Source: an optimization exercise on an open RTL-to-GDS flow (aim: small area, a short achievable clock period and few clock cycles per item). Production flows keep margins and buffers that such runs may drop.
Function was checked by simulation only, so behaviour that the tests miss may differ from the original.
Some runs may be left out. An edit can pass the tests and still lose a function that they never use.

## flow/design.v in outline (module list and top-level ports)
// module PixelSolverMultiCore: 146 lines
// module dp1: 2225 lines
// module dp2: 447 lines
// module add44: 272 lines
// module add45: 279 lines
module PixelSolverMultiCore (
  input               io_cmd_valid,
  output              io_cmd_ready,
  input      [27:0]   io_cmd_payload_x,
  input      [27:0]   io_cmd_payload_y,
  output              io_rsp_valid,
  input               io_rsp_ready,
  output     [5:0]    io_rsp_payload_iteration,
  input               clk,
  input               reset
);
  // ...
==> flow/flow/run.sh <==
#!/bin/bash
# Layout flow: the standard synthesis, then an inverter-polarity pass on the
# synthesized netlist (flow/invopt.py: full adders are self-dual, so most
# inverters between them can go), then the standard ORFS layout with
# repair_timing asked to over-fix setup by a margin, so that the layout is
# optimised below the design's clock period.
set -euo pipefail
HERE=$(pwd)
RES=$HERE/orfs/results/$FLOW_PLATFORM/PixelSolverMultiCore/base
bash standard.sh "$RES/1_2_yosys.v" > flow_synth.log 2>&1
cp "$RES/1_2_yosys.v" "$HERE/synth_standard.v"
python3 flow/invopt.py "$HERE/synth_standard.v" "$RES/1_2_yosys.v" > flow_invopt.log 2>&1
export SETUP_SLACK_MARGIN=12.3
bash standard.sh > flow_make.log 2>&1
==> flow/flow/invopt.py <==
#!/usr/bin/env python3
"""Inverter polarity optimisation on a Yosys-written sky130hd netlist.

A full adder is self-dual: FA(~a, ~b, ~c) = (~sum, ~cout).  Synthesis leaves
many inverters between full adders.  This pass removes every inverter, then
chooses for each full adder whether it computes its outputs in true or in
complemented form (flipping its inputs accordingly) so that as few signals as
possible are needed in both polarities, and adds back one inverter for each
signal that still is.  Registers, ports and all other cells are unchanged.

usage: invopt.py in.v out.v
"""
import re, sys, collections

OUT_PINS = {"X", "Y", "Q", "Q_N", "SUM", "COUT", "HI", "LO"}
src = open(sys.argv[1]).read()
m = re.search(r"^module\s+(\S+)\s*\((.*?)\);", src, re.S | re.M)
ports = set(p.strip() for p in m.group(2).split(","))
inst_re = re.compile(r"^\s*(sky130_fd_sc_hd__\w+)\s+(\S+(?: )?)\s*\((.*?)\);\s*$", re.S | re.M)
pin_re = re.compile(r"\.(\w+)\(([^()]*)\)")

body_start = src.index(";", m.end() - 1) + 1
cells = []
for im in inst_re.finditer(src):
    typ, name, pins = im.group(1), im.group(2).strip(), im.group(3)
    pl = [(p, n.strip()) for p, n in pin_re.findall(pins)]
    cells.append([typ, name, pl, im.start(), im.end()])
first = cells[0][3]; last = cells[-1][4]
head = src[:first]; tail = src[last:]
assert "assign" not in src[first:last]

def is_inv(c):
    return re.match(r"sky130_fd_sc_hd__(clk)?inv_\d+$", c[0]) is not None
def is_fa(c):
    return re.match(r"sky130_fd_sc_hd__fa_\d+$", c[0]) is not None
def portnet(n):
    base = n.split("[")[0].strip().lstrip("\\")
    return base in ports or n in ports

driver = {}
for i, c in enumerate(cells):
    for p, n in c[2]:
        if p in OUT_PINS:
            driver[n] = (i, p)

# inverters eligible for removal: output not a port net
removable = set()
for i, c in enumerate(cells):
    if is_inv(c):
        y = dict(c[2])["Y"]
        if not portnet(y):
            removable.add(i)

memo = {}
def lit(n):
    """net -> (base net, polarity) following removable inverters."""
    if n in memo: return memo[n]
    d = driver.get(n)
    if d is not None and d[0] in removable:
        a = dict(cells[d[0]][2])["A"]
        b, p = lit(a)
        r = (b, p ^ 1)
    else:
        r = (n, 0)
    memo[n] = r
    return r

fa_ids = [i for i, c in enumerate(cells) if is_fa(c)]
phi = {i: 0 for i in fa_ids}
# FA driving base nets
fa_of_base = {}
for i in fa_ids:
    for p, n in cells[i][2]:
        if p in ("SUM", "COUT"):
            if portnet(n):
                phi[i] = None  # fixed, never flip
            fa_of_base[n] = i
# requirements: base -> list of (cell id or -1, pol)
req = collections.defaultdict(list)
uses = collections.defaultdict(list)  # fa id -> list of bases it consumes
for i, c in enumerate(cells):
    if i in removable: continue
    for p, n in c[2]:
        if p in OUT_PINS: continue
        if n.startswith(("1'", "0'")) or n == "": continue
        b, pol = lit(n)
        req[b].append((i, pol))
        if is_fa(c): uses[i].append(b)
# port nets driven through removable inverters cannot happen (excluded); ports read as outputs are consumers too
def prov(b):
    i = fa_of_base.get(b)
    if i is None or phi[i] is None: return 0
    return phi[i]
def eff(i, pol):
    if i in phi and phi[i]: return pol ^ 1
    return pol
def cost(b):
    p = prov(b)
    for i, pol in req[b]:
        if eff(i, pol) != p: return 1
    return 0
total0 = sum(cost(b) for b in req)
n_inv0 = len(removable)
changed = True
it = 0
while changed and it < 50:
    changed = False; it += 1
    for i in fa_ids:
        if phi[i] is None: continue
        aff = set(uses[i])
        for p, n in cells[i][2]:
            if p in ("SUM", "COUT"): aff.add(n)
        before = sum(cost(b) for b in aff)
        phi[i] ^= 1
        after = sum(cost(b) for b in aff)
        if after < before:
            changed = True
        else:
            phi[i] ^= 1
total1 = sum(cost(b) for b in req)
print(f"inverters removed {n_inv0}, signals needing inverters before {total0} after {total1}, passes {it}", file=sys.stderr)

# emit
def esc(n):
    return n + " " if n.startswith("\\") else n
inv_net = {}
new_cells = []
k = 0
for b in req:
    if cost(b):
        k += 1
        nn = f"_invopt_{k}_"
        inv_net[b] = nn
        new_cells.append(f"  sky130_fd_sc_hd__inv_1 _invopt_c{k}_ (\n    .A({esc(b)}),\n    .Y({nn})\n  );\n")
out = []
for i, c in enumerate(cells):
    if i in removable: continue
    lines = []
    for p, n in c[2]:
        if p not in OUT_PINS and not n.startswith(("1'", "0'")) and n != "":
            b, pol = lit(n)
            e = eff(i, pol)
            n = b if e == prov(b) else inv_net[b]
        lines.append(f"    .{p}({esc(n)})")
    out.append(f"  {c[0]} {esc(c[1])} (\n" + ",\n".join(lines) + "\n  );\n")
decl = "".join(f"  wire _invopt_{j}_;\n" for j in range(1, k + 1))
open(sys.argv[2], "w").write(head + decl + "".join(out) + "".join(new_cells) + tail)
==> flow/standard.sh <==
#!/bin/bash
# synth_recipe.tcl (not shown) runs the flow's synth.tcl, then flattens the netlist and writes it again
# the make line also repeats each setting of config.mk as NAME=value (left out here)
make -C /OpenROAD-flow-scripts/flow DESIGN_CONFIG=/design/flow/config.mk WORK_HOME=/design/flow/orfs CLKGATE_MAP_FILE= SYNTH_SCRIPT=/design/flow/synth_recipe.tcl "${@:-finish}"
==> flow/config.mk <==
export PLATFORM = sky130hd
export DESIGN_NAME = PixelSolverMultiCore
export DESIGN_NICKNAME = PixelSolverMultiCore
export VERILOG_FILES = /design/flow/design.v
export SDC_FILE = /design/flow/constraint.sdc
export NUM_CORES = 4
export LEC_CHECK = 0
export ABC_AREA = 1
export CAP_MARGIN = 20
export CORE_MARGIN = 2
export CORE_UTILIZATION = 55
export CTS_CLUSTER_DIAMETER = 70
export CTS_CLUSTER_SIZE = 20
export SLEW_MARGIN = 20
==> flow/constraint.sdc <==
create_clock -name core_clock -period 17.0 [get_ports {clk}]
set_input_delay 3.4000 -clock core_clock [delete_from_list [all_inputs] [get_ports {clk}]]
set_output_delay 3.4000 -clock core_clock [all_outputs]
set_load 0.01 [all_outputs]
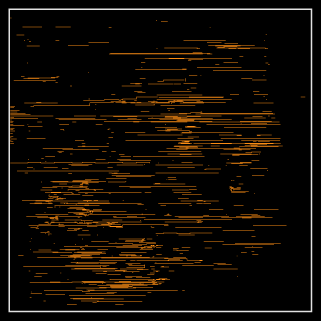
**Above:** run 1 (signal wires on met3).
Drawn at 1 px/um.
nets with wire on the layer: 391
main direction: horizontal
wire length on this layer: 11,300 um
final WL: 136,600 um
GR Util met3: 7.309%
via count: 33,770

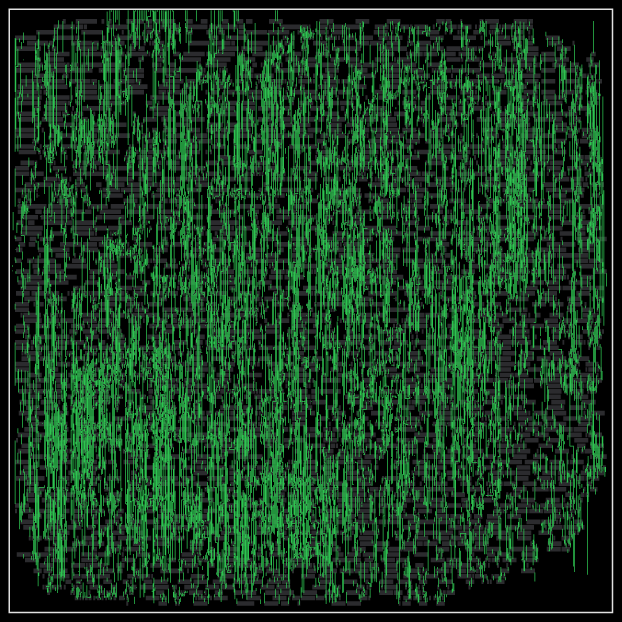
**Above:** run 1 (met2 routing).
Drawn at 2 px/um. Cells faint in the background.
wire length on this layer: 61.0 mm
longest straight run: 116 um
share of all routed wire: 45%
nets with wire on the layer: 4,943

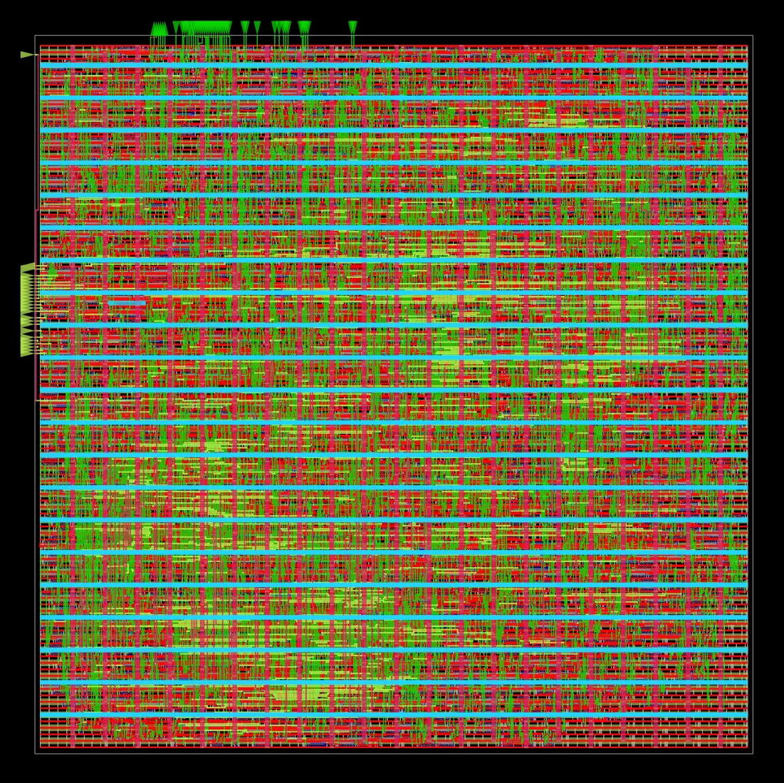
**Above:** run 1 (the whole layout, all layers).
Non-Filler Instances: 6,226
Final Instance Area: 53,410 sq um
Die Area: 90,490 sq um

==> impl_metrics.yaml, run 1 <==
setup_path:
  crit_family: "flip-flops"
  critPathLaunchType: "flop"
  worst-path-stages: 1
  r2r_cells: 15
  cp_num_buf_inv: 1
  crit_type: "flop to primary output"
  slowest_stage: "edfxtp_1"
  max_stage_delay_ns: 0.36
  crit_arrival_ns: 1.25
  end_kind: "primary output"
  regToRegSetupSlack_ns: 12.38
  cp_max_fo: 1
  required_ns: 13.60
  crit_chain: "clkdlybuf4s15_2"
sta:
  hold_violations: 0
  tns_ns: 0
  drv_slew: 0
  setup_viol: 0
  tightest_slew_ns: 0.9984
  fin_crit_sh_pct: 27.35
  fin_crit_ns: 4.650
  fin_skew_ns: 0.03383
  slew_headroom_pct: 33.44
  rsz0062_at_grt: "true"
  max_freq_mhz: 215.1
placement:
  portBuffers: 67
  post-dp-hpwl_um: 100400
  routabilityCongestion: 0.9195
  place_inst: 6057
clocking:
  cts_tree: "done"
  cts_buffers: 49
  clockBufferDepth: 3
  htreeDepth: 2
  cts.sinks: 617
  root_buffer: "clkbuf_16"
  clk_latency_ns: 0.66
  clk_pin_slew_ns: 0.08
die:
  core_sq_um: 87020
  rows: 108
  chipWidth_um: 300.8
  die_h_um: 300.8
  io_pins: 68
  start_util_pct: 55.68
route:
  dr.pass1.iters: 5
  vias_per_cell: 5.424
  drt_iter0_markers: 2932
  antenna_left: 0
  drc: 0
  routedWlPerCell_um: 21.94
finish:
  largest_reg_flops: 48
  insertedDiodeCount: 0
  syn_to_final_growth_pct: 10.23
  multi_input_area_sq_um: 31180
  final_nets: 6140
  final_cell_mix: "nand2_1, inv_1, fa_1"
  regArea_sq_um: 13470
  layout-drive-gt1-share_pct: 7.868
  fill_cells: 7503
  final_common_cell: "nand2_1"
  fin_util_pct: 61.38
logic_synthesis:
  syn_avg_cell_area_sq_um: 9.676
  postSynthCellCount: 5008
  synth_warnings: 2
  synth_area_sq_um: 48460
grt:
  grt.busiest_layer: "met2"
  grt_pass1_wl_um: 209500
  grt_usage_pct: 30.76
  met2_usage_pct: 47.39
  grt_max_degree: 74
  grtUsageMet1_pct: 43.09
  first_global_vias: 34900
  grt_overflow: 0
  antenna_found_initial: 1
status:
  status: "finished clean"
hold_path:
  min_path_type: "flop to flop"
  holdPathStages: 0
job:
  drv_cap: 0
Testbench counts for the RTL of run 1, summed over its fixed seeds: cycles 114,659, items 7,200.
## run 1: stage by stage
step	worst slack (ns)	cell area, sq um	hold slack, ns
after floorplan	12.31	48460	0.3096
after global placement	11.04	50180	0.3098
after detailed placement	10.95	50180	0.3121
after CTS	12.28	52680	0.3118
after global routing	12.22	53410	0.3142
final	12.35	53410	0.3041
## run 1: per-layer routing
metal	wire [um]	vias up
met5	13	-
met4	5016	2
met3	11320	242
met2	61050	1247
met1	59180	16850
li1	-	15430
## run 1: layout make-up
cell class | instances | area share, %
flip-flops and latches | 617 | 25.22
clock inverters | 29 | 0.8620
clock buffers | 62 | 2.483
inverters | 882 | 6.372
repair inverters | 13 | 0.1452
well taps | 1155 | 2.706
repair buffers | 212 | 3.832
multi-input cells | 3256 | 58.38
## run 1: timing repair
item | 4_1_cts | 5_1_grt
hold buffers | 0 | 0
resized for setup | 135 | 84
endpoints found under the setup margin | 181 | 200
cloned | 9 | 9
pin swaps | 11 | 32
setup buffers | 31 | 29
==> inputs of run 2 (changes only) <==
--- a/flow/flow/run.sh
+++ b/flow/flow/run.sh
@@ -11,4 +11,5 @@
 cp "$RES/1_2_yosys.v" "$HERE/synth_standard.v"
 python3 flow/invopt.py "$HERE/synth_standard.v" "$RES/1_2_yosys.v" > flow_invopt.log 2>&1
 export SETUP_SLACK_MARGIN=12.3
+export REMOVE_ABC_BUFFERS=1
 bash standard.sh > flow_make.log 2>&1
==> impl_metrics.yaml, run 2 <==
finish:
  final_nets: 6163
  syn_to_final_growth_pct: 10.25
  final_common_cell: "nand2_1"
  design_area_sq_um: 53420
  final_cell_mix: "nand2_1, inv_1, fa_1"
  fill_cells: 7432
  layout-drive-gt1-share_pct: 8.137
  insertedDiodeCount: 0
  largest_reg_flops: 48
setup_path:
  regToRegSetupSlack_ns: 12.27
  slowest_stage: "clkinvlp_2"
  crit_chain: "buf_6 > ha_1 > clkinvlp_2 > o22ai_1 > xor2_1 > fa_1 > fa_1 > fa_1 > fa_1"
  r2r_cells: 9
  max_stage_delay_ns: 0.73
  required_ns: 17.48
  crit_type: "flop to flop"
  critPathLaunchType: "flop"
  cp_max_fo: 35
  end_kind: "flop"
  crit_arrival_ns: 5.20
logic_synthesis:
  postSynthCellCount: 5008
  syn_avg_cell_area_sq_um: 9.676
  synth_warnings: 2
  synth_area_sq_um: 48460
status:
  status: "finished clean"
sta:
  fin_skew_ns: 0.06043
  max_freq_mhz: 211.6
  fin_crit_ns: 4.727
  tns_ns: 0
  drv_slew: 0
  tightest_slew_ns: 0.9164
  hold_violations: 0
  slew_headroom_pct: 38.82
  rsz0062_at_grt: "true"
  fin_crit_sh_pct: 27.80
clocking:
  root_buffer: "clkbuf_16"
  clockBufferDepth: 3
  cts_buffers: 46
  ctsHoldBuffers: 0
  cts.sinks: 617
  htreeDepth: 2
  cts_tree: "done"
  clk_latency_ns: 0.66
grt:
  grt_pass1_wl_um: 209400
  grt_usage_pct: 30.57
  grt_max_degree: 73
  grt_overflow: 0
  first_global_vias: 34780
route:
  drt_iter0_markers: 2987
  vias_per_cell: 5.450
  dr.pass1.iters: 8
  routedWlPerCell_um: 21.78
  antenna_left: 0
placement:
  portBuffers: 67
  place_area_sq_um: 50150
  routabilityCongestion: 0.8967
  post-dp-hpwl_um: 99260
job:
  drv_cap: 0
die:
  chipWidth_um: 300.8
  core_sq_um: 87020
  dieArea_sq_um: 90490
  rows: 108
  start_util_pct: 55.68
  die_h_um: 300.8
hold_path:
  min_path_type: "flop to flop"
  holdPathStages: 0
-- run 2: timing repair --
| action | in CTS | in global routing |
|---|---|---|
| resized for setup | 118 | 103 |
| cloned | 9 | 9 |
| endpoints found under the setup margin | 185 | 175 |
| pin swaps | 9 | 28 |
| setup buffers | 39 | 51 |
-- run 2: final cells by class --
type                            instances  area, sq um  area share [%]
Clock inverter                         24        301.5          0.5645
Timing Repair Buffer                  239         2286           4.279
Tap cell                             1155         1445           2.705
Inverter                              882         3402           6.368
Timing Repair inverter                 12        70.07          0.1312
Clock buffer                           58         1226           2.295
Sequential cell                       617        13480           25.23
Multi-Input combinational cell       3256        31210           58.43
-- run 2: layer usage --
metal | part of all wire [%] | global-route usage, %
met1 | 45 | 46.15
met2 | 43 | 45.41
met3 | 8.8 | 5.043
met4 | 3.1 | 9.038
met5 | 0.0081 | 0
-- run 2: critical path: cells and delay by family, from the launching register on --
family                   cells  cell delay [ns]
adder cells (fa/ha/maj)      5             2.43
buffers and inverters        2             1.06
AO/OA/AOI/OAI                1             0.44
flip-flops                   1             0.33
XOR/XNOR                     1             0.24
-- run 2: per-stage QoR --
| step | std cells | setup slack [ns] | hold WS, ns | util (%) |
|---|---|---|---|---|
| detailed placement | 6053 | 10.69 | 0.3121 | 57.63 |
| finish | 6243 | 12.27 | 0.3188 | 61.39 |
| floorplan | 4754 | 10.85 | 0.3096 | - |
| global route | 6243 | 12.22 | 0.3230 | 61.39 |
| CTS | 6183 | 12.28 | 0.3216 | 60.28 |
| global placement | 6053 | 10.82 | 0.3096 | 57.63 |
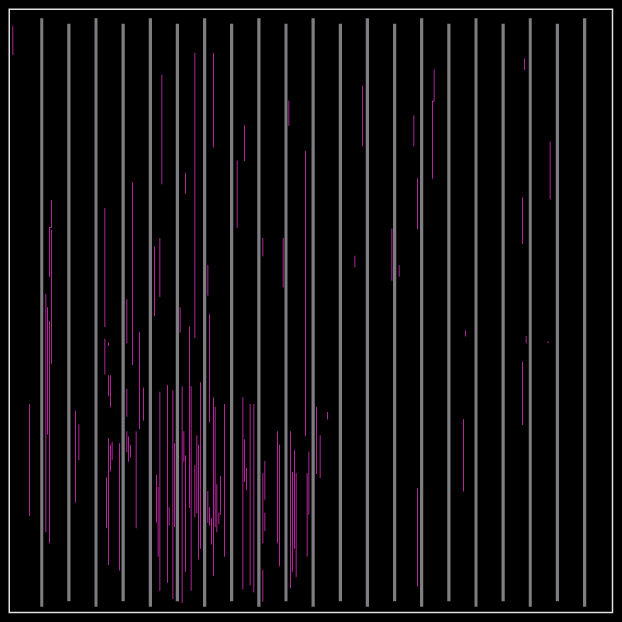
**Above:** run 2 (met4 routing).
Drawn at 2 px/um. Supply wires on this layer in gray.
nets with wire on the layer: 76
longest straight run: 142 um
main direction: vertical
wire length on this layer: 4,220 um
via count: 34,020
final WL: 135,900 um

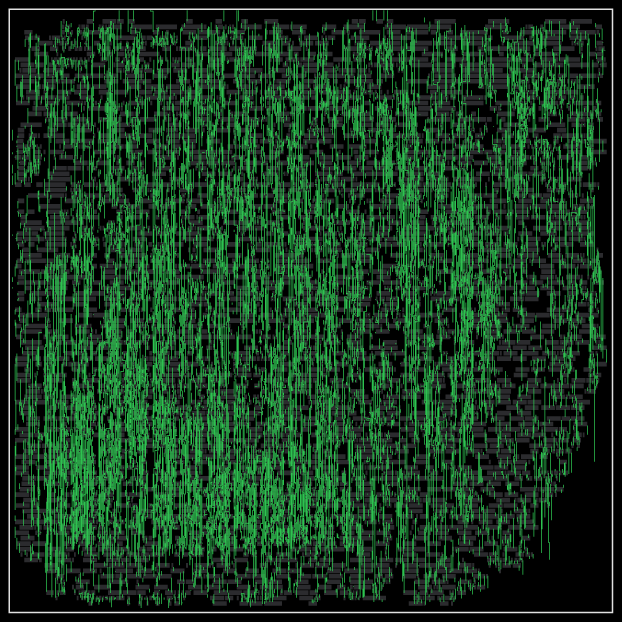
**Above:** run 2 (met2 routing).
Drawn at 2 px/um. Cells faint in the background.
wire length on this layer: 58.8 mm
share of all routed wire: 43%

## Run 3: large edit since run 2, in outline
flow/design.v: 3369 -> 3367 lines; modules unchanged: 3
  PixelSolverMultiCore: edited, 146 -> 144 lines
  dp1: edited, 2225 -> 2225 lines
==> module PixelSolverMultiCore as of run 3 <==
module PixelSolverMultiCore (
  input               io_cmd_valid,
  output              io_cmd_ready,
  input      [27:0]   io_cmd_payload_x,
  input      [27:0]   io_cmd_payload_y,
  output              io_rsp_valid,
  input               io_rsp_ready,
  output     [5:0]    io_rsp_payload_iteration,
  input               clk,
  input               reset
);
  reg  [21:0] bx, by;
  reg         bbig, bcornerhi;
  wire        ld;
  reg         bv, rdy;
  wire        bv_n = bv ? ~ld : (io_cmd_valid & rdy);
  assign io_cmd_ready = rdy;
  always @(posedge clk or posedge reset) begin
    if (reset) begin
      bv <= 1'b0; rdy <= 1'b0;
    end else begin
      bv <= bv_n; rdy <= ~bv_n;
    end
  end
  always @(posedge clk) begin
    if (!bv) begin
      bx <= io_cmd_payload_x[21:0];
      by <= io_cmd_payload_y[21:0];
      bbig <= (io_cmd_payload_x[27:21] != {7{io_cmd_payload_x[21]}}) |
              (io_cmd_payload_y[27:21] != {7{io_cmd_payload_y[21]}});
      bcornerhi <= (io_cmd_payload_x[27:21] == 7'h40) & (io_cmd_payload_y[27:21] == 7'h40);
    end
  end
  reg  [3:0]  head, tail;
  reg  [7:0]  rob_v;
  reg  [5:0]  rob_d [0:7];
  wire robfull = (tail[3] != head[3]) & (tail[2:0] == head[2:0]);
  reg         v1, new1;
  reg  [21:0] x1, y1, x01, y01;
  reg  [21:0] sx1, sy1;
  reg  [5:0]  it1;
  reg  [2:0]  tag1;
  wire [21:0] x0s = new1 ? bx : x01;
  wire [21:0] y0s = new1 ? by : y01;
  wire [43:0] a0, a1, b0, b1;
  wire [44:0] p0, p1;
  dp1 u_dp1 (.x(x1), .y(y1), .x0(x0s), .y0(y0s),
             .a0(a0), .a1(a1), .b0(b0), .b1(b1), .p0(p0), .p1(p1));
  reg         v2, fd2;
  reg  [43:0] a0r, a1r, b0r, b1r;
  reg  [44:0] p0r, p1r;
  reg  [21:0] x02, y02;
  reg  [21:0] sx2, sy2;
  reg         cyc2;
  reg  [5:0]  it2;
  reg  [2:0]  tag2;
  always @(posedge clk or posedge reset) begin
    if (reset) v2 <= 1'b0;
    else v2 <= v1;
  end
  always @(posedge clk) begin
    a0r <= a0; a1r <= a1; b0r <= b0; b1r <= b1;
    p0r <= p0; p1r <= p1;
    x02 <= x0s; y02 <= y0s;
    cyc2 <= ~new1 & (x1 == sx1) & (y1 == sy1);
    if (new1) begin
      sx2 <= bx; sy2 <= by;
      it2 <= (bcornerhi & (bx == 22'd0) & (by == 22'd0)) ? 6'd63 : 6'd1;
      tag2 <= tail[2:0] - 3'd1;
      fd2 <= bbig;
    end else begin
      if (it1[1:0] == 2'd0) begin
        sx2 <= x1; sy2 <= y1;
      end else begin
        sx2 <= sx1; sy2 <= sy1;
      end
      it2 <= it1; tag2 <= tag1; fd2 <= 1'b0;
    end
  end
  wire [43:0] s0r, s1r, d0r, d1r;
  dp2 u_dp2 (.a0(a0r), .a1(a1r), .b0(b0r), .b1(b1r),
             .s0(s0r), .s1(s1r), .d0(d0r), .d1(d1r));
  wire [43:0] dsum, ssum;
  wire [44:0] psum;
  add44 u_dadd (.a(d0r), .b(d1r), .s(dsum));
  add45 u_padd (.a(p0r), .b(p1r), .s(psum));
  add44 u_sadd (.a(s0r), .b(s1r), .s(ssum));
  wire [23:0] dh = dsum[43:20];
  wire [24:0] ph = psum[44:20];
  wire [1:0]  sh = ssum[43:42];
  wire esc  = sh != 2'd0;
  wire oob  = (dh[23:21] != {3{dh[21]}}) | (ph[24:21] != {4{ph[21]}});
  wire done = fd2 | esc | oob | cyc2 | (it2 == 6'd62);
  wire [5:0] it2p = it2 + 6'd1;
  wire [5:0] res  = (fd2 | esc) ? it2 : (cyc2 ? 6'd63 : it2p);
  wire free = ~v2 | done;
  assign ld = free & bv & ~robfull;
  always @(posedge clk or posedge reset) begin
    if (reset) begin
      v1 <= 1'b0; new1 <= 1'b0;
    end else begin
      v1 <= ~free | ld;
      new1 <= ld;
    end
  end
  always @(posedge clk) begin
    if (free) begin
      x1 <= bx; y1 <= by;
    end else begin
      x1 <= dh[21:0];
      y1 <= ph[21:0];
    end
    x01 <= x02; y01 <= y02;
    sx1 <= sx2; sy1 <= sy2;
    it1 <= it2p; tag1 <= tag2;
  end
  reg        ov;
  reg  [5:0] od;
  wire take = ~ov | io_rsp_ready;
  wire hv   = rob_v[head[2:0]];
  assign io_rsp_valid = ov;
  assign io_rsp_payload_iteration = od;
  integer i;
  always @(posedge clk or posedge reset) begin
    if (reset) begin
      ov <= 1'b0; head <= 4'd0; tail <= 4'd0; rob_v <= 8'd0;
    end else begin
      if (ld) tail <= tail + 4'd1;
      if (take) begin
        ov <= hv;
        if (hv) head <= head + 4'd1;
      end
      for (i = 0; i < 8; i = i + 1) begin
        if (v2 & done & (tag2 == i)) rob_v[i] <= 1'b1;
        else if (take & hv & (head[2:0] == i)) rob_v[i] <= 1'b0;
      end
    end
  end
  always @(posedge clk) begin
    if (take & hv) od <= rob_d[head[2:0]];
    for (i = 0; i < 8; i = i + 1)
      if (v2 & done & (tag2 == i)) rob_d[i] <= res;
  end
endmodule
--- a/flow/flow/run.sh
+++ b/flow/flow/run.sh
@@ -12,4 +12,3 @@
 python3 flow/invopt.py "$HERE/synth_standard.v" "$RES/1_2_yosys.v" > flow_invopt.log 2>&1
 export SETUP_SLACK_MARGIN=12.3
-export REMOVE_ABC_BUFFERS=1
 bash standard.sh > flow_make.log 2>&1
==> impl_metrics.yaml, run 3 <==
hold_path:
  min_path_type: "flop to flop"
  holdPathStages: 0
route:
  drc: 0
  drt_wl_total_um: 128100
  vias_per_cell: 5.612
  antenna_left: 0
  drt_iter0_markers: 2426
  routedWlPerCell_um: 22.59
  vias: 31830
grt:
  first_global_vias: 33430
  antenna_found_initial: 0
  grt_overflow: 0
  grt_pass1_wl_um: 198400
  grt_max_degree: 64
  grt_usage_pct: 30.63
finish:
  layout-drive-gt1-share_pct: 5.466
  final_common_cell: "fa_1"
  fill_cells: 7178
  final_cell_mix: "fa_1, inv_1, nand2_1"
  largest_reg_flops: 48
  syn_to_final_growth_pct: 7.597
  final_nets: 5655
  insertedDiodeCount: 0
die:
  io_pins: 68
  dieArea_sq_um: 86660
  core_sq_um: 83560
  start_util_pct: 55.51
  rows: 106
clocking:
  cts_tree: "done"
  clk_pin_slew_ns: 0.08
  clockBufferDepth: 3
  root_buffer: "clkbuf_16"
setup_path:
  r2r_cells: 11
  regToRegSetupSlack_ns: 12.38
  crit_family: "flip-flops"
  crit_arrival_ns: 1.25
  required_ns: 13.60
  slowest_stage: "dfrtp_1"
  cp_num_buf_inv: 1
  crit_chain: "clkdlybuf4s15_1"
  worst-path-stages: 1
  crit_type: "flop to primary output"
  end_kind: "primary output"
sta:
  drv_slew: 0
  fin_skew_ns: 0.03055
  slew_headroom_pct: 31.33
  fin_crit_ns: 4.647
  tns_ns: 0
  setup_viol: 0
  hold_violations: 0
placement:
  portBuffers: 67
  post-dp-hpwl_um: 97470
  routabilityCongestion: 0.9295
logic_synthesis:
  synth_area_sq_um: 46380
  postSynthCellCount: 4575
  synth_warnings: 2
status:
  status: "finished clean"
Testbench counts for the RTL of run 3, summed over its fixed seeds: cycles 114,659, items 7,200.
[run 3: per-layer routing]
layer	global-route usage, %	vias up	wire, um
met3	4.887	232	9366
met1	40.64	16100	51800
met2	51.23	1173	62090
met4	10.63	0	4861
li1	-	14330	-
met5	0	-	0
[run 3: timing repair]
item / CTS / global route
cloned: 1 / 2
endpoints found under the setup margin: 95 / 112
buffers inserted: 7 / 8
hold buffers: 0 / 0
gates resized for setup: 31 / 28
pin swaps: 1 / 1
[run 3: metrics by stage]
stage,setup slack [ns],hold WS (ns),cells,instance area (sq um)
finish,12.35,0.3168,5672,49900
global route,12.29,0.3160,5672,49900
CTS,12.30,0.3079,5662,49750
detailed placement,11.77,0.3121,5570,48100
global placement,11.90,0.3097,5570,48100
floorplan,12.34,0.3096,4575,46380
[run 3: cell type report]
cell class	instances	area [sq um]	share of cell area, %
Tap cell	1080	1351	2.708
Clock buffer	54	1202	2.410
Sequential cell	616	13450	26.95
Clock inverter	30	340.3	0.6820
Multi-Input combinational cell	3102	29780	59.67
Timing Repair inverter	1	5.005	0.01003
Inverter	631	2411	4.832
Timing Repair Buffer	158	1366	2.738
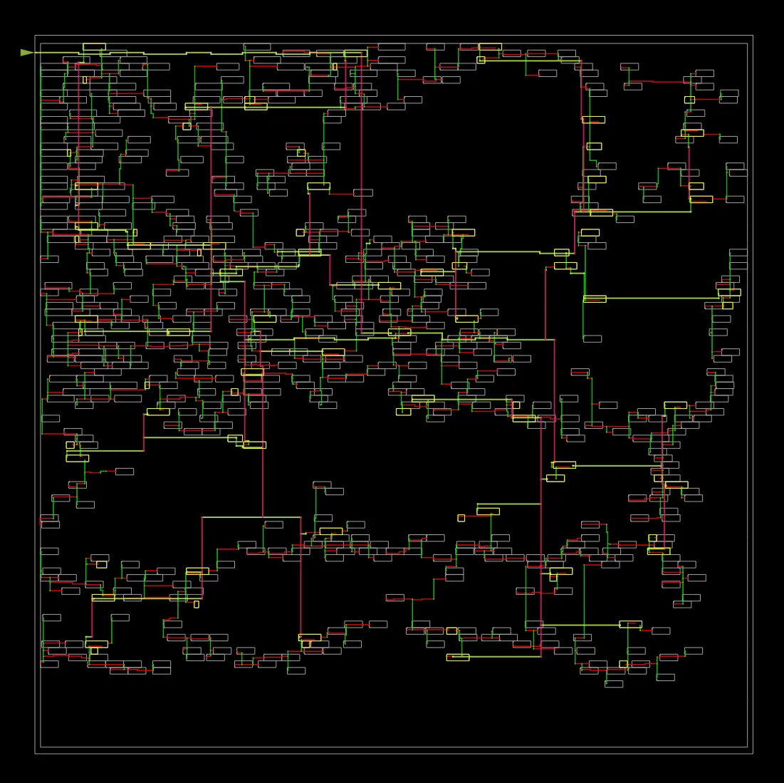
**Above:** run 3 (clock wiring as the flow saved it).
# clk buffers: 54
Worst-Skew Late Latency: 0.64 ns
clock buffer count from CTS: 47
Seq cells: 616

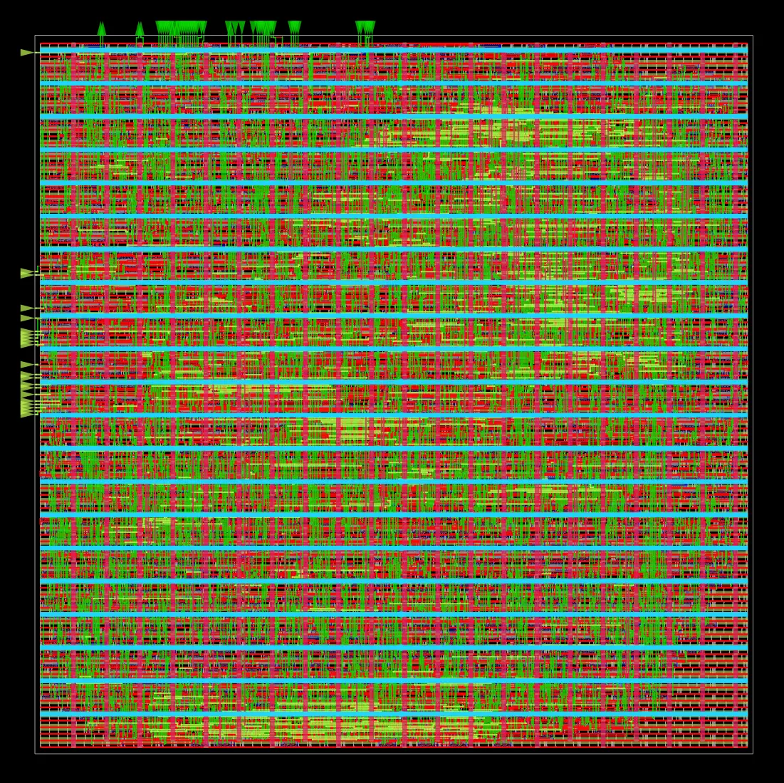
**Above:** run 3 (the whole layout, all layers).
die width: 294.4 um
Layout Utilization: 59.72%

==> inputs of run 4 (changes only) <==
--- a/flow/config.mk
+++ b/flow/config.mk
@@ -8,7 +8,7 @@
 export ABC_AREA = 1
 export CAP_MARGIN = 20
 export CORE_MARGIN = 2
-export CORE_UTILIZATION = 55
+export CORE_UTILIZATION = 65
 export CTS_CLUSTER_DIAMETER = 70
 export CTS_CLUSTER_SIZE = 20
 export SLEW_MARGIN = 20
==> impl_metrics.yaml, run 4 <==
finish:
  insertedDiodeCount: 0
  final_nets: 5660
  final_common_cell: "fa_1"
  final_cell_mix: "fa_1, inv_1, nand2_1"
  design_area_sq_um: 49850
  layout-drive-gt1-share_pct: 5.611
  syn_to_final_growth_pct: 7.476
  largest_reg_flops: 48
setup_path:
  regToRegSetupSlack_ns: 12.43
  required_ns: 13.60
  worst-path-stages: 1
  crit_type: "flop to primary output"
  r2r_cells: 14
  slowest_stage: "edfxtp_1"
  end_kind: "primary output"
  critPathLaunchType: "flop"
  max_stage_delay_ns: 0.37
  crit_chain: "clkdlybuf4s15_1"
  cp_num_buf_inv: 1
  crit_arrival_ns: 1.25
  crit_family: "flip-flops"
  cp_max_fo: 1
die:
  die_h_um: 271.1
  chipWidth_um: 271.1
  rows: 97
  dieArea_sq_um: 73500
  io_pins: 68
  core_sq_um: 70390
  start_util_pct: 65.89
sta:
  max_freq_mhz: 215.2
  fin_crit_ns: 4.646
  hold_violations: 0
  fin_crit_sh_pct: 27.33
  drv_slew: 0
  rsz0062_at_grt: "true"
  slew_headroom_pct: 32.67
  layout_setup_ws_ns: 12.35
  finalHoldWorstSlack_ns: 0.3264
  tns_ns: 0
  fin_skew_ns: 0.02786
  tightest_slew_ns: 0.9994
  setup_viol: 0
grt:
  grt_usage_pct: 35.21
  first_global_vias: 34190
  grt_max_degree: 76
  grt_pass1_wl_um: 196000
  antenna_found_initial: 3
  grt_overflow: 0
logic_synthesis:
  syn_avg_cell_area_sq_um: 10.14
  postSynthCellCount: 4575
  synth_area_sq_um: 46380
  synth_warnings: 2
clocking:
  clk_pin_slew_ns: 0.08
  cts_buffers: 46
  clockBufferDepth: 3
  root_buffer: "clkbuf_16"
  clk_latency_ns: 0.64
  cts_tree: "done"
  htreeDepth: 2
  ctsHoldBuffers: 0
  cts.sinks: 616
hold_path:
  min_path_type: "flop to flop"
  holdPathStages: 0
route:
  vias_per_cell: 5.853
  drt_iter0_markers: 3195
  dr.pass1.iters: 6
  routedWlPerCell_um: 22.60
  antenna_left: 0
  drc: 0
job:
  drv_cap: 0
placement:
  dp_slack_ns: 11.64
  portBuffers: 67
  place_area_sq_um: 47890
  post-dp-hpwl_um: 94390
  routabilityCongestion: 0.9558
status:
  status: "finished clean"
run 4: repair_timing:
action	4_1_cts	5_1_grt
endpoints found under the setup margin	165	131
cloned	2	1
gates resized for setup	42	24
pin swaps	1	2
setup buffers	2	22
run 4: worst register-to-register path, delay by kind of cell (launching register included):
| kind | cells | cell delay (ns) |
|---|---|---|
| xor gates and xnor gates | 1 | 0.18 |
| buffers and inverters | 6 | 1.28 |
| adders and majority gates | 5 | 2.42 |
| DFF | 1 | 0.32 |
| AOI/OAI and AO/OA | 2 | 0.27 |
run 4: cell type report:
type	instances	area [sq um]
Multi-Input combinational cell	3102	29840
Fill cell	5421	20550
Sequential cell	616	13450
Inverter	631	2407
Timing Repair Buffer	164	1420
Clock buffer	57	1192
Tap cell	940	1176
Clock inverter	27	362.8
Timing Repair inverter	1	5.005
run 4: metal layers:
metal	track usage (%)	vias to the layer above	share of wire, %
met5	0	-	0.010
met4	16.11	2	5.6
met3	7.642	381	9.4
met2	56.08	1570	46
met1	46.60	16100	39
li1	-	14360	-
run 4: per-stage QoR:
step	util [%]	instances
after detailed placement	68.04	5427
final	70.81	5538
after CTS	70.44	5515
after global placement	68.04	5427
after floorplan	-	4575
after global routing	70.81	5538
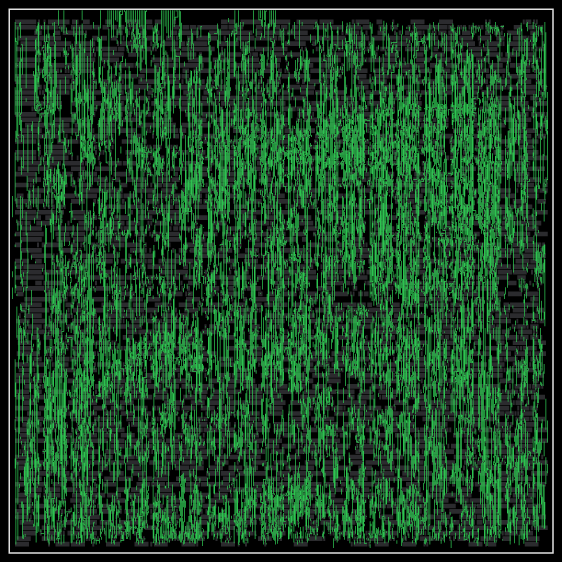
**Above:** run 4 (met2 routing).
Drawn at 2 px/um. Cells faint in the background.
nets with wire on the layer: 4,702
longest straight run: 89.8 um
main direction: vertical
share of all routed wire: 46%
wire length on this layer: 57.8 mm
final WL: 125,100 um
via count: 32,420
met2 global-route usage: 56.08%

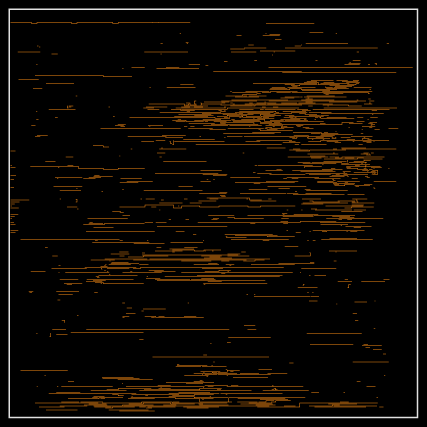
**Above:** run 4 (signal wires on met3).
Drawn at 1.5 px/um.
main direction: horizontal
share of all routed wire: 9.4%
nets with wire on the layer: 387
wire length on this layer: 11,700 um
GR Util met3: 7.642%

==> inputs of run 5 (changes only) <==
--- a/flow/config.mk
+++ b/flow/config.mk
@@ -8,7 +8,7 @@
 export ABC_AREA = 1
 export CAP_MARGIN = 20
 export CORE_MARGIN = 2
-export CORE_UTILIZATION = 65
+export CORE_UTILIZATION = 75
 export CTS_CLUSTER_DIAMETER = 70
 export CTS_CLUSTER_SIZE = 20
 export SLEW_MARGIN = 20
==> impl_metrics.yaml, run 5 <==
status:
  status: "finished clean"
sta:
  slew_headroom_pct: 29.25
  tns_ns: 0
  rsz0062_at_grt: "false"
  fin_crit_sh_pct: 27.46
  setup_viol: 0
  fin_skew_ns: 0.04302
  max_freq_mhz: 214.2
  tightest_slew_ns: 1.060
  fin_crit_ns: 4.669
  drv_slew: 0
  hold_violations: 0
setup_path:
  crit_type: "flop to primary output"
  required_ns: 13.60
  crit_arrival_ns: 1.27
  end_kind: "primary output"
  cp_num_buf_inv: 1
  critPathLaunchType: "flop"
  slowest_stage: "edfxtp_1"
  crit_chain: "clkdlybuf4s15_1"
  r2r_cells: 11
  cp_max_fo: 1
  max_stage_delay_ns: 0.37
  crit_family: "flip-flops"
  worst-path-stages: 1
  regToRegSetupSlack_ns: 12.39
grt:
  met2_usage_pct: 64.14
  grt.busiest_layer: "met2"
  antenna_found_initial: 3
  grtUsageMet1_pct: 51.50
  grt_usage_pct: 41.01
  grt_pass1_wl_um: 196400
  first_global_vias: 35220
  gr-usage-met3_pct: 11.81
  grt_max_degree: 68
  grt_overflow: 0
placement:
  routabilityCongestion: 1.019
  place_area_sq_um: 47680
  post-dp-hpwl_um: 95170
  portBuffers: 67
clocking:
  clk_pin_slew_ns: 0.09
  cts.sinks: 616
  clk_latency_ns: 0.64
  root_buffer: "clkbuf_16"
  cts_tree: "done"
  cts_buffers: 45
  htreeDepth: 2
  clockBufferDepth: 3
  ctsHoldBuffers: 0
finish:
  final_cell_mix: "fa_1, inv_1, nand2_1"
  final_common_cell: "fa_1"
  largest_reg_flops: 48
  syn_to_final_growth_pct: 6.839
  layout-drive-gt1-share_pct: 5.341
  final_nets: 5649
hold_path:
  min_path_type: "flop to flop"
  holdPathStages: 0
route:
  dr.pass1.iters: 7
  antenna_left: 0
  drt_iter0_markers: 3707
  vias_per_cell: 6.210
  drc: 0
  routedWlPerCell_um: 23.63
die:
  start_util_pct: 75.57
  rows: 91
  chipWidth_um: 252.7
  core_sq_um: 61370
logic_synthesis:
  syn_avg_cell_area_sq_um: 10.14
  synth_area_sq_um: 46380
  postSynthCellCount: 4575
  synth_warnings: 2
job:
  drv_cap: 0
run 5: repair_timing:
item / in CTS / in global routing
gates cloned: 2 / 1
hold endpoints to repair: 0 / 0
buffers inserted: 8 / 8
pin swaps: 1 / 0
resized for setup: 43 / 32
setup endpoints to repair: 122 / 140
run 5: layout make-up:
class | instances | area [sq um]
sequential | 616 | 13450
timing repair buffer | 154 | 1344
fill | 3802 | 11820
timing repair inverter | 1 | 5.005
tap | 790 | 988.4
clock buffer | 59 | 1220
multi-input combinational | 3102 | 29830
inverter | 631 | 2407
clock inverter | 24 | 300.3
antenna | 1 | 2.502
run 5: per-layer routing:
metal | vias to the layer above | share of wire, % | wire length [um]
met5 | - | 0.027 | 34
met4 | 6 | 7.0 | 8918
met3 | 569 | 12 | 14750
met2 | 2056 | 46 | 58220
met1 | 16440 | 36 | 45130
li1 | 14330 | - | -
run 5: through the flow:
| stage | utilization, % | hold slack [ns] | cells | worst slack, ns |
|---|---|---|---|---|
| global route | 80.74 | 0.3291 | 5377 | 12.29 |
| floorplan | - | 0.3096 | 4575 | 12.34 |
| detailed placement | 77.70 | 0.3121 | 5275 | 11.66 |
| CTS | 80.46 | 0.3226 | 5368 | 12.29 |
| global placement | 77.70 | 0.3096 | 5275 | 11.75 |
| finish | 80.74 | 0.3205 | 5378 | 12.33 |
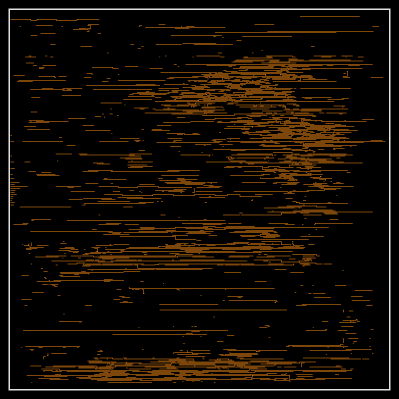
**Above:** run 5 (signal wires on met3).
Drawn at 1.5 px/um.
longest straight run: 136 um
main direction: horizontal
wire length on this layer: 14,700 um
nets with wire on the layer: 513
share of all routed wire: 12%
final WL: 127,100 um
via count: 33,400

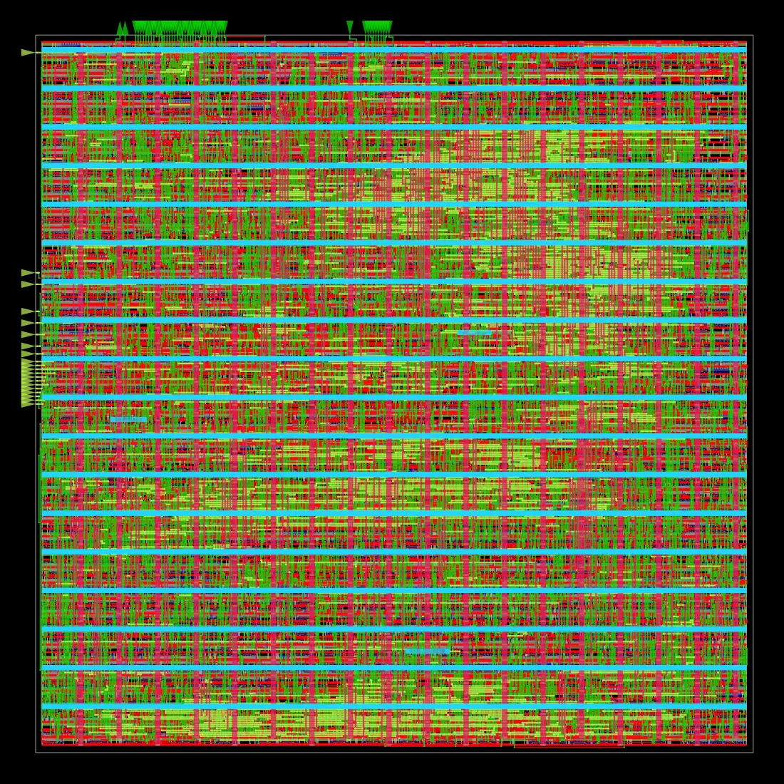
**Above:** run 5 (the whole layout, all layers).
Die Area: 63,840 sq um
Non-Filler Instances: 5,378
number of I/O pins: 68
DIE HEIGHT: 252.7 um
Final Instance Area: 49,550 sq um

==> inputs of run 6 (changes only) <==
--- a/flow/config.mk
+++ b/flow/config.mk
@@ -6,9 +6,9 @@
 export NUM_CORES = 4
 export LEC_CHECK = 0
 export ABC_AREA = 1
-export CAP_MARGIN = 20
+export CAP_MARGIN = 10
 export CORE_MARGIN = 2
-export CORE_UTILIZATION = 75
+export CORE_UTILIZATION = 65
 export CTS_CLUSTER_DIAMETER = 70
 export CTS_CLUSTER_SIZE = 20
-export SLEW_MARGIN = 20
+export SLEW_MARGIN = 10
==> impl_metrics.yaml, run 6 <==
logic_synthesis:
  synth_warnings: 2
  syn_avg_cell_area_sq_um: 10.14
  postSynthCellCount: 4575
die:
  die_h_um: 271.1
  chipWidth_um: 271.1
  dieArea_sq_um: 73500
  start_util_pct: 65.89
  rows: 97
finish:
  regArea_sq_um: 13450
  final_cell_mix: "fa_1, inv_1, nand2_1"
  final_common_cell: "fa_1"
  final_nets: 5660
  layout-drive-gt1-share_pct: 5.611
  multi_input_area_sq_um: 29840
  largest_reg_flops: 48
  fin_util_pct: 70.81
  fill_cells: 5421
  syn_to_final_growth_pct: 7.476
route:
  drt_iter0_markers: 3195
  route.met3.wl_um: 11710
  wl_met1_um: 48620
  dr.pass1.iters: 6
  met2WireLength_um: 57840
  vias_per_cell: 5.853
  routedWlPerCell_um: 22.60
  drc: 0
placement:
  portBuffers: 67
  place_inst: 5427
grt:
  grt_max_degree: 76
  grt_pass1_wl_um: 196000
  grt_overflow: 0
  antenna_found_initial: 3
  grt_usage_pct: 35.21
setup_path:
  end_kind: "primary output"
  crit_family: "flip-flops"
  max_stage_delay_ns: 0.37
  r2r_cells: 14
  required_ns: 13.60
  crit_type: "flop to primary output"
  cp_num_buf_inv: 1
  crit_arrival_ns: 1.25
  critPathLaunchType: "flop"
  worst-path-stages: 1
hold_path:
  holdPathStages: 0
  min_path_type: "flop to flop"
clocking:
  clockBufferDepth: 3
  clk_latency_ns: 0.64
  cts_buffers: 46
  root_buffer: "clkbuf_16"
  cts.sinks: 616
  ctsHoldBuffers: 0
  clk_pin_slew_ns: 0.08
status:
  status: "finished clean"
sta:
  fin_crit_ns: 4.646
  tns_ns: 0
  fin_crit_sh_pct: 27.33
  slew_headroom_pct: 32.67
  tightest_slew_ns: 0.9994
  finalHoldWorstSlack_ns: 0.3264
  rsz0062_at_grt: "true"
job:
  drv_cap: 0
==> run 6: routing by layer <==
metal	GRT usage (%)	vias to the layer above
met4	16.11	2
met5	0	-
met3	7.642	381
met1	46.60	16100
li1	-	14360
met2	56.08	1570
==> run 6: final cells by class <==
type / instances / area share (%)
Multi-Input combinational cell: 3102 / 59.86
Clock inverter: 27 / 0.7279
Sequential cell: 616 / 26.97
Clock buffer: 57 / 2.392
Inverter: 631 / 4.830
Timing Repair inverter: 1 / 0.01004
Tap cell: 940 / 2.360
Timing Repair Buffer: 164 / 2.849
==> run 6: repair_timing <==
item | CTS | global route
setup endpoints to repair | 165 | 131
setup buffers | 2 | 22
resized for setup | 42 | 24
hold endpoints to repair | 0 | 0
gates cloned | 2 | 1
pin swaps | 1 | 2
==> run 6: metrics by stage <==
stage	worst slack (ns)	area [sq um]
after global routing	12.30	49850
after floorplan	12.34	46380
after CTS	12.30	49580
after detailed placement	11.64	47890
after global placement	11.76	47890
final	12.35	49850
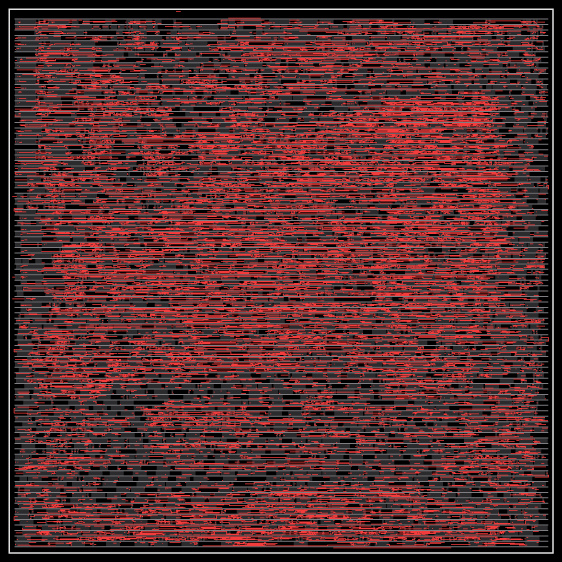
**Above:** run 6 (the metal 1 layer).
Drawn at 2 px/um. Supply wires on this layer in gray. Cells faint in the background.
nets with wire on the layer: 5,141
share of all routed wire: 39%
longest straight run: 82.8 um
main direction: horizontal
via count: 32,420
final WL: 125,100 um

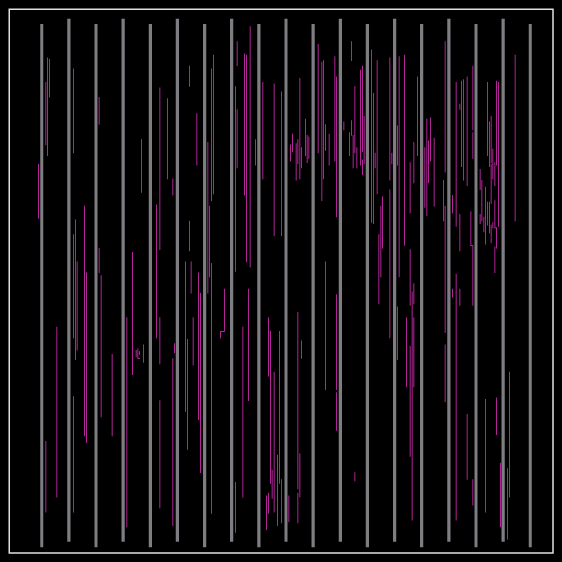
**Above:** run 6 (met4 routing).
Drawn at 2 px/um. Supply wires on this layer in gray.
main direction: vertical
share of all routed wire: 5.6%

==> run 7: too many edits to list; what changed since run 6 <==
flow/design.v: 3367 -> 3376 lines; modules unchanged: 3
  dp1: edited, 2225 -> 2238 lines
  dp2: edited, 447 -> 443 lines
--- a/flow/config.mk
+++ b/flow/config.mk
@@ -7,8 +7,8 @@
 export LEC_CHECK = 0
 export ABC_AREA = 1
-export CAP_MARGIN = 10
+export CAP_MARGIN = 20
 export CORE_MARGIN = 2
 export CORE_UTILIZATION = 65
 export CTS_CLUSTER_DIAMETER = 70
 export CTS_CLUSTER_SIZE = 20
-export SLEW_MARGIN = 10
+export SLEW_MARGIN = 20
==> impl_metrics.yaml, run 7 <==
route:
  drt_iter0_markers: 2963
  drc: 0
  routedWlPerCell_um: 22.48
  antenna_left: 0
  vias_per_cell: 5.826
  dr.pass1.iters: 6
placement:
  post-dp-hpwl_um: 95930
  place_inst: 5477
  portBuffers: 67
  routabilityCongestion: 0.9452
clocking:
  cts_tree: "done"
  htreeDepth: 2
  cts_buffers: 45
  root_buffer: "clkbuf_16"
  clk_pin_slew_ns: 0.09
  clk_latency_ns: 0.64
  cts.sinks: 617
  clockBufferDepth: 3
grt:
  grt.busiest_layer: "met2"
  first_global_vias: 33920
  antenna_found_initial: 3
  grtUsageMet1_pct: 46.65
  met2_usage_pct: 56.41
  grt_pass1_wl_um: 195100
  grt_overflow: 0
  grt_max_degree: 57
  grt_usage_pct: 35.06
sta:
  drv_slew: 0
  fin_crit_ns: 4.659
  tightest_slew_ns: 1.050
  rsz0062_at_grt: "true"
  setup_viol: 0
  fin_skew_ns: 0.03405
  hold_violations: 0
  slew_headroom_pct: 29.28
  max_freq_mhz: 214.6
  tns_ns: 0
  fin_crit_sh_pct: 27.41
finish:
  syn_to_final_growth_pct: 7.163
  insertedDiodeCount: 0
  final_nets: 5704
  final_cells: 5576
  multi_input_area_sq_um: 29750
  final_cell_mix: "fa_1, inv_1, nand2_1"
  final_common_cell: "fa_1"
  regArea_sq_um: 13470
  largest_reg_flops: 48
  layout-drive-gt1-share_pct: 5.188
  fill_cells: 5567
logic_synthesis:
  synth_warnings: 2
  postSynthCellCount: 4608
  syn_avg_cell_area_sq_um: 10.10
  synth_area_sq_um: 46550
job:
  drv_cap: 0
setup_path:
  crit_arrival_ns: 1.26
  crit_chain: "clkdlybuf4s15_1"
  max_stage_delay_ns: 0.37
  critPathLaunchType: "flop"
  worst-path-stages: 1
  r2r_cells: 10
  required_ns: 13.60
  end_kind: "primary output"
  crit_type: "flop to primary output"
  cp_num_buf_inv: 1
  crit_family: "flip-flops"
  cp_max_fo: 1
  slowest_stage: "edfxtp_1"
  regToRegSetupSlack_ns: 12.40
die:
  chipWidth_um: 271.6
  io_pins: 68
  core_sq_um: 71240
  start_util_pct: 65.34
  die_h_um: 271.6
hold_path:
  min_path_type: "flop to flop"
  holdPathStages: 0
status:
  status: "finished clean"
Testbench counts for the RTL of run 7, summed over its fixed seeds: cycles 114,659, items 7,200.
## run 7: what timing repair did
action,in CTS,in global routing
buffers inserted,4,12
pin swaps,1,2
cloned,2,1
gates resized for setup,31,21
hold buffers,0,0
endpoints found under the setup margin,120,125
## run 7: area by class of cell
cell class	instances	share of cell area, %
flip-flops and latches	617	27.00
well taps	950	2.383
clock buffers	54	2.345
multi-input cells	3088	59.64
repair buffers	159	2.756
clock inverters	26	0.6772
inverters	681	5.187
repair inverters	1	0.01003
## run 7: routing by layer
| layer | share of wire, % | wire [um] | vias to the layer above |
|---|---|---|---|
| met5 | 0.012 | 15 | - |
| met4 | 5.4 | 6719 | 2 |
| met3 | 9.0 | 11240 | 353 |
| met2 | 47 | 58440 | 1531 |
| met1 | 39 | 48920 | 16150 |
| li1 | - | - | 14450 |
## run 7: stage by stage
stage | hold WS, ns | cell area (sq um) | setup WS (ns)
2_1_floorplan | 0.3096 | 46550 | 12.43
3_3_place_gp | 0.3098 | 48110 | 11.56
3_5_place_dp | 0.3121 | 48110 | 11.48
4_1_cts | 0.3087 | 49720 | 12.30
5_1_grt | 0.3266 | 49890 | 12.24
6_report | 0.3160 | 49890 | 12.34
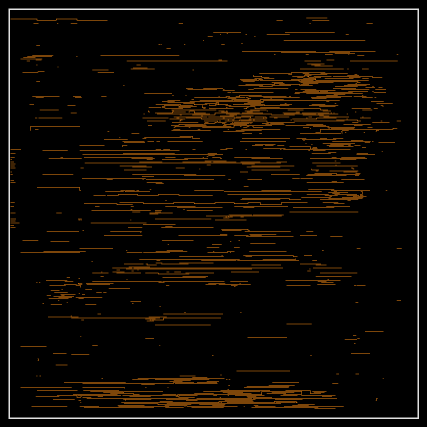
**Above:** run 7 (signal wires on met3).
Drawn at 1.5 px/um.
longest straight run: 131 um
wire length on this layer: 11,200 um
main direction: horizontal
nets with wire on the layer: 378
share of all routed wire: 9.0%
via count: 32,490
GR Util met3: 6.847%

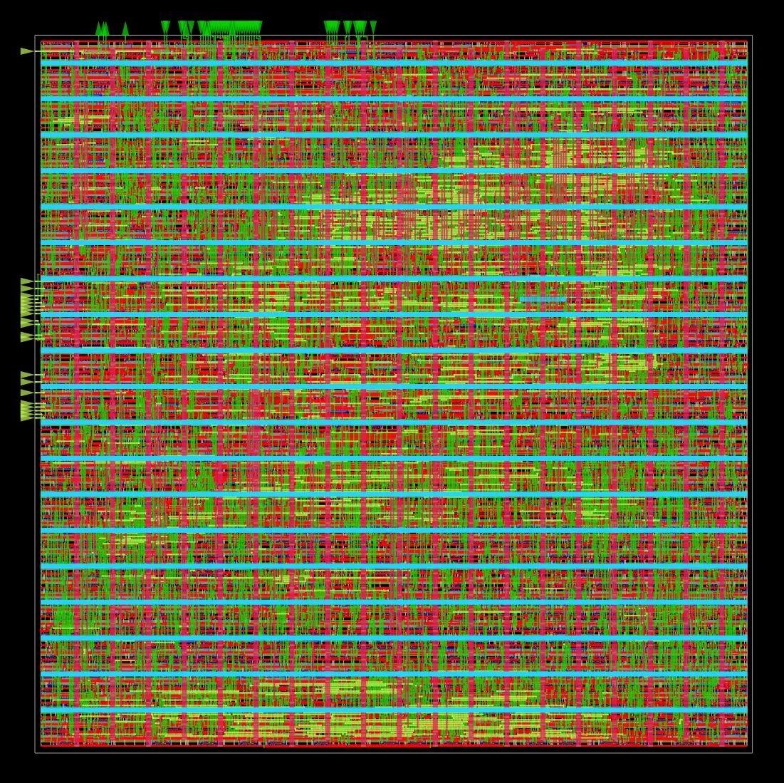
**Above:** run 7 (the whole layout, all layers).
Final Instance Area: 49,890 sq um
Layout Utilization: 70.02%
Die Area: 73,770 sq um
row count: 98
final WL: 125,300 um

==> inputs of run 8 (changes only) <==
--- a/flow/flow/run.sh
+++ b/flow/flow/run.sh
@@ -10,5 +10,5 @@
 bash standard.sh "$RES/1_2_yosys.v" > flow_synth.log 2>&1
 cp "$RES/1_2_yosys.v" "$HERE/synth_standard.v"
 python3 flow/invopt.py "$HERE/synth_standard.v" "$RES/1_2_yosys.v" > flow_invopt.log 2>&1
-export SETUP_SLACK_MARGIN=12.3
+export SETUP_SLACK_MARGIN=12.4
 bash standard.sh > flow_make.log 2>&1
==> impl_metrics.yaml, run 8 <==
status:
  status: "finished clean"
finish:
  final_cell_mix: "fa_1, inv_1, nand2_1"
  fill_cells: 5555
  layout-drive-gt1-share_pct: 5.593
  final_common_cell: "fa_1"
  design_area_sq_um: 49960
  final_nets: 5709
  syn_to_final_growth_pct: 7.314
  largest_reg_flops: 48
placement:
  post-dp-hpwl_um: 95930
  dp_slack_ns: 11.48
  portBuffers: 67
  routabilityCongestion: 0.9452
  place_area_sq_um: 48110
clocking:
  clk_latency_ns: 0.65
  cts_tree: "done"
  clockBufferDepth: 3
  htreeDepth: 2
  clk_pin_slew_ns: 0.08
  root_buffer: "clkbuf_16"
die:
  die_h_um: 271.6
  start_util_pct: 65.34
  core_sq_um: 71240
  dieArea_sq_um: 73770
  rows: 98
  chipWidth_um: 271.6
grt:
  met2_usage_pct: 56.51
  antenna_found_initial: 3
  grt_max_degree: 57
  grt.busiest_layer: "met2"
  first_global_vias: 33930
  grt_pass1_wl_um: 195300
  grt_overflow: 0
hold_path:
  holdPathStages: 0
  min_path_type: "flop to flop"
setup_path:
  end_kind: "primary output"
  slowest_stage: "dfrtp_1"
  cp_num_buf_inv: 1
  critPathLaunchType: "flop"
  max_stage_delay_ns: 0.38
  cp_max_fo: 2
  r2r_cells: 10
  worst-path-stages: 1
  crit_arrival_ns: 1.17
  required_ns: 13.60
  crit_family: "flip-flops"
logic_synthesis:
  postSynthCellCount: 4608
  synth_area_sq_um: 46550
  synth_warnings: 2
  syn_avg_cell_area_sq_um: 10.10
route:
  vias_per_cell: 5.831
  antenna_left: 0
  drc: 0
  routedWlPerCell_um: 22.48
  drt_iter0_markers: 2914
  dr.pass1.iters: 6
sta:
  slew_headroom_pct: 27.48
  hold_violations: 0
  fin_crit_ns: 4.567
  setup_viol: 0
  tns_ns: 0
  fin_crit_sh_pct: 26.86
  drv_slew: 0
  max_freq_mhz: 219.0
  layout_setup_ws_ns: 12.43
job:
  drv_cap: 0
run 8: cell types whose count changed in the layout (fill, tap and decap cells not counted), moves of 2 or more:
| cell | previous run | this run |
|---|---|---|
| buf_2 | 0 | 8 |
| inv_1 | 671 | 667 |
| clkbuf_2 | 2 | 0 |
| clkdlybuf4s15_1 | 6 | 0 |
| nand2_2 | 13 | 16 |
| buf_6 | 1 | 4 |
| nand2_1 | 574 | 571 |
| clkinvlp_4 | 10 | 14 |
run 8: final cells by class:
type	count	area (sq um)	share of cell area, %
multi-input cells	3088	29770	59.60
flip-flops and latches	617	13470	26.96
inverters	681	2604	5.212
repair buffers	164	1406	2.815
well taps	950	1189	2.379
clock buffers	54	1170	2.342
clock inverters	26	337.8	0.6763
repair inverters	1	5.005	0.01002
diodes	1	2.502	0.005009
run 8: through the flow:
step | std cells | hold slack [ns] | utilization [%]
after detailed placement | 5477 | 0.3121 | 67.53
after CTS | 5564 | 0.3087 | 69.77
final | 5582 | 0.3232 | 70.12
after global placement | 5477 | 0.3098 | 67.53
after floorplan | 4608 | 0.3096 | -
after global routing | 5581 | 0.3266 | 70.12
run 8: repair_timing:
action                                  in CTS  in global routing
setup buffers                                4                 17
hold buffers                                 0                  0
gates cloned                                 3                  0
resized for setup                           52                 28
pin swaps                                    1                  3
endpoints found under the setup margin     134                140
run 8: layer usage:
layer | part of all wire, % | vias to the layer above
met5 | 0.012 | -
met4 | 5.1 | 2
met3 | 8.5 | 337
met2 | 47 | 1506
met1 | 40 | 16230
li1 | - | 14470
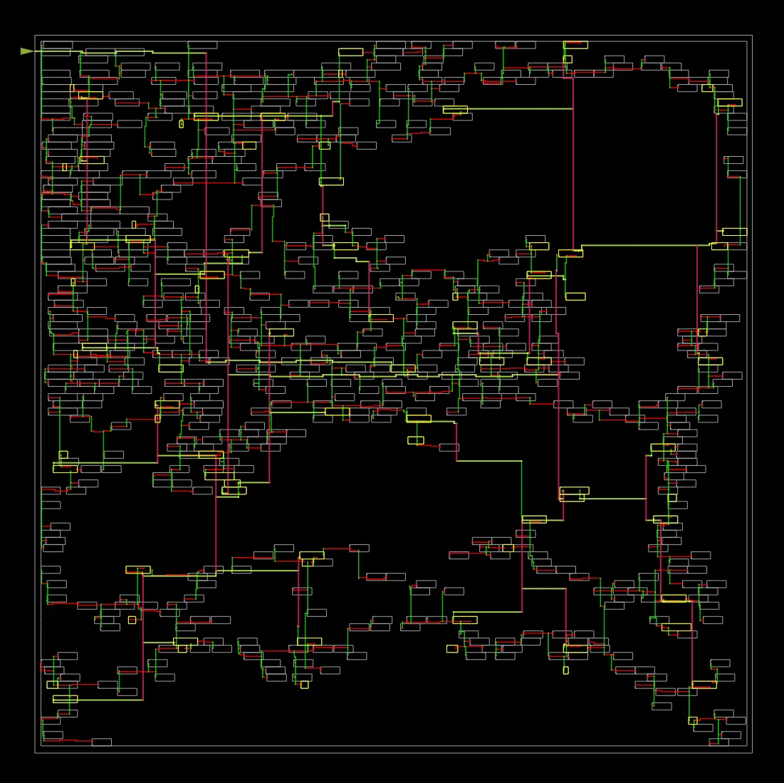
**Above:** run 8 (clock wiring as the flow saved it).
clock buffer count from CTS: 45
Seq cells: 617
clk sinks: 617
Clock Skew: 0.03408 ns

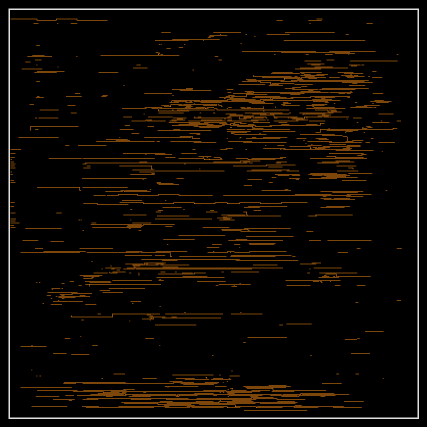
**Above:** run 8 (signal wires on met3).
Drawn at 1.5 px/um.
via count: 32,550
GR Util met3: 6.802%
final WL: 125,500 um

==> inputs of run 9 (changes only) <==
--- a/flow/flow/run.sh
+++ b/flow/flow/run.sh
@@ -10,5 +10,5 @@
 bash standard.sh "$RES/1_2_yosys.v" > flow_synth.log 2>&1
 cp "$RES/1_2_yosys.v" "$HERE/synth_standard.v"
 python3 flow/invopt.py "$HERE/synth_standard.v" "$RES/1_2_yosys.v" > flow_invopt.log 2>&1
-export SETUP_SLACK_MARGIN=12.4
+export SETUP_SLACK_MARGIN=12.5
 bash standard.sh > flow_make.log 2>&1
==> impl_metrics.yaml, run 9 <==
grt:
  grt_max_degree: 68
  antenna_found_initial: 2
  grt_usage_pct: 35.76
  first_global_vias: 34240
  grt_pass1_wl_um: 198400
  grt_overflow: 0
sta:
  drv_slew: 0
  setup_viol: 0
  fin_skew_ns: 0.05421
  hold_violations: 0
  tightest_slew_ns: 1.029
  layout_setup_ws_ns: 12.43
  finalHoldWorstSlack_ns: 0.3097
  fin_crit_sh_pct: 26.89
  fin_crit_ns: 4.572
hold_path:
  min_path_type: "flop to flop"
die:
  rows: 98
  chipWidth_um: 271.6
  core_sq_um: 71240
  die_h_um: 271.6
  dieArea_sq_um: 73770
  start_util_pct: 65.34
placement:
  post-dp-hpwl_um: 96170
  place_inst: 5470
  portBuffers: 67
  dp_slack_ns: 11.62
route:
  drc: 0
  dr.pass1.iters: 7
  drt_iter0_markers: 3231
  vias_per_cell: 5.864
finish:
  final_nets: 5713
  multi_input_area_sq_um: 29850
  largest_reg_flops: 48
  fill_cells: 5450
clocking:
  root_buffer: "clkbuf_16"
  cts_buffers: 46
  ctsHoldBuffers: 0
  clk_pin_slew_ns: 0.08
  cts_tree: "done"
  clockBufferDepth: 3
setup_path:
  crit_family: "flip-flops"
  slowest_stage: "dfrtp_1"
  cp_max_fo: 2
  crit_type: "flop to primary output"
  cp_num_buf_inv: 1
  crit_arrival_ns: 1.17
  r2r_cells: 13
  critPathLaunchType: "flop"
logic_synthesis:
  postSynthCellCount: 4608
  synth_warnings: 2
  synth_area_sq_um: 46550
  syn_avg_cell_area_sq_um: 10.10
status:
  status: "finished clean"
==> run 9: layout make-up <==
| cell class | instances | area share, % |
|---|---|---|
| Sequential cell | 617 | 26.83 |
| Antenna cell | 3 | 0.01495 |
| Clock inverter | 25 | 0.7051 |
| Tap cell | 950 | 2.367 |
| Inverter | 681 | 5.234 |
| Timing Repair inverter | 2 | 0.01993 |
| Timing Repair Buffer | 166 | 2.942 |
| Clock buffer | 57 | 2.437 |
| Multi-Input combinational cell | 3088 | 59.45 |
==> run 9: repair_timing <==
item                       in CTS  in global routing
resized for setup              87                 41
buffers inserted               13                 17
pin swaps                       1                  2
setup endpoints to repair     147                153
gates cloned                    3                  1
==> run 9: routing by layer <==
metal | share of wire, % | GRT usage [%] | routed length [um] | vias to the layer above
met5 | 0 | 0 | 0 | -
met4 | 5.7 | 17.22 | 7292 | 0
met3 | 9.1 | 7.059 | 11680 | 417
met2 | 46 | 57.03 | 59460 | 1646
met1 | 39 | 47.33 | 49920 | 16250
li1 | - | - | - | 14460
==> run 9: through the flow <==
stage	utilization, %	instance area, sq um
final	70.50	50220
after CTS	70.04	49900
after detailed placement	67.46	48060
after global placement	67.46	48060
after floorplan	-	46550
after global routing	70.49	50210
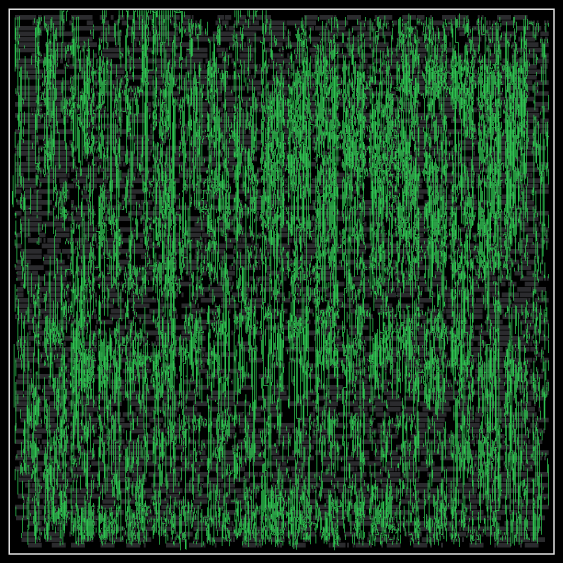
**Above:** run 9 (met2 routing).
Drawn at 2 px/um. Cells faint in the background.
longest straight run: 87.7 um
wire length on this layer: 59.5 mm
main direction: vertical

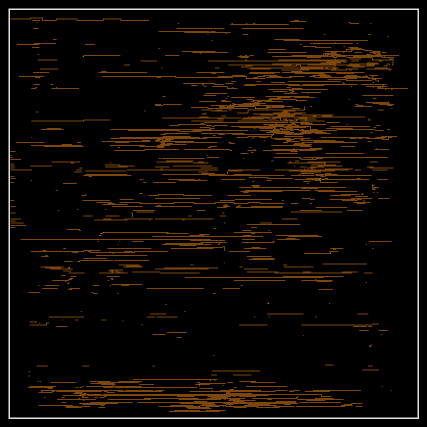
**Above:** run 9 (signal wires on met3).
Drawn at 1.5 px/um.
main direction: horizontal
wire length on this layer: 11,700 um
nets with wire on the layer: 416
share of all routed wire: 9.1%
longest straight run: 145 um
final WL: 128,400 um
via count: 32,780
GR Util met3: 7.059%

==> inputs of run 10 (changes only) <==
--- a/flow/flow/run.sh
+++ b/flow/flow/run.sh
@@ -10,5 +10,5 @@
 bash standard.sh "$RES/1_2_yosys.v" > flow_synth.log 2>&1
 cp "$RES/1_2_yosys.v" "$HERE/synth_standard.v"
 python3 flow/invopt.py "$HERE/synth_standard.v" "$RES/1_2_yosys.v" > flow_invopt.log 2>&1
-export SETUP_SLACK_MARGIN=12.5
+export SETUP_SLACK_MARGIN=12.4
 bash standard.sh > flow_make.log 2>&1
--- a/flow/config.mk
+++ b/flow/config.mk
@@ -9,6 +9,6 @@
 export CAP_MARGIN = 20
 export CORE_MARGIN = 2
 export CORE_UTILIZATION = 65
-export CTS_CLUSTER_DIAMETER = 70
-export CTS_CLUSTER_SIZE = 20
+export CTS_CLUSTER_DIAMETER = 80
+export CTS_CLUSTER_SIZE = 25
 export SLEW_MARGIN = 20
==> impl_metrics.yaml, run 10 <==
status:
  status: "finished clean"
setup_path:
  crit_type: "flop to primary output"
  regToRegSetupSlack_ns: 12.47
  r2r_cells: 11
  end_kind: "primary output"
  crit_arrival_ns: 1.17
  max_stage_delay_ns: 0.40
  worst-path-stages: 1
  critPathLaunchType: "flop"
  cp_num_buf_inv: 1
  crit_family: "flip-flops"
  slowest_stage: "dfrtp_1"
  required_ns: 13.60
  crit_chain: "buf_2"
  cp_max_fo: 2
route:
  antenna_left: 0
  drc: 0
  vias_per_cell: 5.808
  vias: 32330
  dr.pass1.iters: 6
  drt_iter0_markers: 2934
  routedWlPerCell_um: 22.49
  drt_wl_total_um: 125200
clocking:
  clockBufferDepth: 3
  cts.sinks: 617
  ctsHoldBuffers: 0
  cts_tree: "done"
  root_buffer: "clkbuf_16"
  htreeDepth: 2
  clk_latency_ns: 0.64
  cts_buffers: 38
  clk_pin_slew_ns: 0.10
die:
  chipWidth_um: 271.6
  core_sq_um: 71240
  io_pins: 68
  rows: 98
  start_util_pct: 65.34
  dieArea_sq_um: 73770
sta:
  fin_skew_ns: 0.05269
  hold_violations: 0
  rsz0062_at_grt: "true"
  slew_headroom_pct: 26.61
  max_freq_mhz: 218.6
  fin_crit_ns: 4.573
  tns_ns: 0
  drv_slew: 0
  tightest_slew_ns: 1.089
  setup_viol: 0
  fin_crit_sh_pct: 26.90
finish:
  final_cell_mix: "fa_1, inv_1, nand2_1"
  final_nets: 5697
  fin_util_pct: 69.77
  largest_reg_flops: 48
  syn_to_final_growth_pct: 6.771
  layout-drive-gt1-share_pct: 5.265
  fill_cells: 5602
  final_common_cell: "fa_1"
hold_path:
  min_path_type: "flop to flop"
  holdPathStages: 0
logic_synthesis:
  synth_area_sq_um: 46550
  syn_avg_cell_area_sq_um: 10.10
  postSynthCellCount: 4608
  synth_warnings: 2
grt:
  grt_overflow: 0
  grt_max_degree: 57
  grt_pass1_wl_um: 194700
  grt_usage_pct: 34.97
  antenna_found_initial: 4
  first_global_vias: 33720
job:
  drv_cap: 0
placement:
  portBuffers: 67
  routabilityCongestion: 0.9452
  post-dp-hpwl_um: 95930
run 10: cell count changes in the layout (fill, tap and decap cells not counted), sizes merged:
cell	change
buf	-7
clkinvlp	-10
clkinv	-2
bufinv	-2
inv	+9
diode	-2
clkbuf	-9
run 10: per-layer routing:
| metal | vias to the layer above | track usage, % | wire, um | share of wire [%] |
|---|---|---|---|---|
| met5 | - | 0 | 0 | 0 |
| met3 | 304 | 6.838 | 11260 | 9.0 |
| met4 | 0 | 14.26 | 6085 | 4.9 |
| met1 | 16120 | 46.90 | 49170 | 39 |
| li1 | 14440 | - | - | - |
| met2 | 1465 | 56.30 | 58640 | 47 |
run 10: through the flow:
step	hold slack [ns]	setup WS, ns	std cells	area [sq um]
global placement	0.3098	11.56	5477	48110
global route	0.3190	12.36	5565	49700
finish	0.3070	12.43	5566	49700
floorplan	0.3096	12.43	4608	46550
CTS	0.3107	12.37	5553	49490
detailed placement	0.3121	11.48	5477	48110
run 10: cell type report:
cell class	instances	area, sq um	share of cell area, %
Multi-Input combinational cell	3088	29770	59.91
Clock inverter	21	290.3	0.5840
Antenna cell	1	2.502	0.005035
Timing Repair Buffer	159	1369	2.754
Inverter	681	2603	5.236
Tap cell	950	1189	2.391
Timing Repair inverter	1	5.005	0.01007
Clock buffer	48	998.5	2.009
Sequential cell	617	13470	27.10
run 10: repair_timing:
action / in CTS / in global routing
hold endpoints to repair: 0 / 0
setup buffers: 4 / 12
setup endpoints to repair: 138 / 137
resized for setup: 53 / 29
pin swaps: 1 / 3
gates cloned: 3 / 0
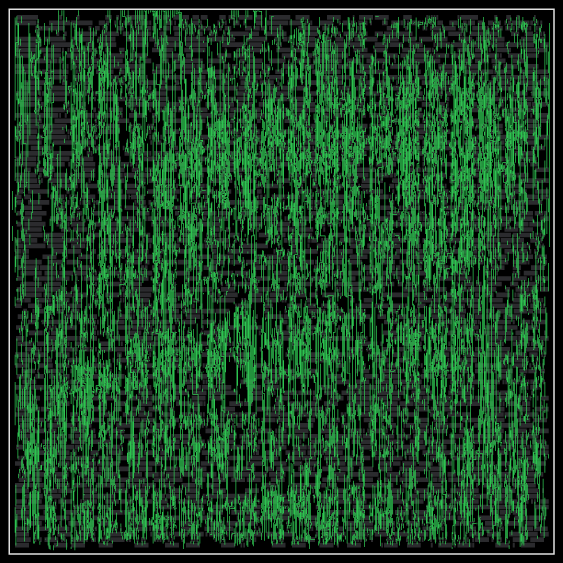
**Above:** run 10 (met2 routing).
Drawn at 2 px/um. Cells faint in the background.
longest straight run: 112 um
wire length on this layer: 58.6 mm
share of all routed wire: 47%
nets with wire on the layer: 4,737
main direction: vertical

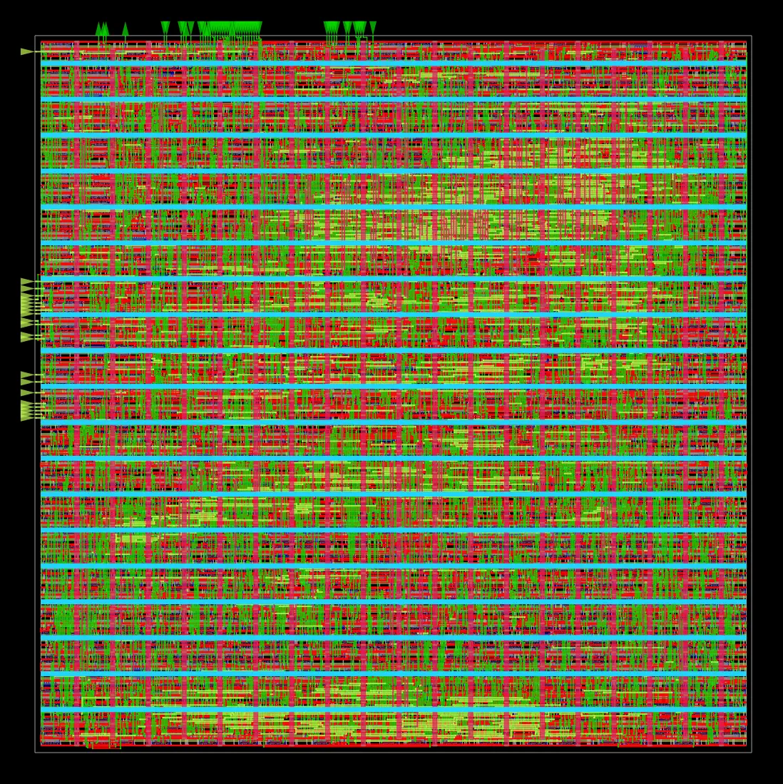
**Above:** run 10 (the whole layout, all layers).
Final Instance Area: 49,700 sq um
DIE HEIGHT: 271.6 um

==> inputs of run 11 (changes only) <==
--- a/flow/design.v
+++ b/flow/design.v
@@ -9,11 +9,12 @@
   input               clk,
   input               reset
 );
+  wire        cmd_in = io_cmd_valid & rdy;
   reg  [21:0] bx, by;
   reg         bbig, bcornerhi;
   wire        ld;
   reg         bv, rdy;
-  wire        bv_n = bv ? ~ld : (io_cmd_valid & rdy);
+  wire        bv_n = bv ? ~ld : (cmd_in & ~ld);
   assign io_cmd_ready = rdy;
   always @(posedge clk or posedge reset) begin
     if (reset) begin
@@ -94,7 +95,7 @@
   wire [5:0] it2p = it2 + 6'd1;
   wire [5:0] res  = (fd2 | esc) ? it2 : (cyc2 ? 6'd63 : it2p);
   wire free = ~v2 | done;
-  assign ld = free & bv & ~robfull;
+  assign ld = free & (bv | cmd_in) & ~robfull;
   always @(posedge clk or posedge reset) begin
     if (reset) begin
       v1 <= 1'b0; new1 <= 1'b0;
@@ -105,7 +106,11 @@
   end
   always @(posedge clk) begin
     if (free) begin
-      x1 <= bx; y1 <= by;
+      if (bv) begin
+        x1 <= bx; y1 <= by;
+      end else begin
+        x1 <= io_cmd_payload_x[21:0]; y1 <= io_cmd_payload_y[21:0];
+      end
     end else begin
       x1 <= dh[21:0];
       y1 <= ph[21:0];
==> impl_metrics.yaml, run 11 <==
setup_path:
  regToRegSetupSlack_ns: 12.52
  cp_num_buf_inv: 1
  cp_max_fo: 2
  max_stage_delay_ns: 0.38
  critPathLaunchType: "flop"
  slowest_stage: "dfrtp_1"
  worst-path-stages: 1
  crit_arrival_ns: 1.13
  required_ns: 13.60
  crit_type: "flop to primary output"
  crit_chain: "buf_2"
  end_kind: "primary output"
  r2r_cells: 11
  crit_family: "flip-flops"
logic_synthesis:
  synth_area_sq_um: 46650
  synth_warnings: 2
  syn_avg_cell_area_sq_um: 9.755
  postSynthCellCount: 4782
sta:
  slew_headroom_pct: 31.89
  setup_viol: 0
  layout_setup_ws_ns: 12.47
  hold_violations: 0
  fin_crit_sh_pct: 26.65
  max_freq_mhz: 220.8
  rsz0062_at_grt: "false"
  drv_slew: 0
  tns_ns: 0
  fin_crit_ns: 4.530
  fin_skew_ns: 0.04018
  finalHoldWorstSlack_ns: 0.2944
  tightest_slew_ns: 1.011
die:
  io_pins: 68
  rows: 98
  core_sq_um: 71240
  start_util_pct: 65.48
  dieArea_sq_um: 73930
  chipWidth_um: 271.9
  die_h_um: 271.9
finish:
  layout-drive-gt1-share_pct: 5.444
  final_cell_mix: "fa_1, inv_1, nand2_1"
  largest_reg_flops: 48
  final_nets: 5877
  final_common_cell: "fa_1"
  fin_util_pct: 70.37
  syn_to_final_growth_pct: 7.459
clocking:
  root_buffer: "clkbuf_16"
  cts_buffers: 40
  cts.sinks: 617
  ctsHoldBuffers: 0
  clk_latency_ns: 0.62
  clk_pin_slew_ns: 0.09
  clockBufferDepth: 3
  cts_tree: "done"
  htreeDepth: 2
grt:
  antenna_found_initial: 1
  first_global_vias: 34540
  grt_overflow: 0
  grt_pass1_wl_um: 200300
  grt_usage_pct: 35.94
  grt_max_degree: 45
route:
  antenna_left: 0
  vias_per_cell: 5.825
  drt_iter0_markers: 3324
  dr.pass1.iters: 6
  drc: 0
  routedWlPerCell_um: 22.52
job:
  drv_cap: 0
placement:
  post-dp-hpwl_um: 97660
  routabilityCongestion: 0.9552
  portBuffers: 67
  dp_slack_ns: 11.64
hold_path:
  min_path_type: "flop to flop"
  holdPathStages: 0
status:
  status: "finished clean"
Testbench counts for the RTL of run 11, summed over its fixed seeds: cycles 113,812, items 7,200.
[run 11: changes by cell type in the layout (fill, tap and decap cells not counted), sizes merged, moves of 6 or more]
cell    delta
a31oi      -6
edfxtp    -44
nor2      +38
clkinv     +6
dfxtp     +44
o21ai     +12
nand2     +99
buf       +12
inv       +21
[run 11: layer usage]
layer,track usage [%],routed length [um],up-vias
met5,0,0,-
met1,48.56,51110,16650
met4,15.59,6598,0
li1,-,-,14900
met3,6.903,11840,307
met2,57.18,59850,1618
[run 11: what timing repair did]
action,4_1_cts,5_1_grt
gates resized for setup,66,51
pin swaps,2,5
cloned,4,2
setup endpoints to repair,192,186
setup buffers,14,24
[run 11: stage by stage]
stage | cell area (sq um) | std cells
5_1_grt | 50130 | 5744
2_1_floorplan | 46650 | 4782
3_3_place_gp | 48130 | 5630
6_report | 50130 | 5745
4_1_cts | 49730 | 5718
3_5_place_dp | 48130 | 5630
[run 11: layout make-up]
type | instances | area [sq um]
timing repair inverter | 1 | 5.005
tap | 950 | 1189
sequential | 617 | 13040
inverter | 704 | 2700
timing repair buffer | 171 | 1454
fill | 5574 | 21110
clock buffer | 46 | 1045
multi-input combinational | 3231 | 30350
antenna | 1 | 2.502
clock inverter | 24 | 342.8
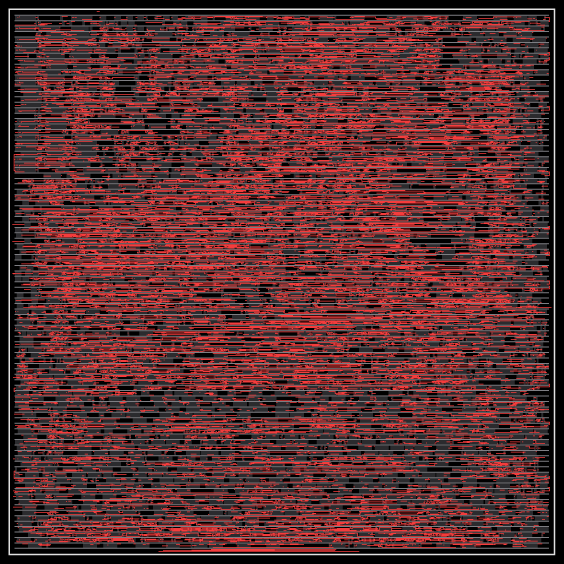
**Above:** run 11 (the metal 1 layer).
Drawn at 2 px/um. Supply wires on this layer in gray. Cells faint in the background.
via count: 33,470
grt met1 use: 48.56%
final WL: 129,400 um

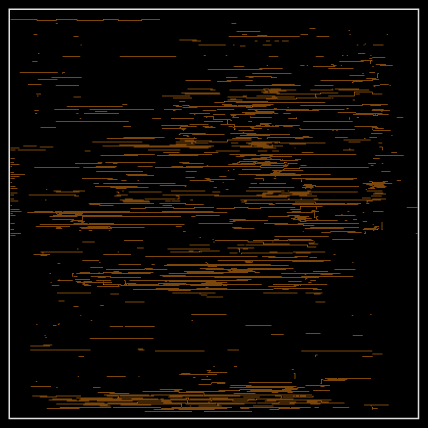
**Above:** run 11 (signal wires on met3).
Drawn at 1.5 px/um.
GR Util met3: 6.903%

==> inputs of run 12 (changes only) <==
--- a/flow/config.mk
+++ b/flow/config.mk
@@ -5,7 +5,6 @@
 export SDC_FILE = /design/flow/constraint.sdc
 export NUM_CORES = 4
 export LEC_CHECK = 0
-export ABC_AREA = 1
 export CAP_MARGIN = 20
 export CORE_MARGIN = 2
 export CORE_UTILIZATION = 65
==> impl_metrics.yaml, run 12 <==
grt:
  first_global_vias: 39430
  grt_max_degree: 90
  antenna_found_initial: 4
  grt_usage_pct: 38.66
  grt_overflow: 0
  grt_pass1_wl_um: 236400
finish:
  fill_cells: 5898
  final_nets: 6249
  syn_to_final_growth_pct: 9.455
  design_area_sq_um: 55630
  final_cell_mix: "fa_1, inv_1, dfxtp_1"
  fin_util_pct: 71.81
  largest_reg_flops: 48
  final_common_cell: "fa_1"
die:
  die_h_um: 283.6
  dieArea_sq_um: 80450
  rows: 102
  core_sq_um: 77470
  io_pins: 68
  start_util_pct: 65.61
  chipWidth_um: 283.6
logic_synthesis:
  postSynthCellCount: 5239
  syn_avg_cell_area_sq_um: 9.702
  synth_warnings: 2
status:
  status: "finished clean"
clocking:
  clockBufferDepth: 3
  cts_tree: "done"
  htreeDepth: 2
  root_buffer: "clkbuf_16"
  cts_buffers: 39
  clk_pin_slew_ns: 0.10
  cts.sinks: 617
sta:
  fin_crit_sh_pct: 28.12
  hold_violations: 0
  rsz0062_at_grt: "true"
  fin_crit_ns: 4.781
  tns_ns: 0
  max_freq_mhz: 209.2
  tightest_slew_ns: 1.192
  drv_slew: 0
  setup_viol: 0
hold_path:
  min_path_type: "flop to flop"
  holdPathStages: 0
placement:
  portBuffers: 67
  post-dp-hpwl_um: 109800
  place_inst: 6036
route:
  dr.pass1.iters: 8
  vias_per_cell: 6.347
  drc: 0
  drt_iter0_markers: 4915
setup_path:
  r2r_cells: 20
  crit_type: "flop to flop"
  regToRegSetupSlack_ns: 12.22
  end_kind: "flop"
  cp_max_fo: 6
  required_ns: 17.51
  critPathLaunchType: "flop"
  crit_arrival_ns: 5.29
job:
  drv_cap: 0
-- run 12: cell count changes in the layout (fill, tap and decap cells not counted), sizes merged, moves of 84 or more --
cell	before	now
inv	705	584
a22oi	0	85
mux2	0	89
nand2	688	280
or2	5	129
a211oi	7	91
a21oi	95	321
buf	112	197
xor2	290	69
o22ai	241	67
-- run 12: repair_timing --
action                     CTS  global route
setup endpoints to repair  262           228
hold buffers                 0             0
cloned                       6             2
pin swaps                   39            25
buffers inserted            59            34
resized for setup          211           138
-- run 12: metrics by stage --
stage               setup slack, ns
global placement              10.88
global route                  12.02
detailed placement            10.68
floorplan                     12.41
finish                        12.22
CTS                           12.25
-- run 12: worst max-delay path, cell delays in order (launching register included) --
cell and delay (ns):
dfxtp_2 0.34, fa_1 0.56, inv_1 0.06, fa_1 0.49, ha_4 0.30, nand4_1 0.12, buf_6 0.16, buf_6 0.11
nor4_4 0.18, o21ai_2 0.10, buf_6 0.14, a21oi_4 0.19, o21ai_4 0.09, or3_4 0.40, nand3_4 0.11, o2111ai_4 0.16
nor4_4 0.31, buf_4 0.17, buf_12 0.14, buf_16 0.16, mux2_2 0.34
-- run 12: layout make-up --
| type | instances | area (sq um) | share of cell area (%) |
|---|---|---|---|
| diodes | 3 | 7.507 | 0.01349 |
| well taps | 1040 | 1301 | 2.339 |
| flip-flops and latches | 617 | 13070 | 23.48 |
| clock inverters | 22 | 345.3 | 0.6207 |
| clock buffers | 44 | 1005 | 1.806 |
| repair buffers | 260 | 2562 | 4.606 |
| inverters | 596 | 2312 | 4.156 |
| multi-input cells | 3624 | 35030 | 62.97 |
-- run 12: metal layers --
layer / global-route usage (%) / vias up / routed length, um
met5: 0 / - / 26
met4: 20.70 / 4 / 10380
met3: 8.256 / 550 / 16600
met2: 59.45 / 2233 / 69050
met1: 51.67 / 19460 / 58990
li1: - / 17140 / -
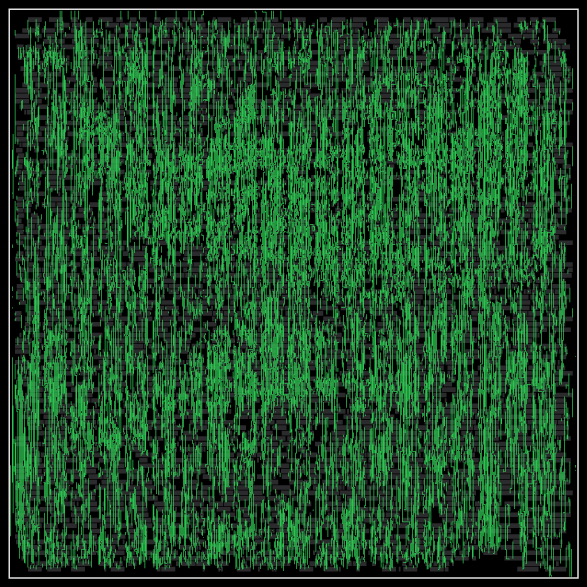
**Above:** run 12 (met2 routing).
Drawn at 2 px/um. Cells faint in the background.
longest straight run: 128 um
wire length on this layer: 69.1 mm
main direction: vertical
via count: 39,390
final WL: 155,000 um
met2 global-route usage: 59.45%

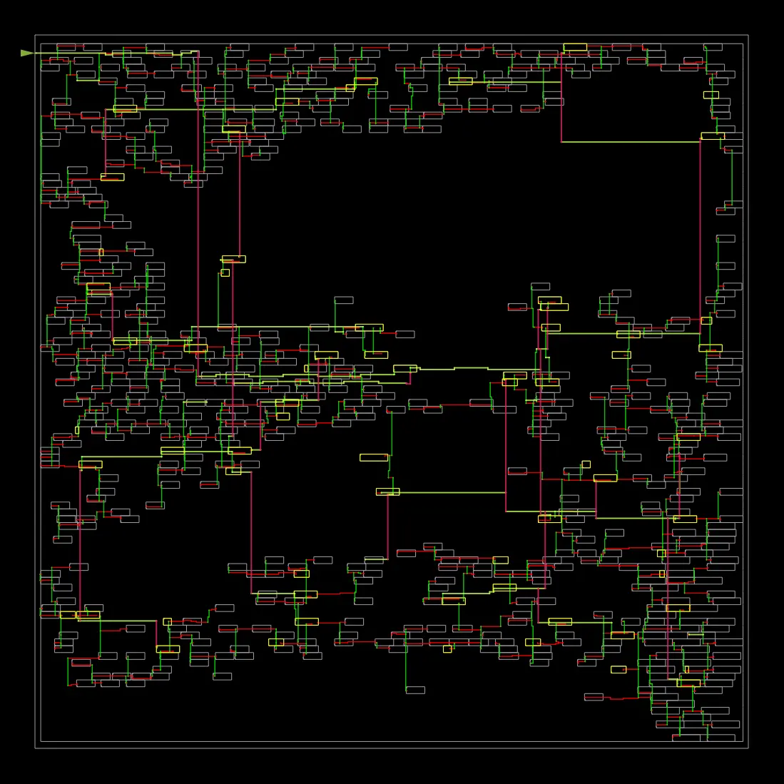
**Above:** run 12 (clock wiring as the flow saved it).
Clock Skew: 0.03622 ns
Worst-Skew Late Latency: 0.63 ns

==> inputs of run 13 (changes only) <==
--- a/flow/flow/run.sh
+++ b/flow/flow/run.sh
@@ -10,5 +10,5 @@
 bash standard.sh "$RES/1_2_yosys.v" > flow_synth.log 2>&1
 cp "$RES/1_2_yosys.v" "$HERE/synth_standard.v"
 python3 flow/invopt.py "$HERE/synth_standard.v" "$RES/1_2_yosys.v" > flow_invopt.log 2>&1
-export SETUP_SLACK_MARGIN=12.4
+export SETUP_SLACK_MARGIN=12.5
 bash standard.sh > flow_make.log 2>&1
--- a/flow/config.mk
+++ b/flow/config.mk
@@ -5,6 +5,7 @@
 export SDC_FILE = /design/flow/constraint.sdc
 export NUM_CORES = 4
 export LEC_CHECK = 0
+export ABC_AREA = 1
 export CAP_MARGIN = 20
 export CORE_MARGIN = 2
 export CORE_UTILIZATION = 65
==> impl_metrics.yaml, run 13 <==
grt:
  antenna_found_initial: 2
  grt_overflow: 0
  grt_max_degree: 54
  grt_usage_pct: 36.29
logic_synthesis:
  syn_avg_cell_area_sq_um: 9.755
  synth_area_sq_um: 46650
  postSynthCellCount: 4782
clocking:
  root_buffer: "clkbuf_16"
  clockBufferDepth: 3
  clk_pin_slew_ns: 0.10
  cts_tree: "done"
  cts_buffers: 38
  cts.sinks: 617
  clk_latency_ns: 0.65
finish:
  final_cell_mix: "fa_1, inv_1, nand2_1"
  fill_cells: 5488
  syn_to_final_growth_pct: 7.931
  layout-drive-gt1-share_pct: 5.766
  final_nets: 5888
  final_common_cell: "fa_1"
sta:
  slew_headroom_pct: 28.30
  fin_crit_ns: 4.577
  setup_viol: 0
  max_freq_mhz: 218.5
  rsz0062_at_grt: "true"
setup_path:
  crit_chain: "buf_2"
  worst-path-stages: 1
  cp_max_fo: 1
  slowest_stage: "edfxtp_1"
  end_kind: "primary output"
  crit_type: "flop to primary output"
  r2r_cells: 14
route:
  drt_iter0_markers: 3216
  vias_per_cell: 5.829
  antenna_left: 0
  drc: 0
die:
  dieArea_sq_um: 73930
  start_util_pct: 65.48
  io_pins: 68
  core_sq_um: 71240
  rows: 98
  die_h_um: 271.9
placement:
  portBuffers: 67
  place_inst: 5642
  routabilityCongestion: 0.9744
job:
  drv_cap: 0
status:
  status: "finished clean"
==> run 13: repair_timing <==
item,in CTS,in global routing
pin swaps,2,4
hold endpoints to repair,0,0
cloned,3,1
resized for setup,81,62
buffers inserted,16,25
setup endpoints to repair,229,215
==> run 13: cell type report <==
| class | count | area [sq um] | area share [%] |
|---|---|---|---|
| antenna | 2 | 5.005 | 0.009940 |
| clock inverter | 21 | 306.5 | 0.6088 |
| sequential | 617 | 13030 | 25.88 |
| clock buffer | 46 | 1022 | 2.030 |
| inverter | 704 | 2704 | 5.370 |
| timing repair inverter | 1 | 5.005 | 0.009940 |
| timing repair buffer | 186 | 1689 | 3.355 |
| tap | 950 | 1189 | 2.361 |
| multi-input combinational | 3229 | 30400 | 60.38 |
==> run 13: through the flow <==
step           utilization [%]  cell area (sq um)  hold slack, ns
3_3_place_gp             67.67              48210          0.3096
5_1_grt                  70.67              50340          0.3119
2_1_floorplan                -              46650          0.3096
3_5_place_dp             67.67              48210          0.3121
6_report                 70.68              50350          0.3124
4_1_cts                  69.95              49840          0.3062
==> run 13: layer usage <==
layer / global-route usage [%] / vias up / routed length (um)
li1: - / 14910 / -
met1: 49.17 / 16680 / 51620
met2: 57.06 / 1618 / 59980
met3: 6.859 / 343 / 11930
met4: 17.00 / 0 / 6876
met5: 0 / - / 0
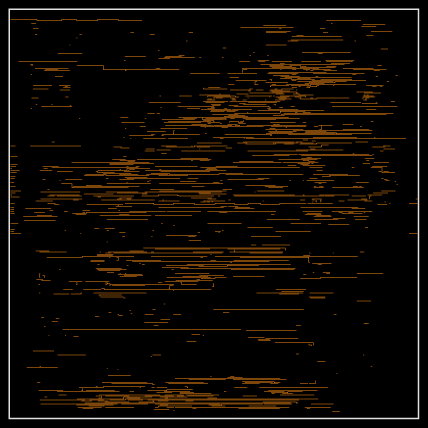
**Above:** run 13 (signal wires on met3).
Drawn at 1.5 px/um.
final WL: 130,400 um
via count: 33,550
GR Util met3: 6.859%

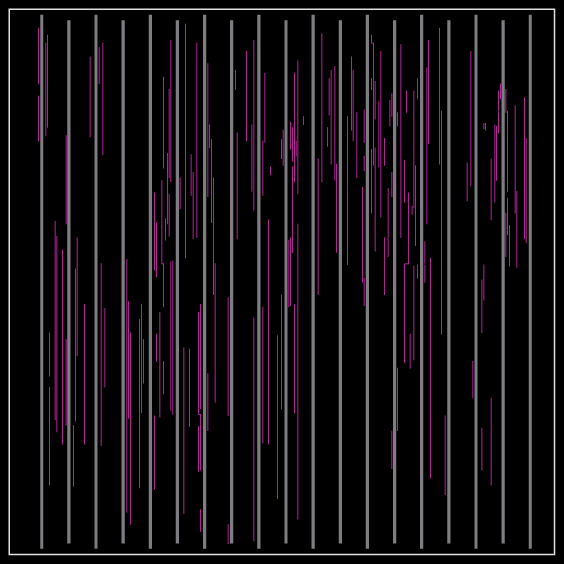
**Above:** run 13 (met4 routing).
Drawn at 2 px/um. Supply wires on this layer in gray.


==> layout pictures side by side <==
The metal 1 layer.
Drawn at 2 px/um. Supply wires on this layer in gray. Cells faint in the background.
image #1
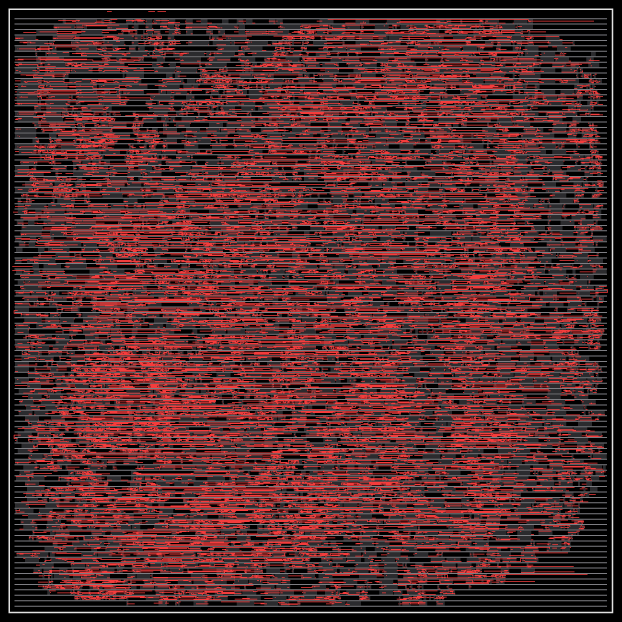
image #2
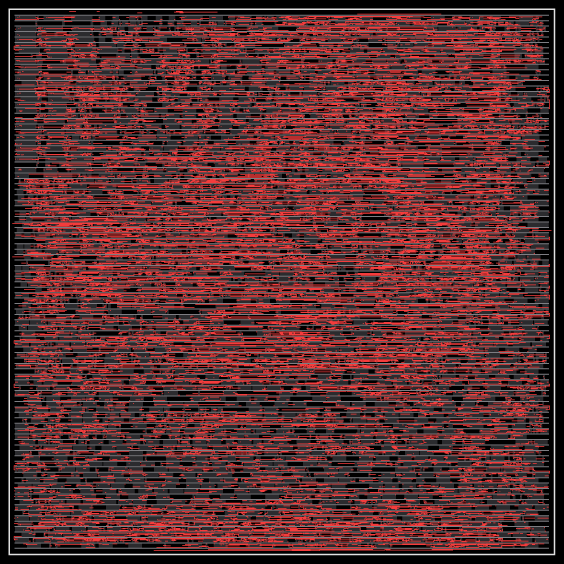
image #3
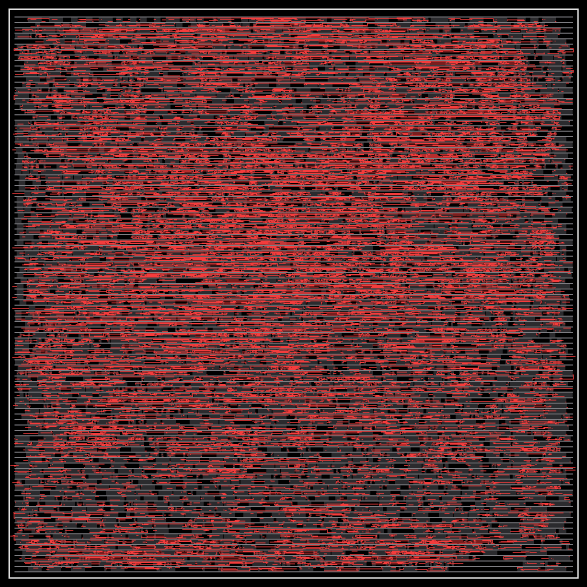
image #4
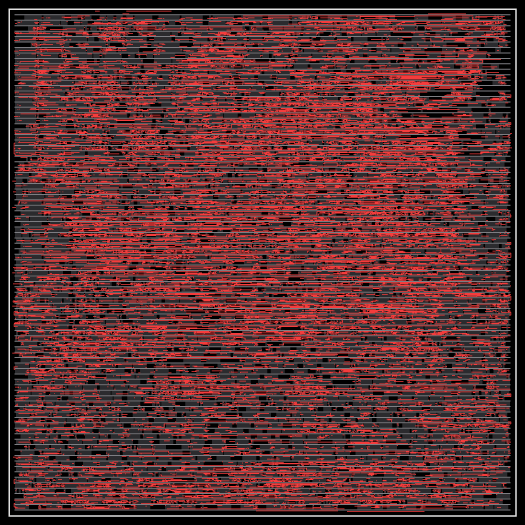
image #5
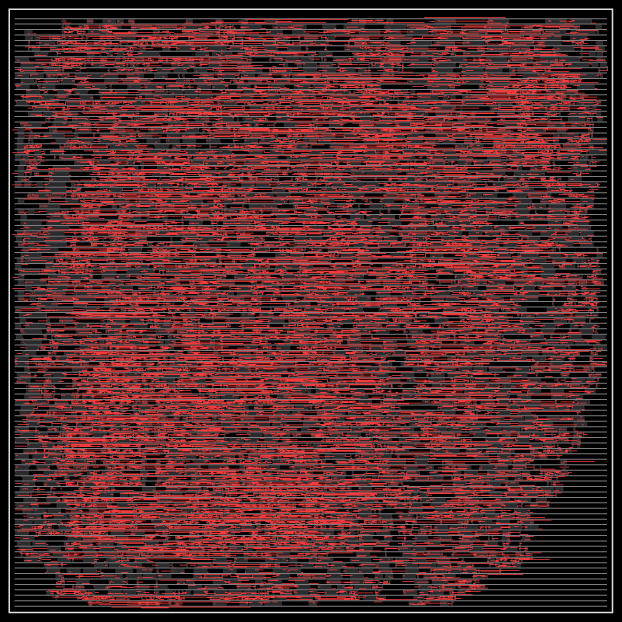
Image #4 comes from run 5.
Image #5 comes from run 2.
Image #3 comes from run 12.
Image #1 comes from run 1.
Image #2 comes from run 13.

Key to image #2:
share of all routed wire: 40%
main direction: horizontal
wire length on this layer: 51.6 mm


==> screenshots <==
Met2 routing.
panel A
Drawn at 2 px/um. Cells faint in the background.
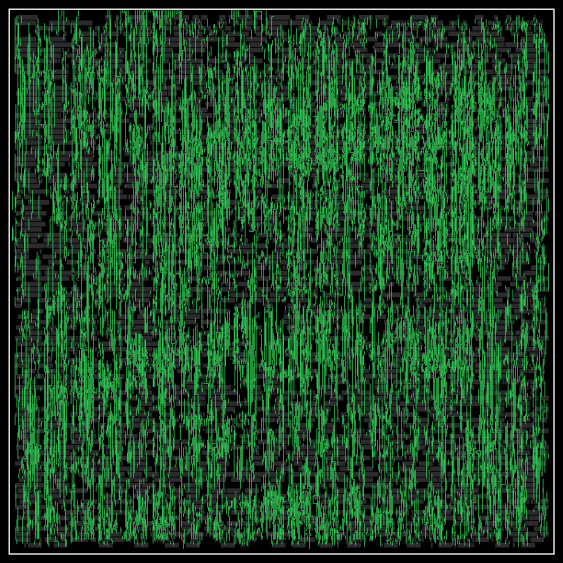
panel B
Drawn at 2 px/um. Cells faint in the background.
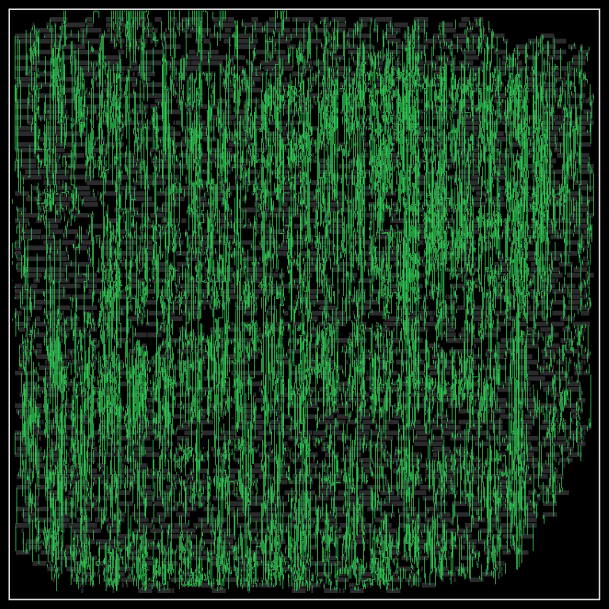
panel C
Drawn at 3 px/um. Cells faint in the background.
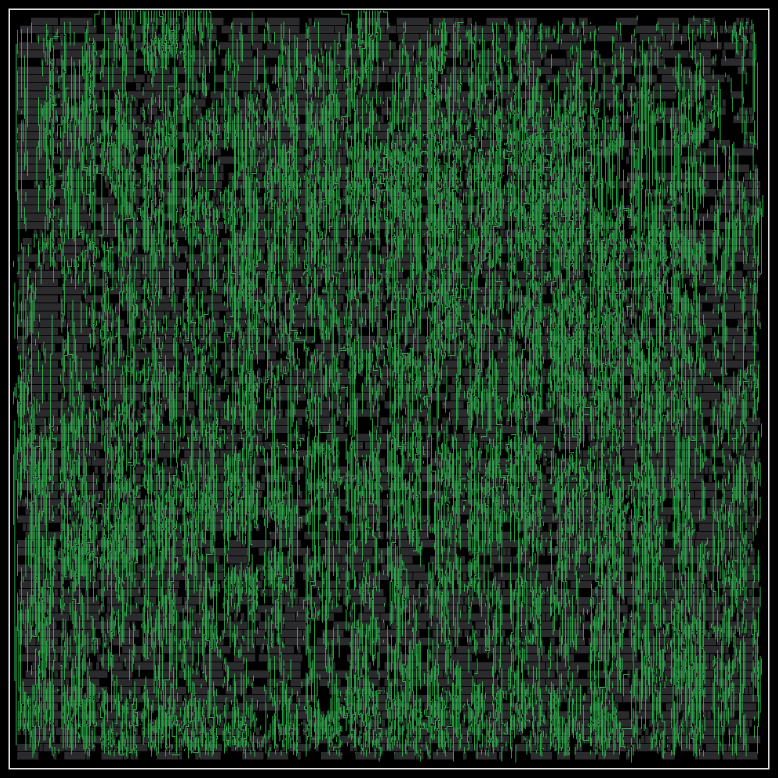
Of these, smallest die: panel C
Of these, largest die: panel B
panel C -> run 5
panel B -> run 3
panel A -> run 8

## separate check: timing with driven ports
How much do the figures lean on ideal ports? The routed layouts below were timed once more, with nothing changed but the port constraints. Step 1 (the two cells are an assumption about what drives the block):
set clk [get_ports {clk}]
set_driving_cell -lib_cell sky130_fd_sc_hd__clkbuf_16 $clk
set_driving_cell -lib_cell sky130_fd_sc_hd__buf_2 [delete_from_list [all_inputs] $clk]
Step 2 moves the port delays by t, midway between the first and last clock arrival at a register: inputs arrive t later, outputs are due t later. That takes back most of the time a late clock gives input paths. Three values: no drivers, after step 1, after step 2; two values: the first two.
run	t (ns)	slack for setup (ns)	worst setup path at the end
run 1	0.708	12.350 / 12.284 / 11.731	input to register
run 2	0.697	12.273 / 12.273 / 11.825	input to register
run 3	0.691	12.353 / 12.286 / 12.002	input to register
run 4	0.691	12.354 / 12.289 / 12.013	input to register
run 5	0.689	12.331 / 12.265 / 12.089	input to register
run 6	0.691	12.354 / 12.289 / 12.013	input to register
run 7	0.695	12.341 / 12.273 / 11.895	input to register
run 8	0.697	12.433 / 12.365 / 11.947	input to register
run 9	0.695	12.428 / 12.363 / 12.021	input to register
run 10	0.676	12.426 / 12.361 / 11.973	input to register
run 11	0.669	12.470 / 12.402 / 12.039	input to register
run 12	0.689	12.219 / 12.219 / 11.957	input to register
run 13	0.694	12.423 / 12.356 / 11.964	input to register
After both steps every run listed still meets setup and hold. The setup slack of run 1, which loses most, moves by -0.066 ns with the drivers and by -0.619 ns with both steps.
